What follows belongs to an exercise in optimizing a design on an open flow for small area; a production flow would make more cautious choices.
RTL that was checked went through simulation tests only; none was proved equivalent to the original.
Not every run is shown, and edits may drop behaviour that the tests do not exercise.
No functional check of the RTL was part of run 3.
Power is estimated from default activity; no workload was simulated.

### Placed standard cells, run 1

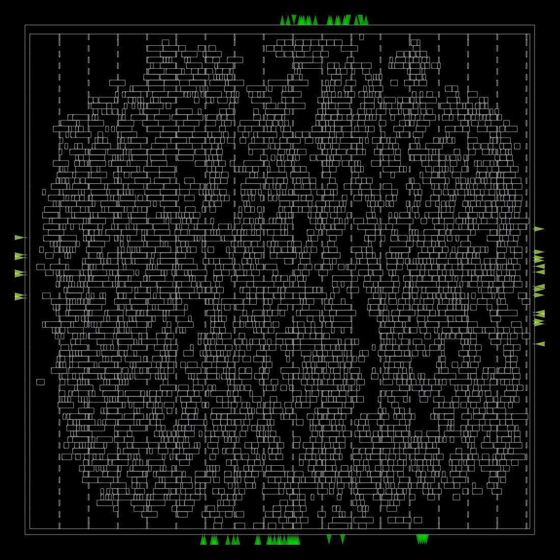
### Port wiring, run 1

Bar = 50 um.
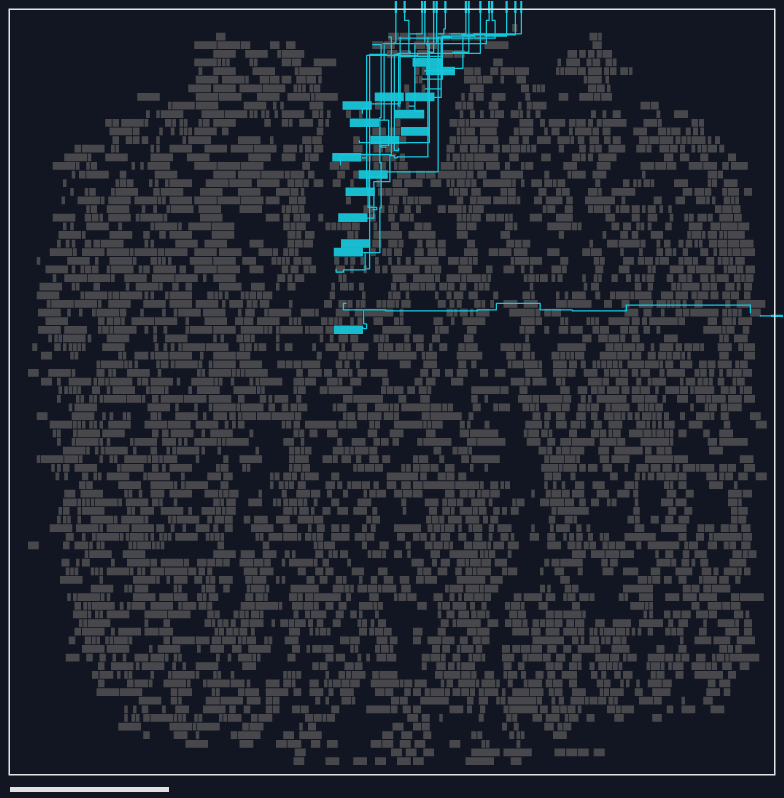
### Clock routing, run 1

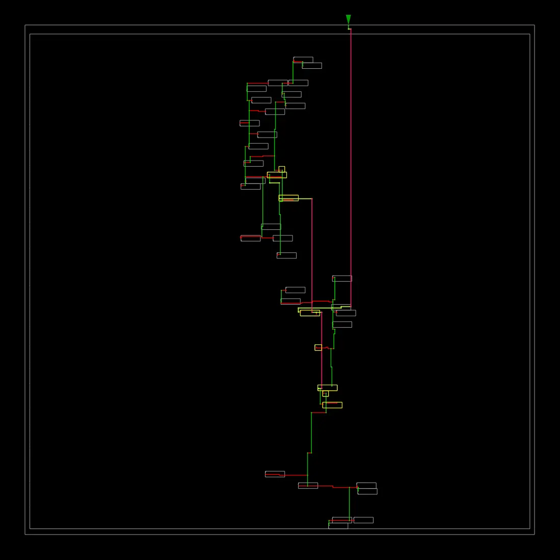
### Ports around the boundary, run 1

Pins as bars across the die edge, other pins in gray.
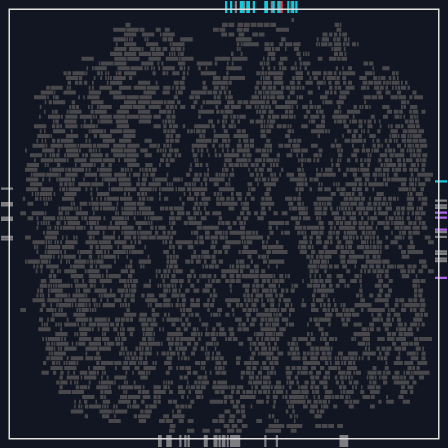
<file path="design/flow/design.v">
module ALU (a,b,ctrl,res,R15,res_we,R15_we);
	input signed [15:0] a,b;
	input [3:0] ctrl;
	output reg signed [15:0] res;
	output reg signed [15:0] R15;
	output reg res_we, R15_we;
	always@(*)begin
		res = 16'sd0;
		R15 = 16'sd0;
		res_we = 1'b1;
		R15_we = 1'b0;
		case(ctrl)
			3'b000: begin
						res = a + b;
					end
			3'b001: begin
						res = a - b;
					end
			3'b010: begin
						{R15,res} = a * b;
						R15_we = 1'b1;
					end
			3'b011: begin
						R15_we = 1'b1;
						if (b == 16'sd0) begin
							res = -16'sd1;
							R15 = a;
						end
						else begin
							res = a / b;
							R15 = a % b;
						end
					end
			3'b100: begin
						res = a & b;
					end
			3'b101: begin
						res = a | b;
					end
			default: begin
						res_we = 1'b0;
					end
		endcase
	end
endmodule
module alu16(clk, rst, a, b, ctrl, res, R15);
	input clk, rst;
	input [15:0] a, b;
	input [3:0] ctrl;
	output reg [15:0] res;
	output reg [15:0] R15;
	wire [15:0] alu_res, alu_R15;
	wire res_we, R15_we;
	ALU u_alu(.a(a), .b(b), .ctrl(ctrl), .res(alu_res), .R15(alu_R15), .res_we(res_we), .R15_we(R15_we));
	always @(posedge clk, negedge rst) begin
		if (~rst) begin
			res <= 16'h0000;
			R15 <= 16'h0000;
		end
		else begin
			if (res_we)
				res <= alu_res;
			if (R15_we)
				R15 <= alu_R15;
		end
	end
endmodule
</file>
<file path="design/flow/run.sh">
#!/bin/bash
# synth_recipe.tcl (not shown) runs the flow's synth.tcl, then flattens the netlist and writes it again
# the make line also repeats each setting of config.mk as NAME=value (left out here)
make -C /OpenROAD-flow-scripts/flow DESIGN_CONFIG=/design/flow/config.mk WORK_HOME=/design/flow/orfs CLKGATE_MAP_FILE= SYNTH_SCRIPT=/design/flow/synth_recipe.tcl finish
</file>
<file path="design/flow/config.mk">
export PLATFORM = sky130hd
export DESIGN_NAME = alu16
export DESIGN_NICKNAME = alu16
export VERILOG_FILES = /design/flow/design.v
export SDC_FILE = /design/flow/constraint.sdc
export NUM_CORES = 4
export LEC_CHECK = 0
export CAP_MARGIN = 20
export CORE_MARGIN = 2
export CORE_UTILIZATION = 40
export SETUP_SLACK_MARGIN = 1.0
export SLEW_MARGIN = 20
</file>
<file path="design/flow/constraint.sdc">
create_clock -name core_clock -period 40.0 [get_ports {clk}]
set_input_delay 8.0000 -clock core_clock [delete_from_list [all_inputs] [get_ports {clk}]]
set_output_delay 8.0000 -clock core_clock [all_outputs]
set_load 0.01 [all_outputs]
</file>
==> impl_metrics.tcl, run 1 <==
set metrics [dict create \
    path_common_cell "ha_1" \
    netlist_top_cells_count "inv_1, nand2_1, fa_1" \
    power.internal_w 0.00104 \
    async_flop_share 1.00 \
    nonClkBufAreaFrac 0.0917 \
    final_common_cell "inv_1" \
    fin_util 0.485 \
    biggestCellCategory "multi-input gates" \
    seq_area_frac_synth 0.0357 \
    place.gp.congestion 1.04 \
    drt-total-wl_um 91800 \
    synth_top_family_by_area "adder cells" \
    vdd_drop_max_mv 0.0834 \
    slew_viol_final 0 \
    synthAdderAreaFrac 0.375 \
    syn-num-nets 3438 \
    tightest_slew_ps 991 \
    crit_path_end_kind "register" \
    grt_antenna_before_repair 2 \
    drt_first_iter_violations 2308 \
    p_per_area_nw_per_um2 91.3 \
    yosysTopAreaCell "fa_1" \
    final_cell_mix "inv_1, nand2_1, fa_1" \
    synth-xor-area-share 0.0713 \
    routed_via_density 6.04 \
    synth_flop_cell "dfrtp_1" \
    die_area_um2 58000 \
    synth_compound_area_frac 0.209 \
    critPathMaxStageDelay_ps 540 \
    arrival_ps 38340 \
    multi_input_area_um2 21200 \
    fin_nets 3612 \
    skew_ps 0 \
    vias 23100 \
    synth_mux_area_frac 0.0194 \
    maxPowerGroup "combinational logic" \
    leakage_nw 12.2 \
    seqCellArea_um2 801 \
    numClockSinks 32 \
    min_period_ps 38180 \
    p_sw_w 0.00141 \
    finalNonFillerCells 3818 \
    cts_resized 45 \
    startpoint_type "input port" \
    critPathBufInv 17 \
    setup_ws_ps 1820 \
    setup_violations 0 \
    crit_required_ps 40160 \
    cts_max_path_buffers 2 \
    cts_buffers 5 \
    yosys.area_share.simple 0.208 \
    timing_hold_violations_final 0 \
    powerClk_w 0.0000422 \
    synth_cell_types 101 \
    fmax_mhz 26.2 \
    yosysTopAreaCellShare 0.235 \
    dpl.hpwl_um 71300 \
    grt_pass1_vias 23200 \
    seq-cell-share 0.0298 \
    fillers 5500 \
    cts_tree "built" \
    netlist_area_um2 22500 \
    wire_per_inst_um 24.0 \
    synth_edf_count 0 \
    syn2layout_area_growth_pct 19.5 \
    insertedDiodeCount 3 \
    avgSynthCellArea_um2 7.76 \
    pre_cts_slack_ps -1250 \
    crit_type "input port to register" \
    fin_crit_sh 0.954 \
    dr.pass1.iters 6 \
    status "complete, no violations" \
    pwr-share-seq 0.024 \
    grt_max_degree 45 \
    clk_pin_slew_ps 70 \
    drive_above_1_share 0.165 \
    start_util 0.406 \
    cp_top_family "compound AO/OA/AOI/OAI gates" \
    synth.area.top_cells "fa_1, ha_1, inv_1, nand2_1, xnor2_1" \
    ys_seq_elements 32 \
    cts_setup_buffers 11 \
    num-multi-input-gates 2385 \
    hp-class "register to register" \
    yosysWarnings 2 \
    overflow 0 \
    final-clk-cell-share 0.00555 \
    inverters 349 \
    multi_input_area_share 0.788 \
    stdcell_area_um2 26800 \
    critPathMaxFanout 24 \
    rsz0062_at_grt "no" \
    pwr-share-clk 0.017 \
]
## Picture notes: 'Placed standard cells'
area of the core: 55300 um^2
tap cells: 748
row count: 86

## Picture notes: 'Port wiring'
[R15] cyan | bits: 16 | direction: output | end cells: 16 | buffers: 16 | wire: 1200 um
I/O pin cnt: 70
IO Port Bufs: 69

## Picture notes: 'Clock routing'
sequential cell count: 32
CLK BUF: 5

## Picture notes: 'Ports around the boundary'
[clk] red | pins: 1 | direction: input | edge: top
[R15] cyan | pins: 16 | direction: output | edge: 15 top, 1 right
[ctrl] purple | pins: 4 | direction: input | edge: right
all pins by edge: 29 bottom, 20 top, 14 right, 7 left
die height: 241 um
die width: 241 um

-- run 1: registers in the layout, summed over array words and instances (netlist names) --
signal	cells
R15	16
res	16
-- run 1: worst paths after layout --
path                       startpoint       to  slack (ps)  cells after the start
max in group asynchronous         rst  res[11]       31610                      1
setup / recovery                b[10]  R15[14]        1820                    143
hold / removal                 R15[6]   R15[6]         500                      2
setup reg to reg              R15[15]  R15[15]       38990                      3
hold reg to reg                R15[6]   R15[6]         500                      2
min in group asynchronous         rst   R15[6]        7800                      1
-- run 1: metrics by stage --
stage          hold WS (ps)  setup TNS (ps)  power, W
2_1_floorplan           514               0   0.00164
3_3_place_gp            490           -2450   0.00220
3_5_place_dp            496          -13320   0.00222
4_1_cts                 510               0   0.00230
5_1_grt                 542               0   0.00270
6_report                498               0   0.00245
-- run 1: per-layer routing --
metal | vias to the layer above | routed length (um) | global-route usage
li1 | 10300 | - | -
met1 | 11400 | 37800 | 0.405
met2 | 1081 | 42200 | 0.518
met3 | 309 | 6530 | 0.0389
met4 | 0 | 5270 | 0.145
met5 | - | 0 | 0
==> run 2: a larger rewrite; changed files in full <==
==> design/flow/design.v <==
module ALU (a, b, ctrl, res, R15, res_we, R15_we);
	input [15:0] a, b;
	input [3:0] ctrl;
	output reg [15:0] res;
	output reg [15:0] R15;
	output reg res_we, R15_we;
	wire pp0_0 = a[0] & b[0];
	wire pp0_1 = a[1] & b[0];
	wire pp0_2 = a[2] & b[0];
	wire pp0_3 = a[3] & b[0];
	wire pp0_4 = a[4] & b[0];
	wire pp0_5 = a[5] & b[0];
	wire pp0_6 = a[6] & b[0];
	wire pp0_7 = a[7] & b[0];
	wire pp0_8 = a[8] & b[0];
	wire pp0_9 = a[9] & b[0];
	wire pp0_10 = a[10] & b[0];
	wire pp0_11 = a[11] & b[0];
	wire pp0_12 = a[12] & b[0];
	wire pp0_13 = a[13] & b[0];
	wire pp0_14 = a[14] & b[0];
	wire pp0_15 = ~(a[15] & b[0]);
	wire pp1_0 = a[0] & b[1];
	wire pp1_1 = a[1] & b[1];
	wire pp1_2 = a[2] & b[1];
	wire pp1_3 = a[3] & b[1];
	wire pp1_4 = a[4] & b[1];
	wire pp1_5 = a[5] & b[1];
	wire pp1_6 = a[6] & b[1];
	wire pp1_7 = a[7] & b[1];
	wire pp1_8 = a[8] & b[1];
	wire pp1_9 = a[9] & b[1];
	wire pp1_10 = a[10] & b[1];
	wire pp1_11 = a[11] & b[1];
	wire pp1_12 = a[12] & b[1];
	wire pp1_13 = a[13] & b[1];
	wire pp1_14 = a[14] & b[1];
	wire pp1_15 = ~(a[15] & b[1]);
	wire pp2_0 = a[0] & b[2];
	wire pp2_1 = a[1] & b[2];
	wire pp2_2 = a[2] & b[2];
	wire pp2_3 = a[3] & b[2];
	wire pp2_4 = a[4] & b[2];
	wire pp2_5 = a[5] & b[2];
	wire pp2_6 = a[6] & b[2];
	wire pp2_7 = a[7] & b[2];
	wire pp2_8 = a[8] & b[2];
	wire pp2_9 = a[9] & b[2];
	wire pp2_10 = a[10] & b[2];
	wire pp2_11 = a[11] & b[2];
	wire pp2_12 = a[12] & b[2];
	wire pp2_13 = a[13] & b[2];
	wire pp2_14 = a[14] & b[2];
	wire pp2_15 = ~(a[15] & b[2]);
	wire pp3_0 = a[0] & b[3];
	wire pp3_1 = a[1] & b[3];
	wire pp3_2 = a[2] & b[3];
	wire pp3_3 = a[3] & b[3];
	wire pp3_4 = a[4] & b[3];
	wire pp3_5 = a[5] & b[3];
	wire pp3_6 = a[6] & b[3];
	wire pp3_7 = a[7] & b[3];
	wire pp3_8 = a[8] & b[3];
	wire pp3_9 = a[9] & b[3];
	wire pp3_10 = a[10] & b[3];
	wire pp3_11 = a[11] & b[3];
	wire pp3_12 = a[12] & b[3];
	wire pp3_13 = a[13] & b[3];
	wire pp3_14 = a[14] & b[3];
	wire pp3_15 = ~(a[15] & b[3]);
	wire pp4_0 = a[0] & b[4];
	wire pp4_1 = a[1] & b[4];
	wire pp4_2 = a[2] & b[4];
	wire pp4_3 = a[3] & b[4];
	wire pp4_4 = a[4] & b[4];
	wire pp4_5 = a[5] & b[4];
	wire pp4_6 = a[6] & b[4];
	wire pp4_7 = a[7] & b[4];
	wire pp4_8 = a[8] & b[4];
	wire pp4_9 = a[9] & b[4];
	wire pp4_10 = a[10] & b[4];
	wire pp4_11 = a[11] & b[4];
	wire pp4_12 = a[12] & b[4];
	wire pp4_13 = a[13] & b[4];
	wire pp4_14 = a[14] & b[4];
	wire pp4_15 = ~(a[15] & b[4]);
	wire pp5_0 = a[0] & b[5];
	wire pp5_1 = a[1] & b[5];
	wire pp5_2 = a[2] & b[5];
	wire pp5_3 = a[3] & b[5];
	wire pp5_4 = a[4] & b[5];
	wire pp5_5 = a[5] & b[5];
	wire pp5_6 = a[6] & b[5];
	wire pp5_7 = a[7] & b[5];
	wire pp5_8 = a[8] & b[5];
	wire pp5_9 = a[9] & b[5];
	wire pp5_10 = a[10] & b[5];
	wire pp5_11 = a[11] & b[5];
	wire pp5_12 = a[12] & b[5];
	wire pp5_13 = a[13] & b[5];
	wire pp5_14 = a[14] & b[5];
	wire pp5_15 = ~(a[15] & b[5]);
	wire pp6_0 = a[0] & b[6];
	wire pp6_1 = a[1] & b[6];
	wire pp6_2 = a[2] & b[6];
	wire pp6_3 = a[3] & b[6];
	wire pp6_4 = a[4] & b[6];
	wire pp6_5 = a[5] & b[6];
	wire pp6_6 = a[6] & b[6];
	wire pp6_7 = a[7] & b[6];
	wire pp6_8 = a[8] & b[6];
	wire pp6_9 = a[9] & b[6];
	wire pp6_10 = a[10] & b[6];
	wire pp6_11 = a[11] & b[6];
	wire pp6_12 = a[12] & b[6];
	wire pp6_13 = a[13] & b[6];
	wire pp6_14 = a[14] & b[6];
	wire pp6_15 = ~(a[15] & b[6]);
	wire pp7_0 = a[0] & b[7];
	wire pp7_1 = a[1] & b[7];
	wire pp7_2 = a[2] & b[7];
	wire pp7_3 = a[3] & b[7];
	wire pp7_4 = a[4] & b[7];
	wire pp7_5 = a[5] & b[7];
	wire pp7_6 = a[6] & b[7];
	wire pp7_7 = a[7] & b[7];
	wire pp7_8 = a[8] & b[7];
	wire pp7_9 = a[9] & b[7];
	wire pp7_10 = a[10] & b[7];
	wire pp7_11 = a[11] & b[7];
	wire pp7_12 = a[12] & b[7];
	wire pp7_13 = a[13] & b[7];
	wire pp7_14 = a[14] & b[7];
	wire pp7_15 = ~(a[15] & b[7]);
	wire pp8_0 = a[0] & b[8];
	wire pp8_1 = a[1] & b[8];
	wire pp8_2 = a[2] & b[8];
	wire pp8_3 = a[3] & b[8];
	wire pp8_4 = a[4] & b[8];
	wire pp8_5 = a[5] & b[8];
	wire pp8_6 = a[6] & b[8];
	wire pp8_7 = a[7] & b[8];
	wire pp8_8 = a[8] & b[8];
	wire pp8_9 = a[9] & b[8];
	wire pp8_10 = a[10] & b[8];
	wire pp8_11 = a[11] & b[8];
	wire pp8_12 = a[12] & b[8];
	wire pp8_13 = a[13] & b[8];
	wire pp8_14 = a[14] & b[8];
	wire pp8_15 = ~(a[15] & b[8]);
	wire pp9_0 = a[0] & b[9];
	wire pp9_1 = a[1] & b[9];
	wire pp9_2 = a[2] & b[9];
	wire pp9_3 = a[3] & b[9];
	wire pp9_4 = a[4] & b[9];
	wire pp9_5 = a[5] & b[9];
	wire pp9_6 = a[6] & b[9];
	wire pp9_7 = a[7] & b[9];
	wire pp9_8 = a[8] & b[9];
	wire pp9_9 = a[9] & b[9];
	wire pp9_10 = a[10] & b[9];
	wire pp9_11 = a[11] & b[9];
	wire pp9_12 = a[12] & b[9];
	wire pp9_13 = a[13] & b[9];
	wire pp9_14 = a[14] & b[9];
	wire pp9_15 = ~(a[15] & b[9]);
	wire pp10_0 = a[0] & b[10];
	wire pp10_1 = a[1] & b[10];
	wire pp10_2 = a[2] & b[10];
	wire pp10_3 = a[3] & b[10];
	wire pp10_4 = a[4] & b[10];
	wire pp10_5 = a[5] & b[10];
	wire pp10_6 = a[6] & b[10];
	wire pp10_7 = a[7] & b[10];
	wire pp10_8 = a[8] & b[10];
	wire pp10_9 = a[9] & b[10];
	wire pp10_10 = a[10] & b[10];
	wire pp10_11 = a[11] & b[10];
	wire pp10_12 = a[12] & b[10];
	wire pp10_13 = a[13] & b[10];
	wire pp10_14 = a[14] & b[10];
	wire pp10_15 = ~(a[15] & b[10]);
	wire pp11_0 = a[0] & b[11];
	wire pp11_1 = a[1] & b[11];
	wire pp11_2 = a[2] & b[11];
	wire pp11_3 = a[3] & b[11];
	wire pp11_4 = a[4] & b[11];
	wire pp11_5 = a[5] & b[11];
	wire pp11_6 = a[6] & b[11];
	wire pp11_7 = a[7] & b[11];
	wire pp11_8 = a[8] & b[11];
	wire pp11_9 = a[9] & b[11];
	wire pp11_10 = a[10] & b[11];
	wire pp11_11 = a[11] & b[11];
	wire pp11_12 = a[12] & b[11];
	wire pp11_13 = a[13] & b[11];
	wire pp11_14 = a[14] & b[11];
	wire pp11_15 = ~(a[15] & b[11]);
	wire pp12_0 = a[0] & b[12];
	wire pp12_1 = a[1] & b[12];
	wire pp12_2 = a[2] & b[12];
	wire pp12_3 = a[3] & b[12];
	wire pp12_4 = a[4] & b[12];
	wire pp12_5 = a[5] & b[12];
	wire pp12_6 = a[6] & b[12];
	wire pp12_7 = a[7] & b[12];
	wire pp12_8 = a[8] & b[12];
	wire pp12_9 = a[9] & b[12];
	wire pp12_10 = a[10] & b[12];
	wire pp12_11 = a[11] & b[12];
	wire pp12_12 = a[12] & b[12];
	wire pp12_13 = a[13] & b[12];
	wire pp12_14 = a[14] & b[12];
	wire pp12_15 = ~(a[15] & b[12]);
	wire pp13_0 = a[0] & b[13];
	wire pp13_1 = a[1] & b[13];
	wire pp13_2 = a[2] & b[13];
	wire pp13_3 = a[3] & b[13];
	wire pp13_4 = a[4] & b[13];
	wire pp13_5 = a[5] & b[13];
	wire pp13_6 = a[6] & b[13];
	wire pp13_7 = a[7] & b[13];
	wire pp13_8 = a[8] & b[13];
	wire pp13_9 = a[9] & b[13];
	wire pp13_10 = a[10] & b[13];
	wire pp13_11 = a[11] & b[13];
	wire pp13_12 = a[12] & b[13];
	wire pp13_13 = a[13] & b[13];
	wire pp13_14 = a[14] & b[13];
	wire pp13_15 = ~(a[15] & b[13]);
	wire pp14_0 = a[0] & b[14];
	wire pp14_1 = a[1] & b[14];
	wire pp14_2 = a[2] & b[14];
	wire pp14_3 = a[3] & b[14];
	wire pp14_4 = a[4] & b[14];
	wire pp14_5 = a[5] & b[14];
	wire pp14_6 = a[6] & b[14];
	wire pp14_7 = a[7] & b[14];
	wire pp14_8 = a[8] & b[14];
	wire pp14_9 = a[9] & b[14];
	wire pp14_10 = a[10] & b[14];
	wire pp14_11 = a[11] & b[14];
	wire pp14_12 = a[12] & b[14];
	wire pp14_13 = a[13] & b[14];
	wire pp14_14 = a[14] & b[14];
	wire pp14_15 = ~(a[15] & b[14]);
	wire pp15_0 = ~(a[0] & b[15]);
	wire pp15_1 = ~(a[1] & b[15]);
	wire pp15_2 = ~(a[2] & b[15]);
	wire pp15_3 = ~(a[3] & b[15]);
	wire pp15_4 = ~(a[4] & b[15]);
	wire pp15_5 = ~(a[5] & b[15]);
	wire pp15_6 = ~(a[6] & b[15]);
	wire pp15_7 = ~(a[7] & b[15]);
	wire pp15_8 = ~(a[8] & b[15]);
	wire pp15_9 = ~(a[9] & b[15]);
	wire pp15_10 = ~(a[10] & b[15]);
	wire pp15_11 = ~(a[11] & b[15]);
	wire pp15_12 = ~(a[12] & b[15]);
	wire pp15_13 = ~(a[13] & b[15]);
	wire pp15_14 = ~(a[14] & b[15]);
	wire pp15_15 = a[15] & b[15];
	wire hs1 = pp0_13 ^ pp1_12;
	wire hc2 = pp0_13 & pp1_12;
	wire fs3 = pp0_14 ^ pp1_13 ^ pp2_12;
	wire fc4 = (pp0_14 & pp1_13) | (pp2_12 & (pp0_14 ^ pp1_13));
	wire hs5 = pp3_11 ^ pp4_10;
	wire hc6 = pp3_11 & pp4_10;
	wire fs7 = pp0_15 ^ pp1_14 ^ pp2_13;
	wire fc8 = (pp0_15 & pp1_14) | (pp2_13 & (pp0_15 ^ pp1_14));
	wire fs9 = pp3_12 ^ pp4_11 ^ pp5_10;
	wire fc10 = (pp3_12 & pp4_11) | (pp5_10 & (pp3_12 ^ pp4_11));
	wire hs11 = pp6_9 ^ pp7_8;
	wire hc12 = pp6_9 & pp7_8;
	wire fs13 = pp1_15 ^ pp2_14 ^ pp3_13;
	wire fc14 = (pp1_15 & pp2_14) | (pp3_13 & (pp1_15 ^ pp2_14));
	wire fs15 = pp4_12 ^ pp5_11 ^ pp6_10;
	wire fc16 = (pp4_12 & pp5_11) | (pp6_10 & (pp4_12 ^ pp5_11));
	wire fs17 = pp7_9 ^ pp8_8 ^ pp9_7;
	wire fc18 = (pp7_9 & pp8_8) | (pp9_7 & (pp7_9 ^ pp8_8));
	wire fs19 = pp2_15 ^ pp3_14 ^ pp4_13;
	wire fc20 = (pp2_15 & pp3_14) | (pp4_13 & (pp2_15 ^ pp3_14));
	wire fs21 = pp5_12 ^ pp6_11 ^ pp7_10;
	wire fc22 = (pp5_12 & pp6_11) | (pp7_10 & (pp5_12 ^ pp6_11));
	wire fs23 = pp3_15 ^ pp4_14 ^ pp5_13;
	wire fc24 = (pp3_15 & pp4_14) | (pp5_13 & (pp3_15 ^ pp4_14));
	wire hs25 = pp0_9 ^ pp1_8;
	wire hc26 = pp0_9 & pp1_8;
	wire fs27 = pp0_10 ^ pp1_9 ^ pp2_8;
	wire fc28 = (pp0_10 & pp1_9) | (pp2_8 & (pp0_10 ^ pp1_9));
	wire hs29 = pp3_7 ^ pp4_6;
	wire hc30 = pp3_7 & pp4_6;
	wire fs31 = pp0_11 ^ pp1_10 ^ pp2_9;
	wire fc32 = (pp0_11 & pp1_10) | (pp2_9 & (pp0_11 ^ pp1_10));
	wire fs33 = pp3_8 ^ pp4_7 ^ pp5_6;
	wire fc34 = (pp3_8 & pp4_7) | (pp5_6 & (pp3_8 ^ pp4_7));
	wire hs35 = pp6_5 ^ pp7_4;
	wire hc36 = pp6_5 & pp7_4;
	wire fs37 = pp0_12 ^ pp1_11 ^ pp2_10;
	wire fc38 = (pp0_12 & pp1_11) | (pp2_10 & (pp0_12 ^ pp1_11));
	wire fs39 = pp3_9 ^ pp4_8 ^ pp5_7;
	wire fc40 = (pp3_9 & pp4_8) | (pp5_7 & (pp3_9 ^ pp4_8));
	wire fs41 = pp6_6 ^ pp7_5 ^ pp8_4;
	wire fc42 = (pp6_6 & pp7_5) | (pp8_4 & (pp6_6 ^ pp7_5));
	wire hs43 = pp9_3 ^ pp10_2;
	wire hc44 = pp9_3 & pp10_2;
	wire fs45 = pp2_11 ^ pp3_10 ^ pp4_9;
	wire fc46 = (pp2_11 & pp3_10) | (pp4_9 & (pp2_11 ^ pp3_10));
	wire fs47 = pp5_8 ^ pp6_7 ^ pp7_6;
	wire fc48 = (pp5_8 & pp6_7) | (pp7_6 & (pp5_8 ^ pp6_7));
	wire fs49 = pp8_5 ^ pp9_4 ^ pp10_3;
	wire fc50 = (pp8_5 & pp9_4) | (pp10_3 & (pp8_5 ^ pp9_4));
	wire fs51 = pp11_2 ^ pp12_1 ^ pp13_0;
	wire fc52 = (pp11_2 & pp12_1) | (pp13_0 & (pp11_2 ^ pp12_1));
	wire fs53 = pp5_9 ^ pp6_8 ^ pp7_7;
	wire fc54 = (pp5_9 & pp6_8) | (pp7_7 & (pp5_9 ^ pp6_8));
	wire fs55 = pp8_6 ^ pp9_5 ^ pp10_4;
	wire fc56 = (pp8_6 & pp9_5) | (pp10_4 & (pp8_6 ^ pp9_5));
	wire fs57 = pp11_3 ^ pp12_2 ^ pp13_1;
	wire fc58 = (pp11_3 & pp12_2) | (pp13_1 & (pp11_3 ^ pp12_2));
	wire fs59 = pp14_0 ^ fs3 ^ hs5;
	wire fc60 = (pp14_0 & fs3) | (hs5 & (pp14_0 ^ fs3));
	wire fs61 = pp8_7 ^ pp9_6 ^ pp10_5;
	wire fc62 = (pp8_7 & pp9_6) | (pp10_5 & (pp8_7 ^ pp9_6));
	wire fs63 = pp11_4 ^ pp12_3 ^ pp13_2;
	wire fc64 = (pp11_4 & pp12_3) | (pp13_2 & (pp11_4 ^ pp12_3));
	wire fs65 = pp14_1 ^ pp15_0 ^ fs7;
	wire fc66 = (pp14_1 & pp15_0) | (fs7 & (pp14_1 ^ pp15_0));
	wire fs67 = fs9 ^ hs11 ^ fc4;
	wire fc68 = (fs9 & hs11) | (fc4 & (fs9 ^ hs11));
	wire fs69 = pp10_6 ^ pp11_5 ^ pp12_4;
	wire fc70 = (pp10_6 & pp11_5) | (pp12_4 & (pp10_6 ^ pp11_5));
	wire fs71 = pp13_3 ^ pp14_2 ^ pp15_1;
	wire fc72 = (pp13_3 & pp14_2) | (pp15_1 & (pp13_3 ^ pp14_2));
	wire fs73 = 1'b1 ^ fs13 ^ fs15;
	wire fc74 = (1'b1 & fs13) | (fs15 & (1'b1 ^ fs13));
	wire fs75 = fs17 ^ fc8 ^ fc10;
	wire fc76 = (fs17 & fc8) | (fc10 & (fs17 ^ fc8));
	wire fs77 = pp8_9 ^ pp9_8 ^ pp10_7;
	wire fc78 = (pp8_9 & pp9_8) | (pp10_7 & (pp8_9 ^ pp9_8));
	wire fs79 = pp11_6 ^ pp12_5 ^ pp13_4;
	wire fc80 = (pp11_6 & pp12_5) | (pp13_4 & (pp11_6 ^ pp12_5));
	wire fs81 = pp14_3 ^ pp15_2 ^ fs19;
	wire fc82 = (pp14_3 & pp15_2) | (fs19 & (pp14_3 ^ pp15_2));
	wire fs83 = fs21 ^ fc14 ^ fc16;
	wire fc84 = (fs21 & fc14) | (fc16 & (fs21 ^ fc14));
	wire fs85 = pp6_12 ^ pp7_11 ^ pp8_10;
	wire fc86 = (pp6_12 & pp7_11) | (pp8_10 & (pp6_12 ^ pp7_11));
	wire fs87 = pp9_9 ^ pp10_8 ^ pp11_7;
	wire fc88 = (pp9_9 & pp10_8) | (pp11_7 & (pp9_9 ^ pp10_8));
	wire fs89 = pp12_6 ^ pp13_5 ^ pp14_4;
	wire fc90 = (pp12_6 & pp13_5) | (pp14_4 & (pp12_6 ^ pp13_5));
	wire fs91 = pp15_3 ^ fs23 ^ fc20;
	wire fc92 = (pp15_3 & fs23) | (fc20 & (pp15_3 ^ fs23));
	wire fs93 = pp4_15 ^ pp5_14 ^ pp6_13;
	wire fc94 = (pp4_15 & pp5_14) | (pp6_13 & (pp4_15 ^ pp5_14));
	wire fs95 = pp7_12 ^ pp8_11 ^ pp9_10;
	wire fc96 = (pp7_12 & pp8_11) | (pp9_10 & (pp7_12 ^ pp8_11));
	wire fs97 = pp10_9 ^ pp11_8 ^ pp12_7;
	wire fc98 = (pp10_9 & pp11_8) | (pp12_7 & (pp10_9 ^ pp11_8));
	wire fs99 = pp13_6 ^ pp14_5 ^ pp15_4;
	wire fc100 = (pp13_6 & pp14_5) | (pp15_4 & (pp13_6 ^ pp14_5));
	wire fs101 = pp5_15 ^ pp6_14 ^ pp7_13;
	wire fc102 = (pp5_15 & pp6_14) | (pp7_13 & (pp5_15 ^ pp6_14));
	wire fs103 = pp8_12 ^ pp9_11 ^ pp10_10;
	wire fc104 = (pp8_12 & pp9_11) | (pp10_10 & (pp8_12 ^ pp9_11));
	wire fs105 = pp11_9 ^ pp12_8 ^ pp13_7;
	wire fc106 = (pp11_9 & pp12_8) | (pp13_7 & (pp11_9 ^ pp12_8));
	wire fs107 = pp6_15 ^ pp7_14 ^ pp8_13;
	wire fc108 = (pp6_15 & pp7_14) | (pp8_13 & (pp6_15 ^ pp7_14));
	wire fs109 = pp9_12 ^ pp10_11 ^ pp11_10;
	wire fc110 = (pp9_12 & pp10_11) | (pp11_10 & (pp9_12 ^ pp10_11));
	wire fs111 = pp7_15 ^ pp8_14 ^ pp9_13;
	wire fc112 = (pp7_15 & pp8_14) | (pp9_13 & (pp7_15 ^ pp8_14));
	wire hs113 = pp0_6 ^ pp1_5;
	wire hc114 = pp0_6 & pp1_5;
	wire fs115 = pp0_7 ^ pp1_6 ^ pp2_5;
	wire fc116 = (pp0_7 & pp1_6) | (pp2_5 & (pp0_7 ^ pp1_6));
	wire hs117 = pp3_4 ^ pp4_3;
	wire hc118 = pp3_4 & pp4_3;
	wire fs119 = pp0_8 ^ pp1_7 ^ pp2_6;
	wire fc120 = (pp0_8 & pp1_7) | (pp2_6 & (pp0_8 ^ pp1_7));
	wire fs121 = pp3_5 ^ pp4_4 ^ pp5_3;
	wire fc122 = (pp3_5 & pp4_4) | (pp5_3 & (pp3_5 ^ pp4_4));
	wire hs123 = pp6_2 ^ pp7_1;
	wire hc124 = pp6_2 & pp7_1;
	wire fs125 = pp2_7 ^ pp3_6 ^ pp4_5;
	wire fc126 = (pp2_7 & pp3_6) | (pp4_5 & (pp2_7 ^ pp3_6));
	wire fs127 = pp5_4 ^ pp6_3 ^ pp7_2;
	wire fc128 = (pp5_4 & pp6_3) | (pp7_2 & (pp5_4 ^ pp6_3));
	wire fs129 = pp8_1 ^ pp9_0 ^ hs25;
	wire fc130 = (pp8_1 & pp9_0) | (hs25 & (pp8_1 ^ pp9_0));
	wire fs131 = pp5_5 ^ pp6_4 ^ pp7_3;
	wire fc132 = (pp5_5 & pp6_4) | (pp7_3 & (pp5_5 ^ pp6_4));
	wire fs133 = pp8_2 ^ pp9_1 ^ pp10_0;
	wire fc134 = (pp8_2 & pp9_1) | (pp10_0 & (pp8_2 ^ pp9_1));
	wire fs135 = fs27 ^ hs29 ^ hc26;
	wire fc136 = (fs27 & hs29) | (hc26 & (fs27 ^ hs29));
	wire fs137 = pp8_3 ^ pp9_2 ^ pp10_1;
	wire fc138 = (pp8_3 & pp9_2) | (pp10_1 & (pp8_3 ^ pp9_2));
	wire fs139 = pp11_0 ^ fs31 ^ fs33;
	wire fc140 = (pp11_0 & fs31) | (fs33 & (pp11_0 ^ fs31));
	wire fs141 = hs35 ^ fc28 ^ hc30;
	wire fc142 = (hs35 & fc28) | (hc30 & (hs35 ^ fc28));
	wire fs143 = pp11_1 ^ pp12_0 ^ fs37;
	wire fc144 = (pp11_1 & pp12_0) | (fs37 & (pp11_1 ^ pp12_0));
	wire fs145 = fs39 ^ fs41 ^ hs43;
	wire fc146 = (fs39 & fs41) | (hs43 & (fs39 ^ fs41));
	wire fs147 = fc32 ^ fc34 ^ hc36;
	wire fc148 = (fc32 & fc34) | (hc36 & (fc32 ^ fc34));
	wire fs149 = hs1 ^ fs45 ^ fs47;
	wire fc150 = (hs1 & fs45) | (fs47 & (hs1 ^ fs45));
	wire fs151 = fs49 ^ fs51 ^ fc38;
	wire fc152 = (fs49 & fs51) | (fc38 & (fs49 ^ fs51));
	wire fs153 = fc40 ^ fc42 ^ hc44;
	wire fc154 = (fc40 & fc42) | (hc44 & (fc40 ^ fc42));
	wire fs155 = hc2 ^ fs53 ^ fs55;
	wire fc156 = (hc2 & fs53) | (fs55 & (hc2 ^ fs53));
	wire fs157 = fs57 ^ fs59 ^ fc46;
	wire fc158 = (fs57 & fs59) | (fc46 & (fs57 ^ fs59));
	wire fs159 = fc48 ^ fc50 ^ fc52;
	wire fc160 = (fc48 & fc50) | (fc52 & (fc48 ^ fc50));
	wire fs161 = hc6 ^ fs61 ^ fs63;
	wire fc162 = (hc6 & fs61) | (fs63 & (hc6 ^ fs61));
	wire fs163 = fs65 ^ fs67 ^ fc54;
	wire fc164 = (fs65 & fs67) | (fc54 & (fs65 ^ fs67));
	wire fs165 = fc56 ^ fc58 ^ fc60;
	wire fc166 = (fc56 & fc58) | (fc60 & (fc56 ^ fc58));
	wire fs167 = hc12 ^ fs69 ^ fs71;
	wire fc168 = (hc12 & fs69) | (fs71 & (hc12 ^ fs69));
	wire fs169 = fs73 ^ fs75 ^ fc62;
	wire fc170 = (fs73 & fs75) | (fc62 & (fs73 ^ fs75));
	wire fs171 = fc64 ^ fc66 ^ fc68;
	wire fc172 = (fc64 & fc66) | (fc68 & (fc64 ^ fc66));
	wire fs173 = fc18 ^ fs77 ^ fs79;
	wire fc174 = (fc18 & fs77) | (fs79 & (fc18 ^ fs77));
	wire fs175 = fs81 ^ fs83 ^ fc70;
	wire fc176 = (fs81 & fs83) | (fc70 & (fs81 ^ fs83));
	wire fs177 = fc72 ^ fc74 ^ fc76;
	wire fc178 = (fc72 & fc74) | (fc76 & (fc72 ^ fc74));
	wire fs179 = fc22 ^ fs85 ^ fs87;
	wire fc180 = (fc22 & fs85) | (fs87 & (fc22 ^ fs85));
	wire fs181 = fs89 ^ fs91 ^ fc78;
	wire fc182 = (fs89 & fs91) | (fc78 & (fs89 ^ fs91));
	wire fs183 = fc80 ^ fc82 ^ fc84;
	wire fc184 = (fc80 & fc82) | (fc84 & (fc80 ^ fc82));
	wire fs185 = fc24 ^ fs93 ^ fs95;
	wire fc186 = (fc24 & fs93) | (fs95 & (fc24 ^ fs93));
	wire fs187 = fs97 ^ fs99 ^ fc86;
	wire fc188 = (fs97 & fs99) | (fc86 & (fs97 ^ fs99));
	wire fs189 = fc88 ^ fc90 ^ fc92;
	wire fc190 = (fc88 & fc90) | (fc92 & (fc88 ^ fc90));
	wire fs191 = pp14_6 ^ pp15_5 ^ fs101;
	wire fc192 = (pp14_6 & pp15_5) | (fs101 & (pp14_6 ^ pp15_5));
	wire fs193 = fs103 ^ fs105 ^ fc94;
	wire fc194 = (fs103 & fs105) | (fc94 & (fs103 ^ fs105));
	wire fs195 = fc96 ^ fc98 ^ fc100;
	wire fc196 = (fc96 & fc98) | (fc100 & (fc96 ^ fc98));
	wire fs197 = pp12_9 ^ pp13_8 ^ pp14_7;
	wire fc198 = (pp12_9 & pp13_8) | (pp14_7 & (pp12_9 ^ pp13_8));
	wire fs199 = pp15_6 ^ fs107 ^ fs109;
	wire fc200 = (pp15_6 & fs107) | (fs109 & (pp15_6 ^ fs107));
	wire fs201 = fc102 ^ fc104 ^ fc106;
	wire fc202 = (fc102 & fc104) | (fc106 & (fc102 ^ fc104));
	wire fs203 = pp10_12 ^ pp11_11 ^ pp12_10;
	wire fc204 = (pp10_12 & pp11_11) | (pp12_10 & (pp10_12 ^ pp11_11));
	wire fs205 = pp13_9 ^ pp14_8 ^ pp15_7;
	wire fc206 = (pp13_9 & pp14_8) | (pp15_7 & (pp13_9 ^ pp14_8));
	wire fs207 = fs111 ^ fc108 ^ fc110;
	wire fc208 = (fs111 & fc108) | (fc110 & (fs111 ^ fc108));
	wire fs209 = pp8_15 ^ pp9_14 ^ pp10_13;
	wire fc210 = (pp8_15 & pp9_14) | (pp10_13 & (pp8_15 ^ pp9_14));
	wire fs211 = pp11_12 ^ pp12_11 ^ pp13_10;
	wire fc212 = (pp11_12 & pp12_11) | (pp13_10 & (pp11_12 ^ pp12_11));
	wire fs213 = pp14_9 ^ pp15_8 ^ fc112;
	wire fc214 = (pp14_9 & pp15_8) | (fc112 & (pp14_9 ^ pp15_8));
	wire fs215 = pp9_15 ^ pp10_14 ^ pp11_13;
	wire fc216 = (pp9_15 & pp10_14) | (pp11_13 & (pp9_15 ^ pp10_14));
	wire fs217 = pp12_12 ^ pp13_11 ^ pp14_10;
	wire fc218 = (pp12_12 & pp13_11) | (pp14_10 & (pp12_12 ^ pp13_11));
	wire fs219 = pp10_15 ^ pp11_14 ^ pp12_13;
	wire fc220 = (pp10_15 & pp11_14) | (pp12_13 & (pp10_15 ^ pp11_14));
	wire hs221 = pp0_4 ^ pp1_3;
	wire hc222 = pp0_4 & pp1_3;
	wire fs223 = pp0_5 ^ pp1_4 ^ pp2_3;
	wire fc224 = (pp0_5 & pp1_4) | (pp2_3 & (pp0_5 ^ pp1_4));
	wire hs225 = pp3_2 ^ pp4_1;
	wire hc226 = pp3_2 & pp4_1;
	wire fs227 = pp2_4 ^ pp3_3 ^ pp4_2;
	wire fc228 = (pp2_4 & pp3_3) | (pp4_2 & (pp2_4 ^ pp3_3));
	wire fs229 = pp5_1 ^ pp6_0 ^ hs113;
	wire fc230 = (pp5_1 & pp6_0) | (hs113 & (pp5_1 ^ pp6_0));
	wire fs231 = pp5_2 ^ pp6_1 ^ pp7_0;
	wire fc232 = (pp5_2 & pp6_1) | (pp7_0 & (pp5_2 ^ pp6_1));
	wire fs233 = fs115 ^ hs117 ^ hc114;
	wire fc234 = (fs115 & hs117) | (hc114 & (fs115 ^ hs117));
	wire fs235 = pp8_0 ^ fs119 ^ fs121;
	wire fc236 = (pp8_0 & fs119) | (fs121 & (pp8_0 ^ fs119));
	wire fs237 = hs123 ^ fc116 ^ hc118;
	wire fc238 = (hs123 & fc116) | (hc118 & (hs123 ^ fc116));
	wire fs239 = fs125 ^ fs127 ^ fs129;
	wire fc240 = (fs125 & fs127) | (fs129 & (fs125 ^ fs127));
	wire fs241 = fc120 ^ fc122 ^ hc124;
	wire fc242 = (fc120 & fc122) | (hc124 & (fc120 ^ fc122));
	wire fs243 = fs131 ^ fs133 ^ fs135;
	wire fc244 = (fs131 & fs133) | (fs135 & (fs131 ^ fs133));
	wire fs245 = fc126 ^ fc128 ^ fc130;
	wire fc246 = (fc126 & fc128) | (fc130 & (fc126 ^ fc128));
	wire fs247 = fs137 ^ fs139 ^ fs141;
	wire fc248 = (fs137 & fs139) | (fs141 & (fs137 ^ fs139));
	wire fs249 = fc132 ^ fc134 ^ fc136;
	wire fc250 = (fc132 & fc134) | (fc136 & (fc132 ^ fc134));
	wire fs251 = fs143 ^ fs145 ^ fs147;
	wire fc252 = (fs143 & fs145) | (fs147 & (fs143 ^ fs145));
	wire fs253 = fc138 ^ fc140 ^ fc142;
	wire fc254 = (fc138 & fc140) | (fc142 & (fc138 ^ fc140));
	wire fs255 = fs149 ^ fs151 ^ fs153;
	wire fc256 = (fs149 & fs151) | (fs153 & (fs149 ^ fs151));
	wire fs257 = fc144 ^ fc146 ^ fc148;
	wire fc258 = (fc144 & fc146) | (fc148 & (fc144 ^ fc146));
	wire fs259 = fs155 ^ fs157 ^ fs159;
	wire fc260 = (fs155 & fs157) | (fs159 & (fs155 ^ fs157));
	wire fs261 = fc150 ^ fc152 ^ fc154;
	wire fc262 = (fc150 & fc152) | (fc154 & (fc150 ^ fc152));
	wire fs263 = fs161 ^ fs163 ^ fs165;
	wire fc264 = (fs161 & fs163) | (fs165 & (fs161 ^ fs163));
	wire fs265 = fc156 ^ fc158 ^ fc160;
	wire fc266 = (fc156 & fc158) | (fc160 & (fc156 ^ fc158));
	wire fs267 = fs167 ^ fs169 ^ fs171;
	wire fc268 = (fs167 & fs169) | (fs171 & (fs167 ^ fs169));
	wire fs269 = fc162 ^ fc164 ^ fc166;
	wire fc270 = (fc162 & fc164) | (fc166 & (fc162 ^ fc164));
	wire fs271 = fs173 ^ fs175 ^ fs177;
	wire fc272 = (fs173 & fs175) | (fs177 & (fs173 ^ fs175));
	wire fs273 = fc168 ^ fc170 ^ fc172;
	wire fc274 = (fc168 & fc170) | (fc172 & (fc168 ^ fc170));
	wire fs275 = fs179 ^ fs181 ^ fs183;
	wire fc276 = (fs179 & fs181) | (fs183 & (fs179 ^ fs181));
	wire fs277 = fc174 ^ fc176 ^ fc178;
	wire fc278 = (fc174 & fc176) | (fc178 & (fc174 ^ fc176));
	wire fs279 = fs185 ^ fs187 ^ fs189;
	wire fc280 = (fs185 & fs187) | (fs189 & (fs185 ^ fs187));
	wire fs281 = fc180 ^ fc182 ^ fc184;
	wire fc282 = (fc180 & fc182) | (fc184 & (fc180 ^ fc182));
	wire fs283 = fs191 ^ fs193 ^ fs195;
	wire fc284 = (fs191 & fs193) | (fs195 & (fs191 ^ fs193));
	wire fs285 = fc186 ^ fc188 ^ fc190;
	wire fc286 = (fc186 & fc188) | (fc190 & (fc186 ^ fc188));
	wire fs287 = fs197 ^ fs199 ^ fs201;
	wire fc288 = (fs197 & fs199) | (fs201 & (fs197 ^ fs199));
	wire fs289 = fc192 ^ fc194 ^ fc196;
	wire fc290 = (fc192 & fc194) | (fc196 & (fc192 ^ fc194));
	wire fs291 = fs203 ^ fs205 ^ fs207;
	wire fc292 = (fs203 & fs205) | (fs207 & (fs203 ^ fs205));
	wire fs293 = fc198 ^ fc200 ^ fc202;
	wire fc294 = (fc198 & fc200) | (fc202 & (fc198 ^ fc200));
	wire fs295 = fs209 ^ fs211 ^ fs213;
	wire fc296 = (fs209 & fs211) | (fs213 & (fs209 ^ fs211));
	wire fs297 = fc204 ^ fc206 ^ fc208;
	wire fc298 = (fc204 & fc206) | (fc208 & (fc204 ^ fc206));
	wire fs299 = pp15_9 ^ fs215 ^ fs217;
	wire fc300 = (pp15_9 & fs215) | (fs217 & (pp15_9 ^ fs215));
	wire fs301 = fc210 ^ fc212 ^ fc214;
	wire fc302 = (fc210 & fc212) | (fc214 & (fc210 ^ fc212));
	wire fs303 = pp13_12 ^ pp14_11 ^ pp15_10;
	wire fc304 = (pp13_12 & pp14_11) | (pp15_10 & (pp13_12 ^ pp14_11));
	wire fs305 = fs219 ^ fc216 ^ fc218;
	wire fc306 = (fs219 & fc216) | (fc218 & (fs219 ^ fc216));
	wire fs307 = pp11_15 ^ pp12_14 ^ pp13_13;
	wire fc308 = (pp11_15 & pp12_14) | (pp13_13 & (pp11_15 ^ pp12_14));
	wire fs309 = pp14_12 ^ pp15_11 ^ fc220;
	wire fc310 = (pp14_12 & pp15_11) | (fc220 & (pp14_12 ^ pp15_11));
	wire fs311 = pp12_15 ^ pp13_14 ^ pp14_13;
	wire fc312 = (pp12_15 & pp13_14) | (pp14_13 & (pp12_15 ^ pp13_14));
	wire hs313 = pp0_3 ^ pp1_2;
	wire hc314 = pp0_3 & pp1_2;
	wire fs315 = pp2_2 ^ pp3_1 ^ pp4_0;
	wire fc316 = (pp2_2 & pp3_1) | (pp4_0 & (pp2_2 ^ pp3_1));
	wire fs317 = pp5_0 ^ fs223 ^ hs225;
	wire fc318 = (pp5_0 & fs223) | (hs225 & (pp5_0 ^ fs223));
	wire fs319 = fs227 ^ fs229 ^ fc224;
	wire fc320 = (fs227 & fs229) | (fc224 & (fs227 ^ fs229));
	wire fs321 = fs231 ^ fs233 ^ fc228;
	wire fc322 = (fs231 & fs233) | (fc228 & (fs231 ^ fs233));
	wire fs323 = fs235 ^ fs237 ^ fc232;
	wire fc324 = (fs235 & fs237) | (fc232 & (fs235 ^ fs237));
	wire fs325 = fs239 ^ fs241 ^ fc236;
	wire fc326 = (fs239 & fs241) | (fc236 & (fs239 ^ fs241));
	wire fs327 = fs243 ^ fs245 ^ fc240;
	wire fc328 = (fs243 & fs245) | (fc240 & (fs243 ^ fs245));
	wire fs329 = fs247 ^ fs249 ^ fc244;
	wire fc330 = (fs247 & fs249) | (fc244 & (fs247 ^ fs249));
	wire fs331 = fs251 ^ fs253 ^ fc248;
	wire fc332 = (fs251 & fs253) | (fc248 & (fs251 ^ fs253));
	wire fs333 = fs255 ^ fs257 ^ fc252;
	wire fc334 = (fs255 & fs257) | (fc252 & (fs255 ^ fs257));
	wire fs335 = fs259 ^ fs261 ^ fc256;
	wire fc336 = (fs259 & fs261) | (fc256 & (fs259 ^ fs261));
	wire fs337 = fs263 ^ fs265 ^ fc260;
	wire fc338 = (fs263 & fs265) | (fc260 & (fs263 ^ fs265));
	wire fs339 = fs267 ^ fs269 ^ fc264;
	wire fc340 = (fs267 & fs269) | (fc264 & (fs267 ^ fs269));
	wire fs341 = fs271 ^ fs273 ^ fc268;
	wire fc342 = (fs271 & fs273) | (fc268 & (fs271 ^ fs273));
	wire fs343 = fs275 ^ fs277 ^ fc272;
	wire fc344 = (fs275 & fs277) | (fc272 & (fs275 ^ fs277));
	wire fs345 = fs279 ^ fs281 ^ fc276;
	wire fc346 = (fs279 & fs281) | (fc276 & (fs279 ^ fs281));
	wire fs347 = fs283 ^ fs285 ^ fc280;
	wire fc348 = (fs283 & fs285) | (fc280 & (fs283 ^ fs285));
	wire fs349 = fs287 ^ fs289 ^ fc284;
	wire fc350 = (fs287 & fs289) | (fc284 & (fs287 ^ fs289));
	wire fs351 = fs291 ^ fs293 ^ fc288;
	wire fc352 = (fs291 & fs293) | (fc288 & (fs291 ^ fs293));
	wire fs353 = fs295 ^ fs297 ^ fc292;
	wire fc354 = (fs295 & fs297) | (fc292 & (fs295 ^ fs297));
	wire fs355 = fs299 ^ fs301 ^ fc296;
	wire fc356 = (fs299 & fs301) | (fc296 & (fs299 ^ fs301));
	wire fs357 = fs303 ^ fs305 ^ fc300;
	wire fc358 = (fs303 & fs305) | (fc300 & (fs303 ^ fs305));
	wire fs359 = fs307 ^ fs309 ^ fc304;
	wire fc360 = (fs307 & fs309) | (fc304 & (fs307 ^ fs309));
	wire fs361 = pp15_12 ^ fs311 ^ fc308;
	wire fc362 = (pp15_12 & fs311) | (fc308 & (pp15_12 ^ fs311));
	wire fs363 = pp13_15 ^ pp14_14 ^ pp15_13;
	wire fc364 = (pp13_15 & pp14_14) | (pp15_13 & (pp13_15 ^ pp14_14));
	wire hs365 = pp0_2 ^ pp1_1;
	wire hc366 = pp0_2 & pp1_1;
	wire fs367 = pp2_1 ^ pp3_0 ^ hs313;
	wire fc368 = (pp2_1 & pp3_0) | (hs313 & (pp2_1 ^ pp3_0));
	wire fs369 = hs221 ^ fs315 ^ hc314;
	wire fc370 = (hs221 & fs315) | (hc314 & (hs221 ^ fs315));
	wire fs371 = hc222 ^ fs317 ^ fc316;
	wire fc372 = (hc222 & fs317) | (fc316 & (hc222 ^ fs317));
	wire fs373 = hc226 ^ fs319 ^ fc318;
	wire fc374 = (hc226 & fs319) | (fc318 & (hc226 ^ fs319));
	wire fs375 = fc230 ^ fs321 ^ fc320;
	wire fc376 = (fc230 & fs321) | (fc320 & (fc230 ^ fs321));
	wire fs377 = fc234 ^ fs323 ^ fc322;
	wire fc378 = (fc234 & fs323) | (fc322 & (fc234 ^ fs323));
	wire fs379 = fc238 ^ fs325 ^ fc324;
	wire fc380 = (fc238 & fs325) | (fc324 & (fc238 ^ fs325));
	wire fs381 = fc242 ^ fs327 ^ fc326;
	wire fc382 = (fc242 & fs327) | (fc326 & (fc242 ^ fs327));
	wire fs383 = fc246 ^ fs329 ^ fc328;
	wire fc384 = (fc246 & fs329) | (fc328 & (fc246 ^ fs329));
	wire fs385 = fc250 ^ fs331 ^ fc330;
	wire fc386 = (fc250 & fs331) | (fc330 & (fc250 ^ fs331));
	wire fs387 = fc254 ^ fs333 ^ fc332;
	wire fc388 = (fc254 & fs333) | (fc332 & (fc254 ^ fs333));
	wire fs389 = fc258 ^ fs335 ^ fc334;
	wire fc390 = (fc258 & fs335) | (fc334 & (fc258 ^ fs335));
	wire fs391 = fc262 ^ fs337 ^ fc336;
	wire fc392 = (fc262 & fs337) | (fc336 & (fc262 ^ fs337));
	wire fs393 = fc266 ^ fs339 ^ fc338;
	wire fc394 = (fc266 & fs339) | (fc338 & (fc266 ^ fs339));
	wire fs395 = fc270 ^ fs341 ^ fc340;
	wire fc396 = (fc270 & fs341) | (fc340 & (fc270 ^ fs341));
	wire fs397 = fc274 ^ fs343 ^ fc342;
	wire fc398 = (fc274 & fs343) | (fc342 & (fc274 ^ fs343));
	wire fs399 = fc278 ^ fs345 ^ fc344;
	wire fc400 = (fc278 & fs345) | (fc344 & (fc278 ^ fs345));
	wire fs401 = fc282 ^ fs347 ^ fc346;
	wire fc402 = (fc282 & fs347) | (fc346 & (fc282 ^ fs347));
	wire fs403 = fc286 ^ fs349 ^ fc348;
	wire fc404 = (fc286 & fs349) | (fc348 & (fc286 ^ fs349));
	wire fs405 = fc290 ^ fs351 ^ fc350;
	wire fc406 = (fc290 & fs351) | (fc350 & (fc290 ^ fs351));
	wire fs407 = fc294 ^ fs353 ^ fc352;
	wire fc408 = (fc294 & fs353) | (fc352 & (fc294 ^ fs353));
	wire fs409 = fc298 ^ fs355 ^ fc354;
	wire fc410 = (fc298 & fs355) | (fc354 & (fc298 ^ fs355));
	wire fs411 = fc302 ^ fs357 ^ fc356;
	wire fc412 = (fc302 & fs357) | (fc356 & (fc302 ^ fs357));
	wire fs413 = fc306 ^ fs359 ^ fc358;
	wire fc414 = (fc306 & fs359) | (fc358 & (fc306 ^ fs359));
	wire fs415 = fc310 ^ fs361 ^ fc360;
	wire fc416 = (fc310 & fs361) | (fc360 & (fc310 ^ fs361));
	wire fs417 = fc312 ^ fs363 ^ fc362;
	wire fc418 = (fc312 & fs363) | (fc362 & (fc312 ^ fs363));
	wire fs419 = pp14_15 ^ pp15_14 ^ fc364;
	wire fc420 = (pp14_15 & pp15_14) | (fc364 & (pp14_15 ^ pp15_14));
	wire hs421 = pp0_1 ^ pp1_0;
	wire hc422 = pp0_1 & pp1_0;
	wire fs423 = pp2_0 ^ hs365 ^ hc422;
	wire fc424 = (pp2_0 & hs365) | (hc422 & (pp2_0 ^ hs365));
	wire fs425 = fs367 ^ hc366 ^ fc424;
	wire fc426 = (fs367 & hc366) | (fc424 & (fs367 ^ hc366));
	wire fs427 = fs369 ^ fc368 ^ fc426;
	wire fc428 = (fs369 & fc368) | (fc426 & (fs369 ^ fc368));
	wire fs429 = fs371 ^ fc370 ^ fc428;
	wire fc430 = (fs371 & fc370) | (fc428 & (fs371 ^ fc370));
	wire fs431 = fs373 ^ fc372 ^ fc430;
	wire fc432 = (fs373 & fc372) | (fc430 & (fs373 ^ fc372));
	wire fs433 = fs375 ^ fc374 ^ fc432;
	wire fc434 = (fs375 & fc374) | (fc432 & (fs375 ^ fc374));
	wire fs435 = fs377 ^ fc376 ^ fc434;
	wire fc436 = (fs377 & fc376) | (fc434 & (fs377 ^ fc376));
	wire fs437 = fs379 ^ fc378 ^ fc436;
	wire fc438 = (fs379 & fc378) | (fc436 & (fs379 ^ fc378));
	wire fs439 = fs381 ^ fc380 ^ fc438;
	wire fc440 = (fs381 & fc380) | (fc438 & (fs381 ^ fc380));
	wire fs441 = fs383 ^ fc382 ^ fc440;
	wire fc442 = (fs383 & fc382) | (fc440 & (fs383 ^ fc382));
	wire fs443 = fs385 ^ fc384 ^ fc442;
	wire fc444 = (fs385 & fc384) | (fc442 & (fs385 ^ fc384));
	wire fs445 = fs387 ^ fc386 ^ fc444;
	wire fc446 = (fs387 & fc386) | (fc444 & (fs387 ^ fc386));
	wire fs447 = fs389 ^ fc388 ^ fc446;
	wire fc448 = (fs389 & fc388) | (fc446 & (fs389 ^ fc388));
	wire fs449 = fs391 ^ fc390 ^ fc448;
	wire fc450 = (fs391 & fc390) | (fc448 & (fs391 ^ fc390));
	wire fs451 = fs393 ^ fc392 ^ fc450;
	wire fc452 = (fs393 & fc392) | (fc450 & (fs393 ^ fc392));
	wire fs453 = fs395 ^ fc394 ^ fc452;
	wire fc454 = (fs395 & fc394) | (fc452 & (fs395 ^ fc394));
	wire fs455 = fs397 ^ fc396 ^ fc454;
	wire fc456 = (fs397 & fc396) | (fc454 & (fs397 ^ fc396));
	wire fs457 = fs399 ^ fc398 ^ fc456;
	wire fc458 = (fs399 & fc398) | (fc456 & (fs399 ^ fc398));
	wire fs459 = fs401 ^ fc400 ^ fc458;
	wire fc460 = (fs401 & fc400) | (fc458 & (fs401 ^ fc400));
	wire fs461 = fs403 ^ fc402 ^ fc460;
	wire fc462 = (fs403 & fc402) | (fc460 & (fs403 ^ fc402));
	wire fs463 = fs405 ^ fc404 ^ fc462;
	wire fc464 = (fs405 & fc404) | (fc462 & (fs405 ^ fc404));
	wire fs465 = fs407 ^ fc406 ^ fc464;
	wire fc466 = (fs407 & fc406) | (fc464 & (fs407 ^ fc406));
	wire fs467 = fs409 ^ fc408 ^ fc466;
	wire fc468 = (fs409 & fc408) | (fc466 & (fs409 ^ fc408));
	wire fs469 = fs411 ^ fc410 ^ fc468;
	wire fc470 = (fs411 & fc410) | (fc468 & (fs411 ^ fc410));
	wire fs471 = fs413 ^ fc412 ^ fc470;
	wire fc472 = (fs413 & fc412) | (fc470 & (fs413 ^ fc412));
	wire fs473 = fs415 ^ fc414 ^ fc472;
	wire fc474 = (fs415 & fc414) | (fc472 & (fs415 ^ fc414));
	wire fs475 = fs417 ^ fc416 ^ fc474;
	wire fc476 = (fs417 & fc416) | (fc474 & (fs417 ^ fc416));
	wire fs477 = fs419 ^ fc418 ^ fc476;
	wire fc478 = (fs419 & fc418) | (fc476 & (fs419 ^ fc418));
	wire fs479 = pp15_15 ^ fc420 ^ fc478;
	wire fc480 = (pp15_15 & fc420) | (fc478 & (pp15_15 ^ fc420));
	wire [31:0] prod_l = {fc480, fs479, fs477, fs475, fs473, fs471, fs469, fs467, fs465, fs463, fs461, fs459, fs457, fs455, fs453, fs451, fs449, fs447, fs445, fs443, fs441, fs439, fs437, fs435, fs433, fs431, fs429, fs427, fs425, fs423, hs421, pp0_0};
	wire [31:0] prod = {~prod_l[31], prod_l[30:0]};
	wire sa = a[15];
	wire sb = b[15];
	wire [15:0] A, D;
	genvar g, j;
	generate
		for (g = 0; g < 16; g = g + 1) begin : mag
			if (g == 0) begin : m0
				assign A[0] = a[0];
				assign D[0] = b[0];
			end else begin : mn
				assign A[g] = a[g] ^ (sa & (|a[g-1:0]));
				assign D[g] = b[g] ^ (sb & (|b[g-1:0]));
			end
		end
	endgenerate
	wire [16:0] z;
	assign z[16] = 1'b1;
	generate
		for (g = 0; g < 16; g = g + 1) begin : zz
			assign z[g] = z[g+1] & ~D[g];
		end
	endgenerate
	wire [15:0] rr [0:16];
	wire [15:0] q;
	assign rr[16] = 16'd0;
	generate
		for (g = 15; g >= 0; g = g - 1) begin : row
			localparam W = 16 - g;
			wire [W-1:0] P;
			if (W == 1) begin : p1
				assign P = A[g];
			end else begin : pn
				assign P = {rr[g+1][W-2:0], A[g]};
			end
			wire [W:0] c;
			wire [W-1:0] T;
			assign c[0] = 1'b1;
			for (j = 0; j < W; j = j + 1) begin : cb
				assign T[j] = P[j] ^ (q[g] & ~(D[j] ^ c[j]));
				assign c[j+1] = (P[j] & ~D[j]) | (c[j] & (P[j] | ~D[j]));
			end
			assign q[g] = c[W] & z[W];
			wire [W-1:0] r = T;
			if (W == 16) begin : rf
				assign rr[g] = r;
			end else begin : rp
				assign rr[g] = {{(16-W){1'b0}}, r};
			end
		end
	endgenerate
	wire sq = (sa ^ sb) & ~z[0];
	wire [15:0] quo = sq ? -q : q;
	wire [15:0] rem = sa ? -rr[0] : rr[0];
	always @(*) begin
		res = 16'd0;
		R15 = 16'd0;
		res_we = 1'b1;
		R15_we = 1'b0;
		case (ctrl)
			4'd0: res = a + b;
			4'd1: res = a - b;
			4'd2: begin {R15, res} = prod; R15_we = 1'b1; end
			4'd3: begin res = quo; R15 = rem; R15_we = 1'b1; end
			4'd4: res = a & b;
			4'd5: res = a | b;
			default: res_we = 1'b0;
		endcase
	end
endmodule
module alu16(clk, rst, a, b, ctrl, res, R15);
	input clk, rst;
	input [15:0] a, b;
	input [3:0] ctrl;
	output reg [15:0] res;
	output reg [15:0] R15;
	wire [15:0] alu_res, alu_R15;
	wire res_we, R15_we;
	ALU u_alu(.a(a), .b(b), .ctrl(ctrl), .res(alu_res), .R15(alu_R15), .res_we(res_we), .R15_we(R15_we));
	always @(posedge clk, negedge rst) begin
		if (~rst) begin
			res <= 16'h0000;
			R15 <= 16'h0000;
		end
		else begin
			if (res_we)
				res <= alu_res;
			if (R15_we)
				R15 <= alu_R15;
		end
	end
endmodule
==> design/flow/config.mk <==
export PLATFORM = sky130hd
export DESIGN_NAME = alu16
export DESIGN_NICKNAME = alu16
export VERILOG_FILES = /design/flow/design.v
export SDC_FILE = /design/flow/constraint.sdc
export NUM_CORES = 4
export LEC_CHECK = 0
export ABC_AREA = 1
export CAP_MARGIN = 20
export CORE_MARGIN = 2
export CORE_UTILIZATION = 40
export SLEW_MARGIN = 20
==> run 2 against run 1 <==
Still clean. Area after synthesis decreased by 16%. First-iteration DRC count decreased by 49%. Routed wire length decreased by 34%. Sequential power about the same. Clock skew unchanged. Critical endpoint is now res[14]. Largest cell class unchanged.
==> impl_metrics.tcl, run 2 <==
set metrics [dict create \
    pre_cts_slack_ps 9270 \
    rr_worst_depth 1 \
    critPathMaxStageDelay_ps 570 \
    avgSynthCellArea_um2 6.55 \
    grt_max_degree 51 \
    power.internal_w 0.000422 \
    path_common_cell "nand3_2" \
    slew_viol_final 0 \
    leakage_nw 11.0 \
    hold_depth 2 \
    dpl.hpwl_um 46600 \
    netlist_area_um2 18800 \
    rr_endpoint "res[2]" \
    yosysTopAreaCell "fa_1" \
    pwr-share-clk 0.042 \
    skew_ps 0 \
    critPathMaxFanout 50 \
    yosysTopAreaCellShare 0.240 \
    fillers 4900 \
    numClockSinks 32 \
    routed_via_density 5.20 \
    grt_antenna_before_repair 1 \
    start_util 0.405 \
    syn-num-nets 3174 \
    final_cell_mix "nand2_1, inv_1, nand3_1" \
    route.met2.wl_um 30100 \
    wl_met3_um 3260 \
    p_sw_w 0.000572 \
    vdd_drop_max_mv 0.0462 \
    reg_top3 "R15 (16), res (16)" \
    place.gp.congestion 0.930 \
    status "complete, no violations" \
    drive_above_1_share 0.110 \
    critPathBufInv 31 \
    tightest_slew_ps 1090 \
    fin_crit_sh 0.764 \
    clk_pin_slew_ps 60 \
    vias 18100 \
    wire_per_inst_um 17.5 \
    synth.area.top_cells "fa_1, nand2_1, inv_1, nand3_1, nand3_2" \
    synth_cell_types 67 \
    powerClk_w 0.0000413 \
    crit_type "input port to register" \
    tns_ps 0 \
    synth_flop_cell "dfrtp_1" \
    timing_hold_violations_final 0 \
    cts_resized 0 \
    startpoint_type "input port" \
    fin_util 0.427 \
    crit_path_end_kind "register" \
    seq_area_frac_synth 0.0426 \
    stdcell_area_um2 19800 \
    dr.pass1.iters 6 \
    io_buffer_count 69 \
    fin_nets 3177 \
    die_h_um 221 \
    fp.coreArea_um2 46500 \
    cts_buffers 5 \
    overflow 0 \
    syn2layout_area_growth_pct 5.56 \
    cp_top_family "simple AND/OR/NAND/NOR gates" \
    ys_seq_elements 32 \
    async_flop_share 1.00 \
    pwr-share-seq 0.059 \
    synth_edf_count 0 \
]
-- run 2: worst max path at each step --
stage,cells after the start,to,from
after floorplan,214,res[14],b[0]
after global placement,198,res[14],b[0]
after detailed placement,204,res[14],b[0]
after CTS,206,res[14],b[0]
after global routing,209,res[14],b[0]
final,204,res[14],b[0]
-- run 2: layout make-up --
type | instances | area [um^2] | share of cell area
well taps | 607 | 759 | 0.0383
flip-flops and latches | 32 | 801 | 0.0403
clock inverters | 2 | 10.0 | 0.000504
repair buffers | 118 | 1040 | 0.0526
clock buffers | 6 | 139 | 0.00700
inverters | 595 | 2280 | 0.115
multi-input cells | 2122 | 14800 | 0.746
diodes | 1 | 2.50 | 0.000126
-- run 2: cell families after synthesis --
kind of cell | synth area share
AOI/OAI and AO/OA | 0.0627
adders and majority gates | 0.266
and+or+nand+nor | 0.384
buffers and inverters | 0.171
xor gates and xnor gates | 0.0731
DFF | 0.0426
-- run 2: routing by layer --
metal,vias to the layer above,GRT usage
met5,-,0
met4,0,0.0801
met3,139,0.0191
met2,589,0.451
met1,8719,0.321
li1,8649,-
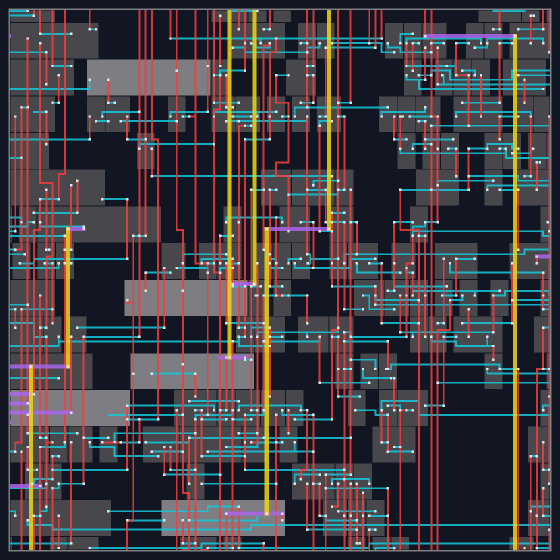
*Layout detail, run 2*
Region (90, 135) to (130, 175) um. Cells in gray, sequential cells in the stronger gray; small squares are vias.
[met4] yellow
[met1] cyan
[met2] red
[met3] purple
sequential cells in the window: 5
most frequent: nand2_1 (48), nand3_1 (15), inv_1 (12)
netlist names of flops here include: R15 (5)
cells with their middle in the window: 124

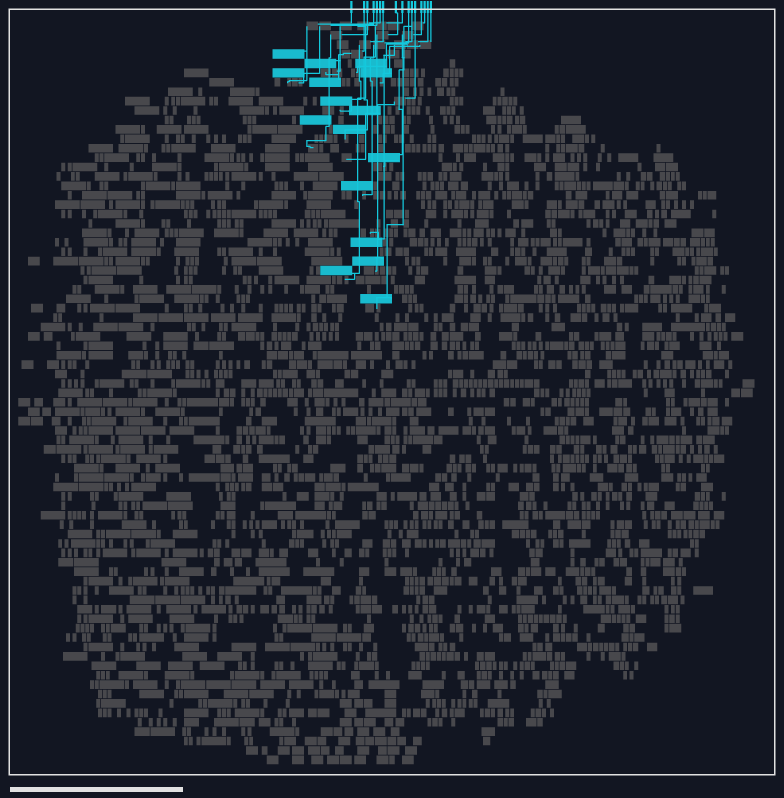
*Port wiring, run 2*
Bar = 50 um.
[R15] cyan | bits: 16 | direction: output | end cells: 16 | buffers: 16 | wire: 862 um

## Run 3: large edit since run 2, in outline
design/flow/design.v: 835 -> 1747 lines; modules unchanged: 0
  fa_cell: new, 6 lines
  ixnor_cell: new, 5 lines
  ior_cell: new, 5 lines
  mul16: new, 803 lines
  dpg_e: new, 6 lines
  dpg_o: new, 6 lines
  dcy_e: new, 5 lines
  dcy_o: new, 5 lines
  dx_e: new, 5 lines
  dx_o: new, 5 lines
  dsel_e: new, 5 lines
  dmux: new, 5 lines
  dsel_o: new, 5 lines
  div16: new, 826 lines
  addsub16: new, 13 lines
  ALU: edited, 813 -> 9 lines
  alu16: edited, 22 -> 33 lines
==> module dsel_o as of run 3 <==
module dsel_o (xn, cn, q, p, rn);
	input xn, cn, q, p;
	output rn;
	assign rn = q ? ~(xn ^ cn) : ~p;
endmodule
==> module alu16 as of run 3 <==
module alu16(clk, rst, a, b, ctrl, res, R15);
	input clk, rst;
	input [15:0] a, b;
	input [3:0] ctrl;
	output reg [15:0] res;
	output reg [15:0] R15;
	wire [15:0] sum, quo, rem;
	wire [31:0] pn;
	reg [15:0] res_d, R15_d;
	ALU u_alu(.a(a), .b(b), .ctrl(ctrl), .sum(sum), .pn(pn), .quo(quo), .rem(rem));
	always @(*) begin
		res_d = res;
		R15_d = R15;
		case (ctrl)
			4'd0, 4'd1: res_d = sum;
			4'd2: {R15_d, res_d} = ~pn;
			4'd3: begin res_d = quo; R15_d = rem; end
			4'd4: res_d = a & b;
			4'd5: res_d = a | b;
			default: ;
		endcase
	end
	always @(posedge clk, negedge rst) begin
		if (~rst) begin
			res <= 16'h0000;
			R15 <= 16'h0000;
		end
		else begin
			res <= res_d;
			R15 <= R15_d;
		end
	end
endmodule
==> module dmux as of run 3 <==
module dmux (s, a1, a0, y);
	input s, a1, a0;
	output y;
	assign y = s ? a1 : a0;
endmodule
==> module dx_o as of run 3 <==
module dx_o (pn, gn, xn);
	input pn, gn;
	output xn;
	assign xn = pn | ~gn;
endmodule
==> module dpg_o as of run 3 <==
module dpg_o (p, nd, pn, gn);
	input p, nd;
	output pn, gn;
	assign pn = ~(p | nd);
	assign gn = ~(p & nd);
endmodule
==> module dx_e as of run 3 <==
module dx_e (p, g, xn);
	input p, g;
	output xn;
	assign xn = ~p | g;
endmodule
==> module ixnor_cell as of run 3 <==
module ixnor_cell (a, b, y);
	input a, b;
	output y;
	assign y = ~(a ^ b);
endmodule
==> module dcy_e as of run 3 <==
module dcy_e (p, g, c, cn);
	input p, g, c;
	output cn;
	assign cn = ~(g | (p & c));
endmodule
==> module fa_cell as of run 3 <==
module fa_cell (a, b, c, s, co);
	input a, b, c;
	output s, co;
	assign s = a ^ b ^ c;
	assign co = (a & b) | (c & (a ^ b));
endmodule
==> module addsub16 as of run 3 <==
module addsub16 (a, b, sub, y);
	input [15:0] a, b;
	input sub;
	output [15:0] y;
	wire [16:0] c;
	assign c[0] = sub;
	genvar g;
	generate
		for (g = 0; g < 16; g = g + 1) begin : ad
			fa_cell u (.a(a[g]), .b(b[g] ^ sub), .c(c[g]), .s(y[g]), .co(c[g+1]));
		end
	endgenerate
endmodule
==> module dpg_e as of run 3 <==
module dpg_e (pn, d, p, g);
	input pn, d;
	output p, g;
	assign p = ~(pn & d);
	assign g = ~(pn | d);
endmodule
==> module dsel_e as of run 3 <==
module dsel_e (xn, c, q, pn, r);
	input xn, c, q, pn;
	output r;
	assign r = q ? ~(xn ^ c) : ~pn;
endmodule
==> module dcy_o as of run 3 <==
module dcy_o (pn, gn, cn, c);
	input pn, gn, cn;
	output c;
	assign c = ~(gn & (pn | cn));
endmodule
==> module ior_cell as of run 3 <==
module ior_cell (a, b, y);
	input a, b;
	output y;
	assign y = a | b;
endmodule
==> module ALU as of run 3 <==
module ALU (a, b, ctrl, sum, pn, quo, rem);
	input [15:0] a, b;
	input [3:0] ctrl;
	output [15:0] sum, quo, rem;
	output [31:0] pn;
	mul16 u_mul (.a(a), .b(b), .pn(pn));
	div16 u_div (.a(a), .b(b), .quo(quo), .rem(rem));
	addsub16 u_add (.a(a), .b(b), .sub(ctrl[0]), .y(sum));
endmodule
--- a/design/flow/config.mk
+++ b/design/flow/config.mk
@@ -6,7 +6,8 @@
 export NUM_CORES = 4
 export LEC_CHECK = 0
-export ABC_AREA = 1
 export CAP_MARGIN = 20
 export CORE_MARGIN = 2
 export CORE_UTILIZATION = 40
 export SLEW_MARGIN = 20
+export SYNTH_HIERARCHICAL = 1
+export SYNTH_MINIMUM_KEEP_SIZE = 0
==> run 3 against run 2 <==
Clock skew unchanged. Total power increased by 39%. Die area down 16%. Core utilization up 6.4 points. Fmax decreased by 22%. Critical path type unchanged. Synthesized cell count shrank 35%. First-iteration DRC count down 16%. Worst setup slack worse by 8700 ps. Clock power up about 10%. Combinational power is 42% higher.
==> impl_metrics.tcl, run 3 <==
set metrics [dict create \
    p_sw_w 0.000746 \
    synth_edf_count 0 \
    p_per_area_nw_per_um2 72.3 \
    r2r_slack_ps 39180 \
    startpoint "a[1]" \
    start_util 0.406 \
    seq_cells 32 \
    wl_met3_um 4950 \
    syn2layout_area_growth_pct 21.0 \
    inverters 53 \
    seq_area_frac_synth 0.0509 \
    final_cell_mix "nand2_1, fa_1, buf_4" \
    timing_hold_violations_final 0 \
    reg2reg_from "res[0]" \
    skew_ps 0 \
    route.met2.wl_um 24100 \
    tightest_slew_ps 994 \
    h-tree-depth 2 \
    final_common_cell "nand2_1" \
    grt_antenna_before_repair 0 \
    leakage_nw 7.52 \
    cts_buffers 5 \
    crit_path_top_delay_cell "or4_4" \
    clk_pin_slew_ps 60 \
    reg_top3 "R15 (16), res (16)" \
    fmax_mhz 25.4 \
    powerClk_w 0.0000456 \
    async_flop_share 1.00 \
    met2_usage 0.393 \
    seq_power_w 0.0000580 \
    fin_crit_sh 0.983 \
    final-clk-cell-share 0.00881 \
    io_buffer_count 69 \
    critPathMaxFanout 6 \
    insertedDiodeCount 0 \
    overflow 0 \
    routed_via_density 5.59 \
    met3_usage 0.0651 \
    ys_seq_elements 32 \
    synth_flop_cell "dfrtp_1" \
    busiest_layer "met2" \
    drive_above_1_share 0.233 \
    cts_root_buf "clkbuf_16" \
    biggestCellCategory "multi-input gates" \
    cp_top_family "compound AO/OA/AOI/OAI gates" \
    status "complete, no violations" \
    avgSynthCellArea_um2 8.47 \
    yosysTopAreaCellShare 0.305 \
    power_frac_comb 0.925 \
    synth_cell_types 60 \
    critPathMaxStageDelay_ps 530 \
    dpl.hpwl_um 38000 \
    place.gp.congestion 0.935 \
    path_common_cell "o21ai_2" \
    taps 518 \
    maxCapViolCount 0 \
    highest-signal-layer "met4" \
    critPathBufInv 6 \
    num-multi-input-gates 1675 \
    stdcell_area_um2 19000 \
    startpoint_type "input port" \
    die_area_um2 40900 \
    pwr-share-seq 0.042 \
    insertion_delay_ps 280 \
    holdWs_ps 486 \
    pwr-share-clk 0.033 \
    die_h_um 202 \
    fin_nets 2317 \
    dr.pass1.iters 5 \
    synth.area.top_cells "fa_1, nand2_1, xor2_1, mux2i_1, dfrtp_1" \
    ant_nets 0 \
    numClockSinks 32 \
    crit_required_ps 40140 \
    seqCellArea_um2 801 \
    vdd_drop_max_mv 0.0658 \
    multi_input_area_um2 15100 \
    tns_ps 0 \
    power.internal_w 0.000631 \
    multi_input_area_share 0.793 \
    crit_path_end_kind "register" \
    yosysTopAreaCell "fa_1" \
    wl_met1_um 22500 \
    dp.cells 2438 \
    setup_ws_ps 683 \
    buffers 256 \
    die_w_um 202 \
    netlist_area_um2 15700 \
    pre_cts_slack_ps -820 \
    ios 70 \
    syn-num-nets 2151 \
    nonClkBufAreaFrac 0.112 \
    maxPowerGroup "combinational logic" \
    grt_use_met1 0.338 \
    clock_buffers 5 \
    slew_viol_final 0 \
    fin_util 0.491 \
    crit_type "input port to register" \
    grt_max_degree 55 \
]
[run 3: cell types whose count changed after synthesis, moves of 67 or more]
cell	change
inv_1	-490
mux2i_1	+136
nand2_1	-492
nand2b_1	+126
nand3_1	-236
nand3_2	-88
o21ai_1	+67
[run 3: final timing paths]
kind                                end  cells past startpoint
worst max-delay path            R15[14]                    192
worst min-delay path             R15[1]                      2
worst max register to register   res[0]                      1
worst min register to register   R15[1]                      2
max in group asynchronous        res[5]                      2
min in group asynchronous        res[6]                      2
[run 3: kinds of logic (layout without fill, tap and decap cells)]
| group | Yosys count | count (layout) | share of synthesized area |
|---|---|---|---|
| xor+xnor | 227 | 227 | 0.126 |
| flops | 32 | 32 | 0.0509 |
| mux | 153 | 153 | 0.103 |
| compound gates | 251 | 252 | 0.107 |
| fa+ha+maj | 272 | 272 | 0.328 |
| buf+inv | 151 | 317 | 0.0596 |
| simple gates | 771 | 771 | 0.226 |
[run 3: repair_timing]
action	in CTS	in global routing
gates resized for setup	11	158
setup buffers	5	90
gates cloned	0	1
pin swaps	4	146
setup endpoints to repair	18	32
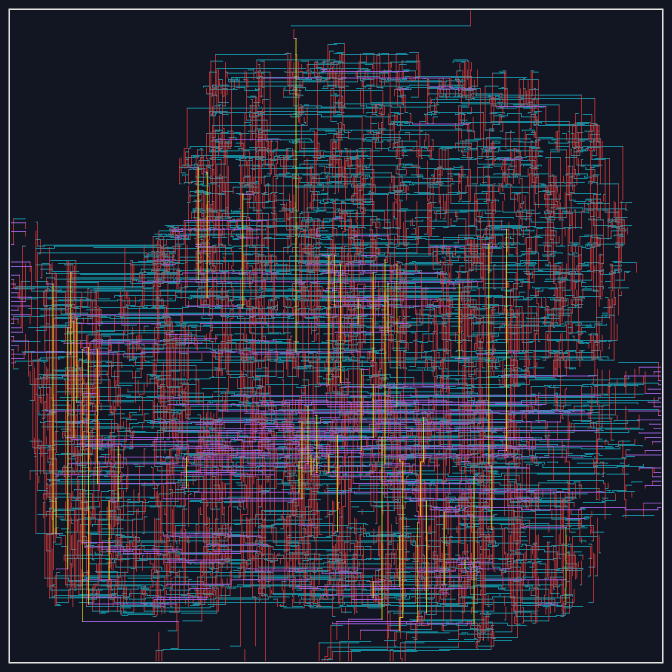
*Routed metal, one color a layer, run 3*
[met4] yellow | wire length: 1620 um
[met1] cyan | wire length: 22.5 mm
[met2] red | wire length: 24.1 mm
[met3] purple | wire length: 4950 um
All-Layer GR Usage: 0.250
final WL: 53100 um
via count: 14.2k
Avg WL per Cell: 20.9 um

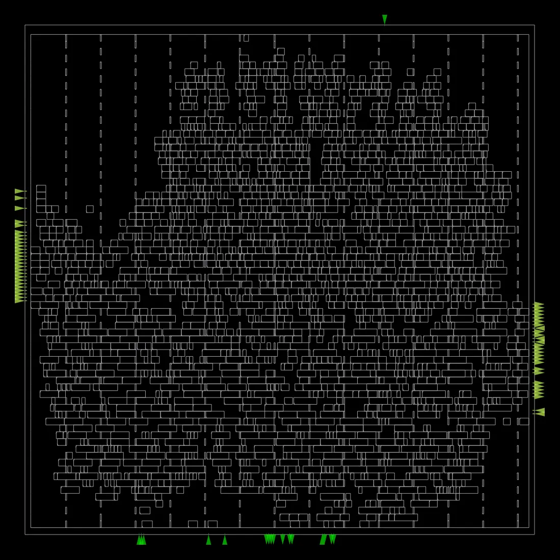
*Placed standard cells, run 3*
sequential cell area share: 0.0421
Non-Filler Instances: 2542
area of the core: 38700 um^2
Filler Cells Inserted: 3691

==> run 4: too many edits to list; what changed since run 3 <==
design/flow/design.v: 1747 -> 1682 lines; modules unchanged: 16
  dsum_e: new, 5 lines
  dsum_o: new, 5 lines
  qfix: new, 5 lines
  div16: edited, 826 -> 746 lines
==> module dsum_o as of run 4 <==
module dsum_o (xn, cn, t);
	input xn, cn;
	output t;
	assign t = xn ^ cn;
endmodule
==> module dsum_e as of run 4 <==
module dsum_e (xn, c, t);
	input xn, c;
	output t;
	assign t = ~(xn ^ c);
endmodule
==> module qfix as of run 4 <==
module qfix (q0, o, s, qj, y);
	input q0, o, s, qj;
	output y;
	assign y = qj ^ (s & (q0 | o));
endmodule
==> run 4 against run 3 <==
Clock-buffer cell count increased by 1. First-iteration DRC count rose by 22%. Clock skew stayed put. Sequential share of layout area up 0.063 points. Largest cell class unchanged. Routed wire length rose by 4.6%. Combinational power decreased by 5%. Flip-flop and latch count unchanged. Largest power group unchanged.
==> impl_metrics.tcl, run 4 <==
set metrics [dict create \
    status "complete, no violations" \
    async_flop_share 1.00 \
    grt_max_degree 64 \
    grt_antenna_before_repair 0 \
    min_to "R15[4]" \
    yosysTopAreaCell "fa_1" \
    dr.pass1.iters 6 \
    p_sw_w 0.000703 \
    wl_met3_um 2990 \
    grt_use_met1 0.325 \
    fmax_mhz 26.2 \
    synth_flop_cell "dfrtp_1" \
    vdd_drop_max_mv 0.0621 \
    timing_hold_violations_final 0 \
    vias 14900 \
    path_common_cell "a21oi_2" \
    r2r_slack_ps 39170 \
    insertion_delay_ps 300 \
    leakage_nw 7.26 \
    cp_top_family "compound AO/OA/AOI/OAI gates" \
    syn2layout_area_growth_pct 11.7 \
    netlist_area_um2 16800 \
    yosysTopAreaCellShare 0.286 \
    rr_endpoint "res[13]" \
    numClockSinks 32 \
    tns_ps 0 \
    critPathMaxStageDelay_ps 680 \
    cts_root_buf "clkbuf_16" \
    die_area_um2 43600 \
    routed_via_density 5.65 \
    startpoint_type "input port" \
    insertedDiodeCount 0 \
    startpoint "a[9]" \
    busiest_layer "met2" \
    dpl.hpwl_um 41100 \
    setup_ws_ps 1810 \
    rr_worst_depth 1 \
    power.internal_w 0.000611 \
    crit_path_end_kind "register" \
    reg_top3 "R15 (16), res (16)" \
    yosys.area_share.simple 0.231 \
    cts_setup_buffers 0 \
    synth_mux_area_frac 0.112 \
    final_common_cell "nand2_1" \
    highest-signal-layer "met4" \
    critPathBufInv 21 \
    fin_nets 2392 \
    final_cell_mix "nand2_1, fa_1, nor2_1" \
    pwr-share-clk 0.036 \
    crit_end "res[6]" \
    crit_type "input port to register" \
    met2_usage 0.442 \
    overflow 0 \
    tightest_slew_ps 1170 \
    finalNonFillerCells 2638 \
    slew_viol_final 0 \
    holdWs_ps 488 \
]
-- run 4: power by group through the flow --
| stage | clock network (W) | logic [W] | registers (W) |
|---|---|---|---|
| after floorplan | 0 | 0.000946 | 0.0000595 |
| after global placement | 0 | 0.00117 | 0.0000598 |
| after detailed placement | 0 | 0.00118 | 0.0000604 |
| after CTS | 0.0000480 | 0.00119 | 0.0000598 |
| after global routing | 0.0000489 | 0.00130 | 0.0000611 |
| final | 0.0000477 | 0.00121 | 0.0000598 |
-- run 4: per-module statistics from Yosys (local to each module, per instance), a selection --
module    flops+latches  area [um^2]  cells  times used
alu16                32         1860    204           1
fa_cell               0         20.0      1         240
dsel_e                0         18.8      2          49
dmux                  0         15.0      1          46
dsum_e                0         8.76      1           7
dpg_o                 0         7.51      2          64
ior_cell              0         6.26      1          30
dx_o                  0         6.26      1          64
-- run 4: area by class of cell --
class | count | area (um^2) | share of cell area
sequential | 32 | 801 | 0.0427
timing repair buffer | 176 | 1500 | 0.0802
inverter | 59 | 228 | 0.0121
tap | 539 | 674 | 0.0360
clock buffer | 6 | 129 | 0.00687
multi-input combinational | 1824 | 15400 | 0.820
clock inverter | 2 | 35.0 | 0.00187
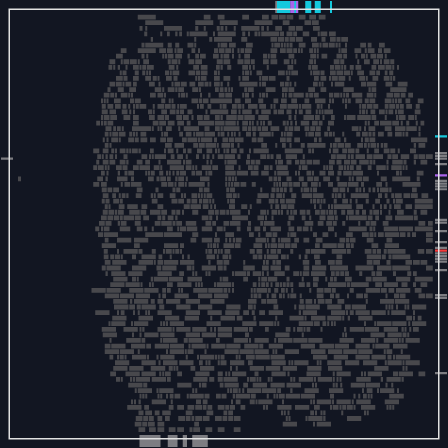
*Ports around the boundary, run 4*
Pins as bars across the die edge, other pins in gray.
[ctrl] purple | pins: 4 | direction: input | edge: 3 top, 1 right
[R15] cyan | pins: 16 | direction: output | edge: 15 top, 1 right
[clk] red | pins: 1 | direction: input | edge: right
all pins by edge: 26 bottom, 24 right, 19 top, 1 left
die width: 209 um
die height: 209 um

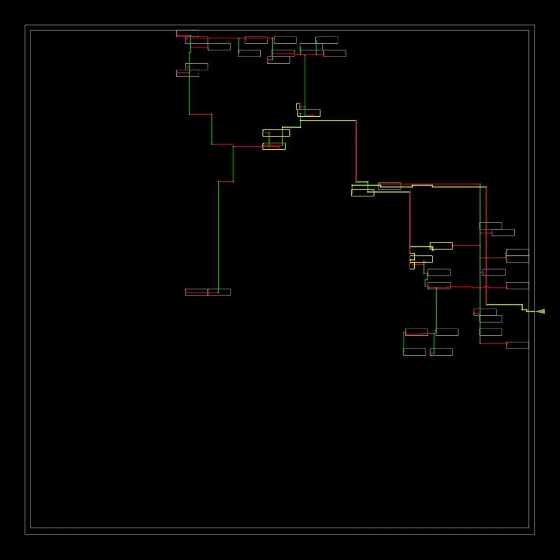
*Clock routing, run 4*
Clock Skew: 0 ps
total CTS buffers: 5
clock-net power: 0.0000477 W


==> screenshots <==
Routed metal, one color a layer.
shot_01.png
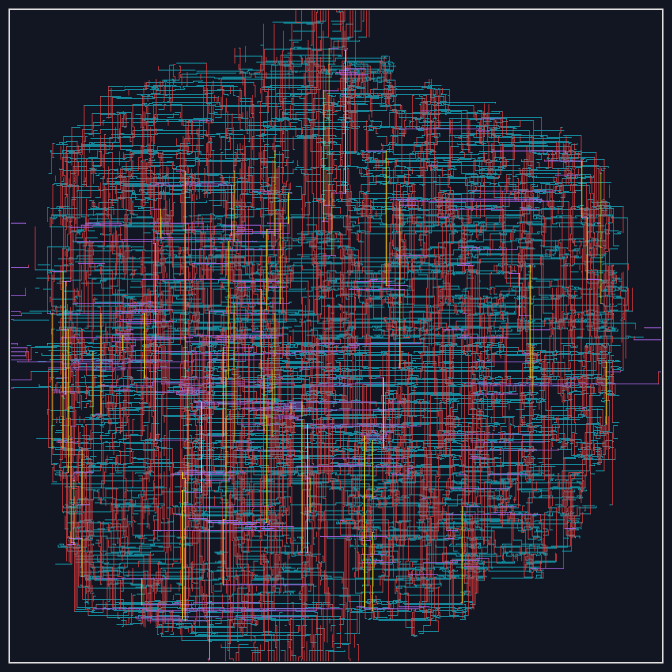
shot_02.png
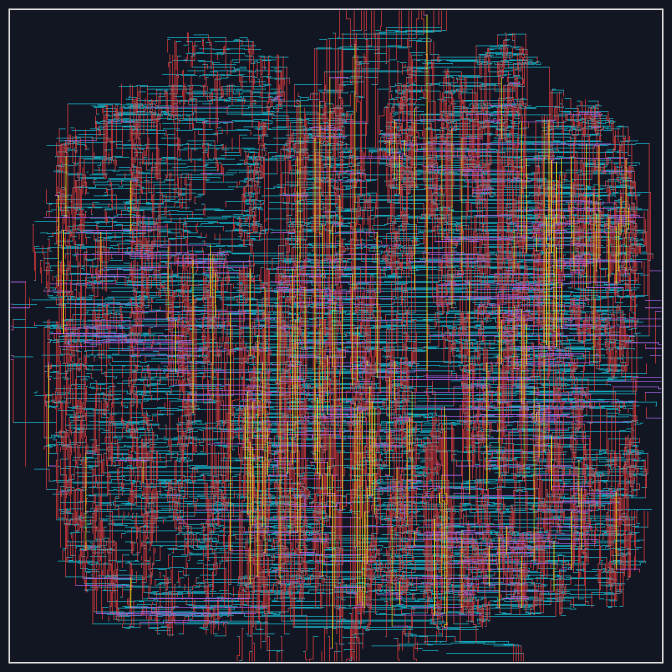
shot_03.png
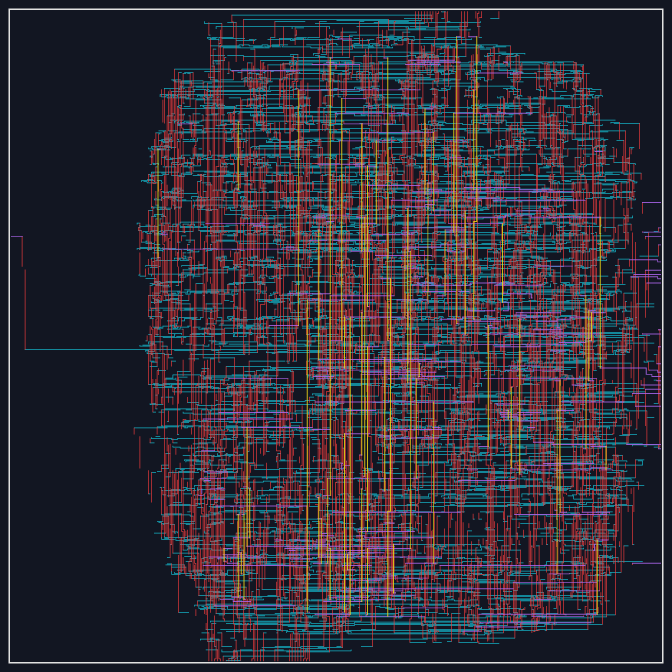
run 1 -> shot_02.png
run 2 -> shot_01.png
run 4 -> shot_03.png
The one with the most wire is shot_02.png.

Key to shot_03.png:
[met1] cyan | wire length: 23.0 mm
[met3] purple | wire length: 2990 um
[met4] yellow | wire length: 2530 um
[met2] red | wire length: 27.0 mm

==> static timing again, ports no longer ideal <==
How much do the figures lean on ideal ports? The routed layouts below were timed once more, with nothing changed but the port constraints.
Step 1 assumes that a clkbuf_16 drives the clock port and a buf_2 every other input.
Step 2 moves the port delays by t, midway between the first and last clock arrival at a register: inputs arrive t later, outputs are due t later. That takes back most of the time a late clock gives input paths.
Three values: no drivers, after step 1, after step 2; two values: the first two.
| run | t (ns) | slack for setup (ns) | hold slack, ns |
|---|---|---|---|
| run 1 | 0.351 | 1.823 / 1.843 / 1.492 | 0.498 / 0.498 / 0.498 |
| run 2 | 0.339 | 9.422 / 9.449 / 9.110 | 0.516 / 0.516 / 0.516 |
| run 3 | 0.312 | 0.683 / 0.683 / 0.370 | 0.486 / 0.486 / 0.486 |
| run 4 | 0.343 | 1.805 / 1.827 / 1.484 | 0.488 / 0.488 / 0.488 |
After both steps every run listed still meets setup and hold. The setup slack of run 1, which loses most, moves by +0.020 ns with the drivers and by -0.331 ns with both steps.
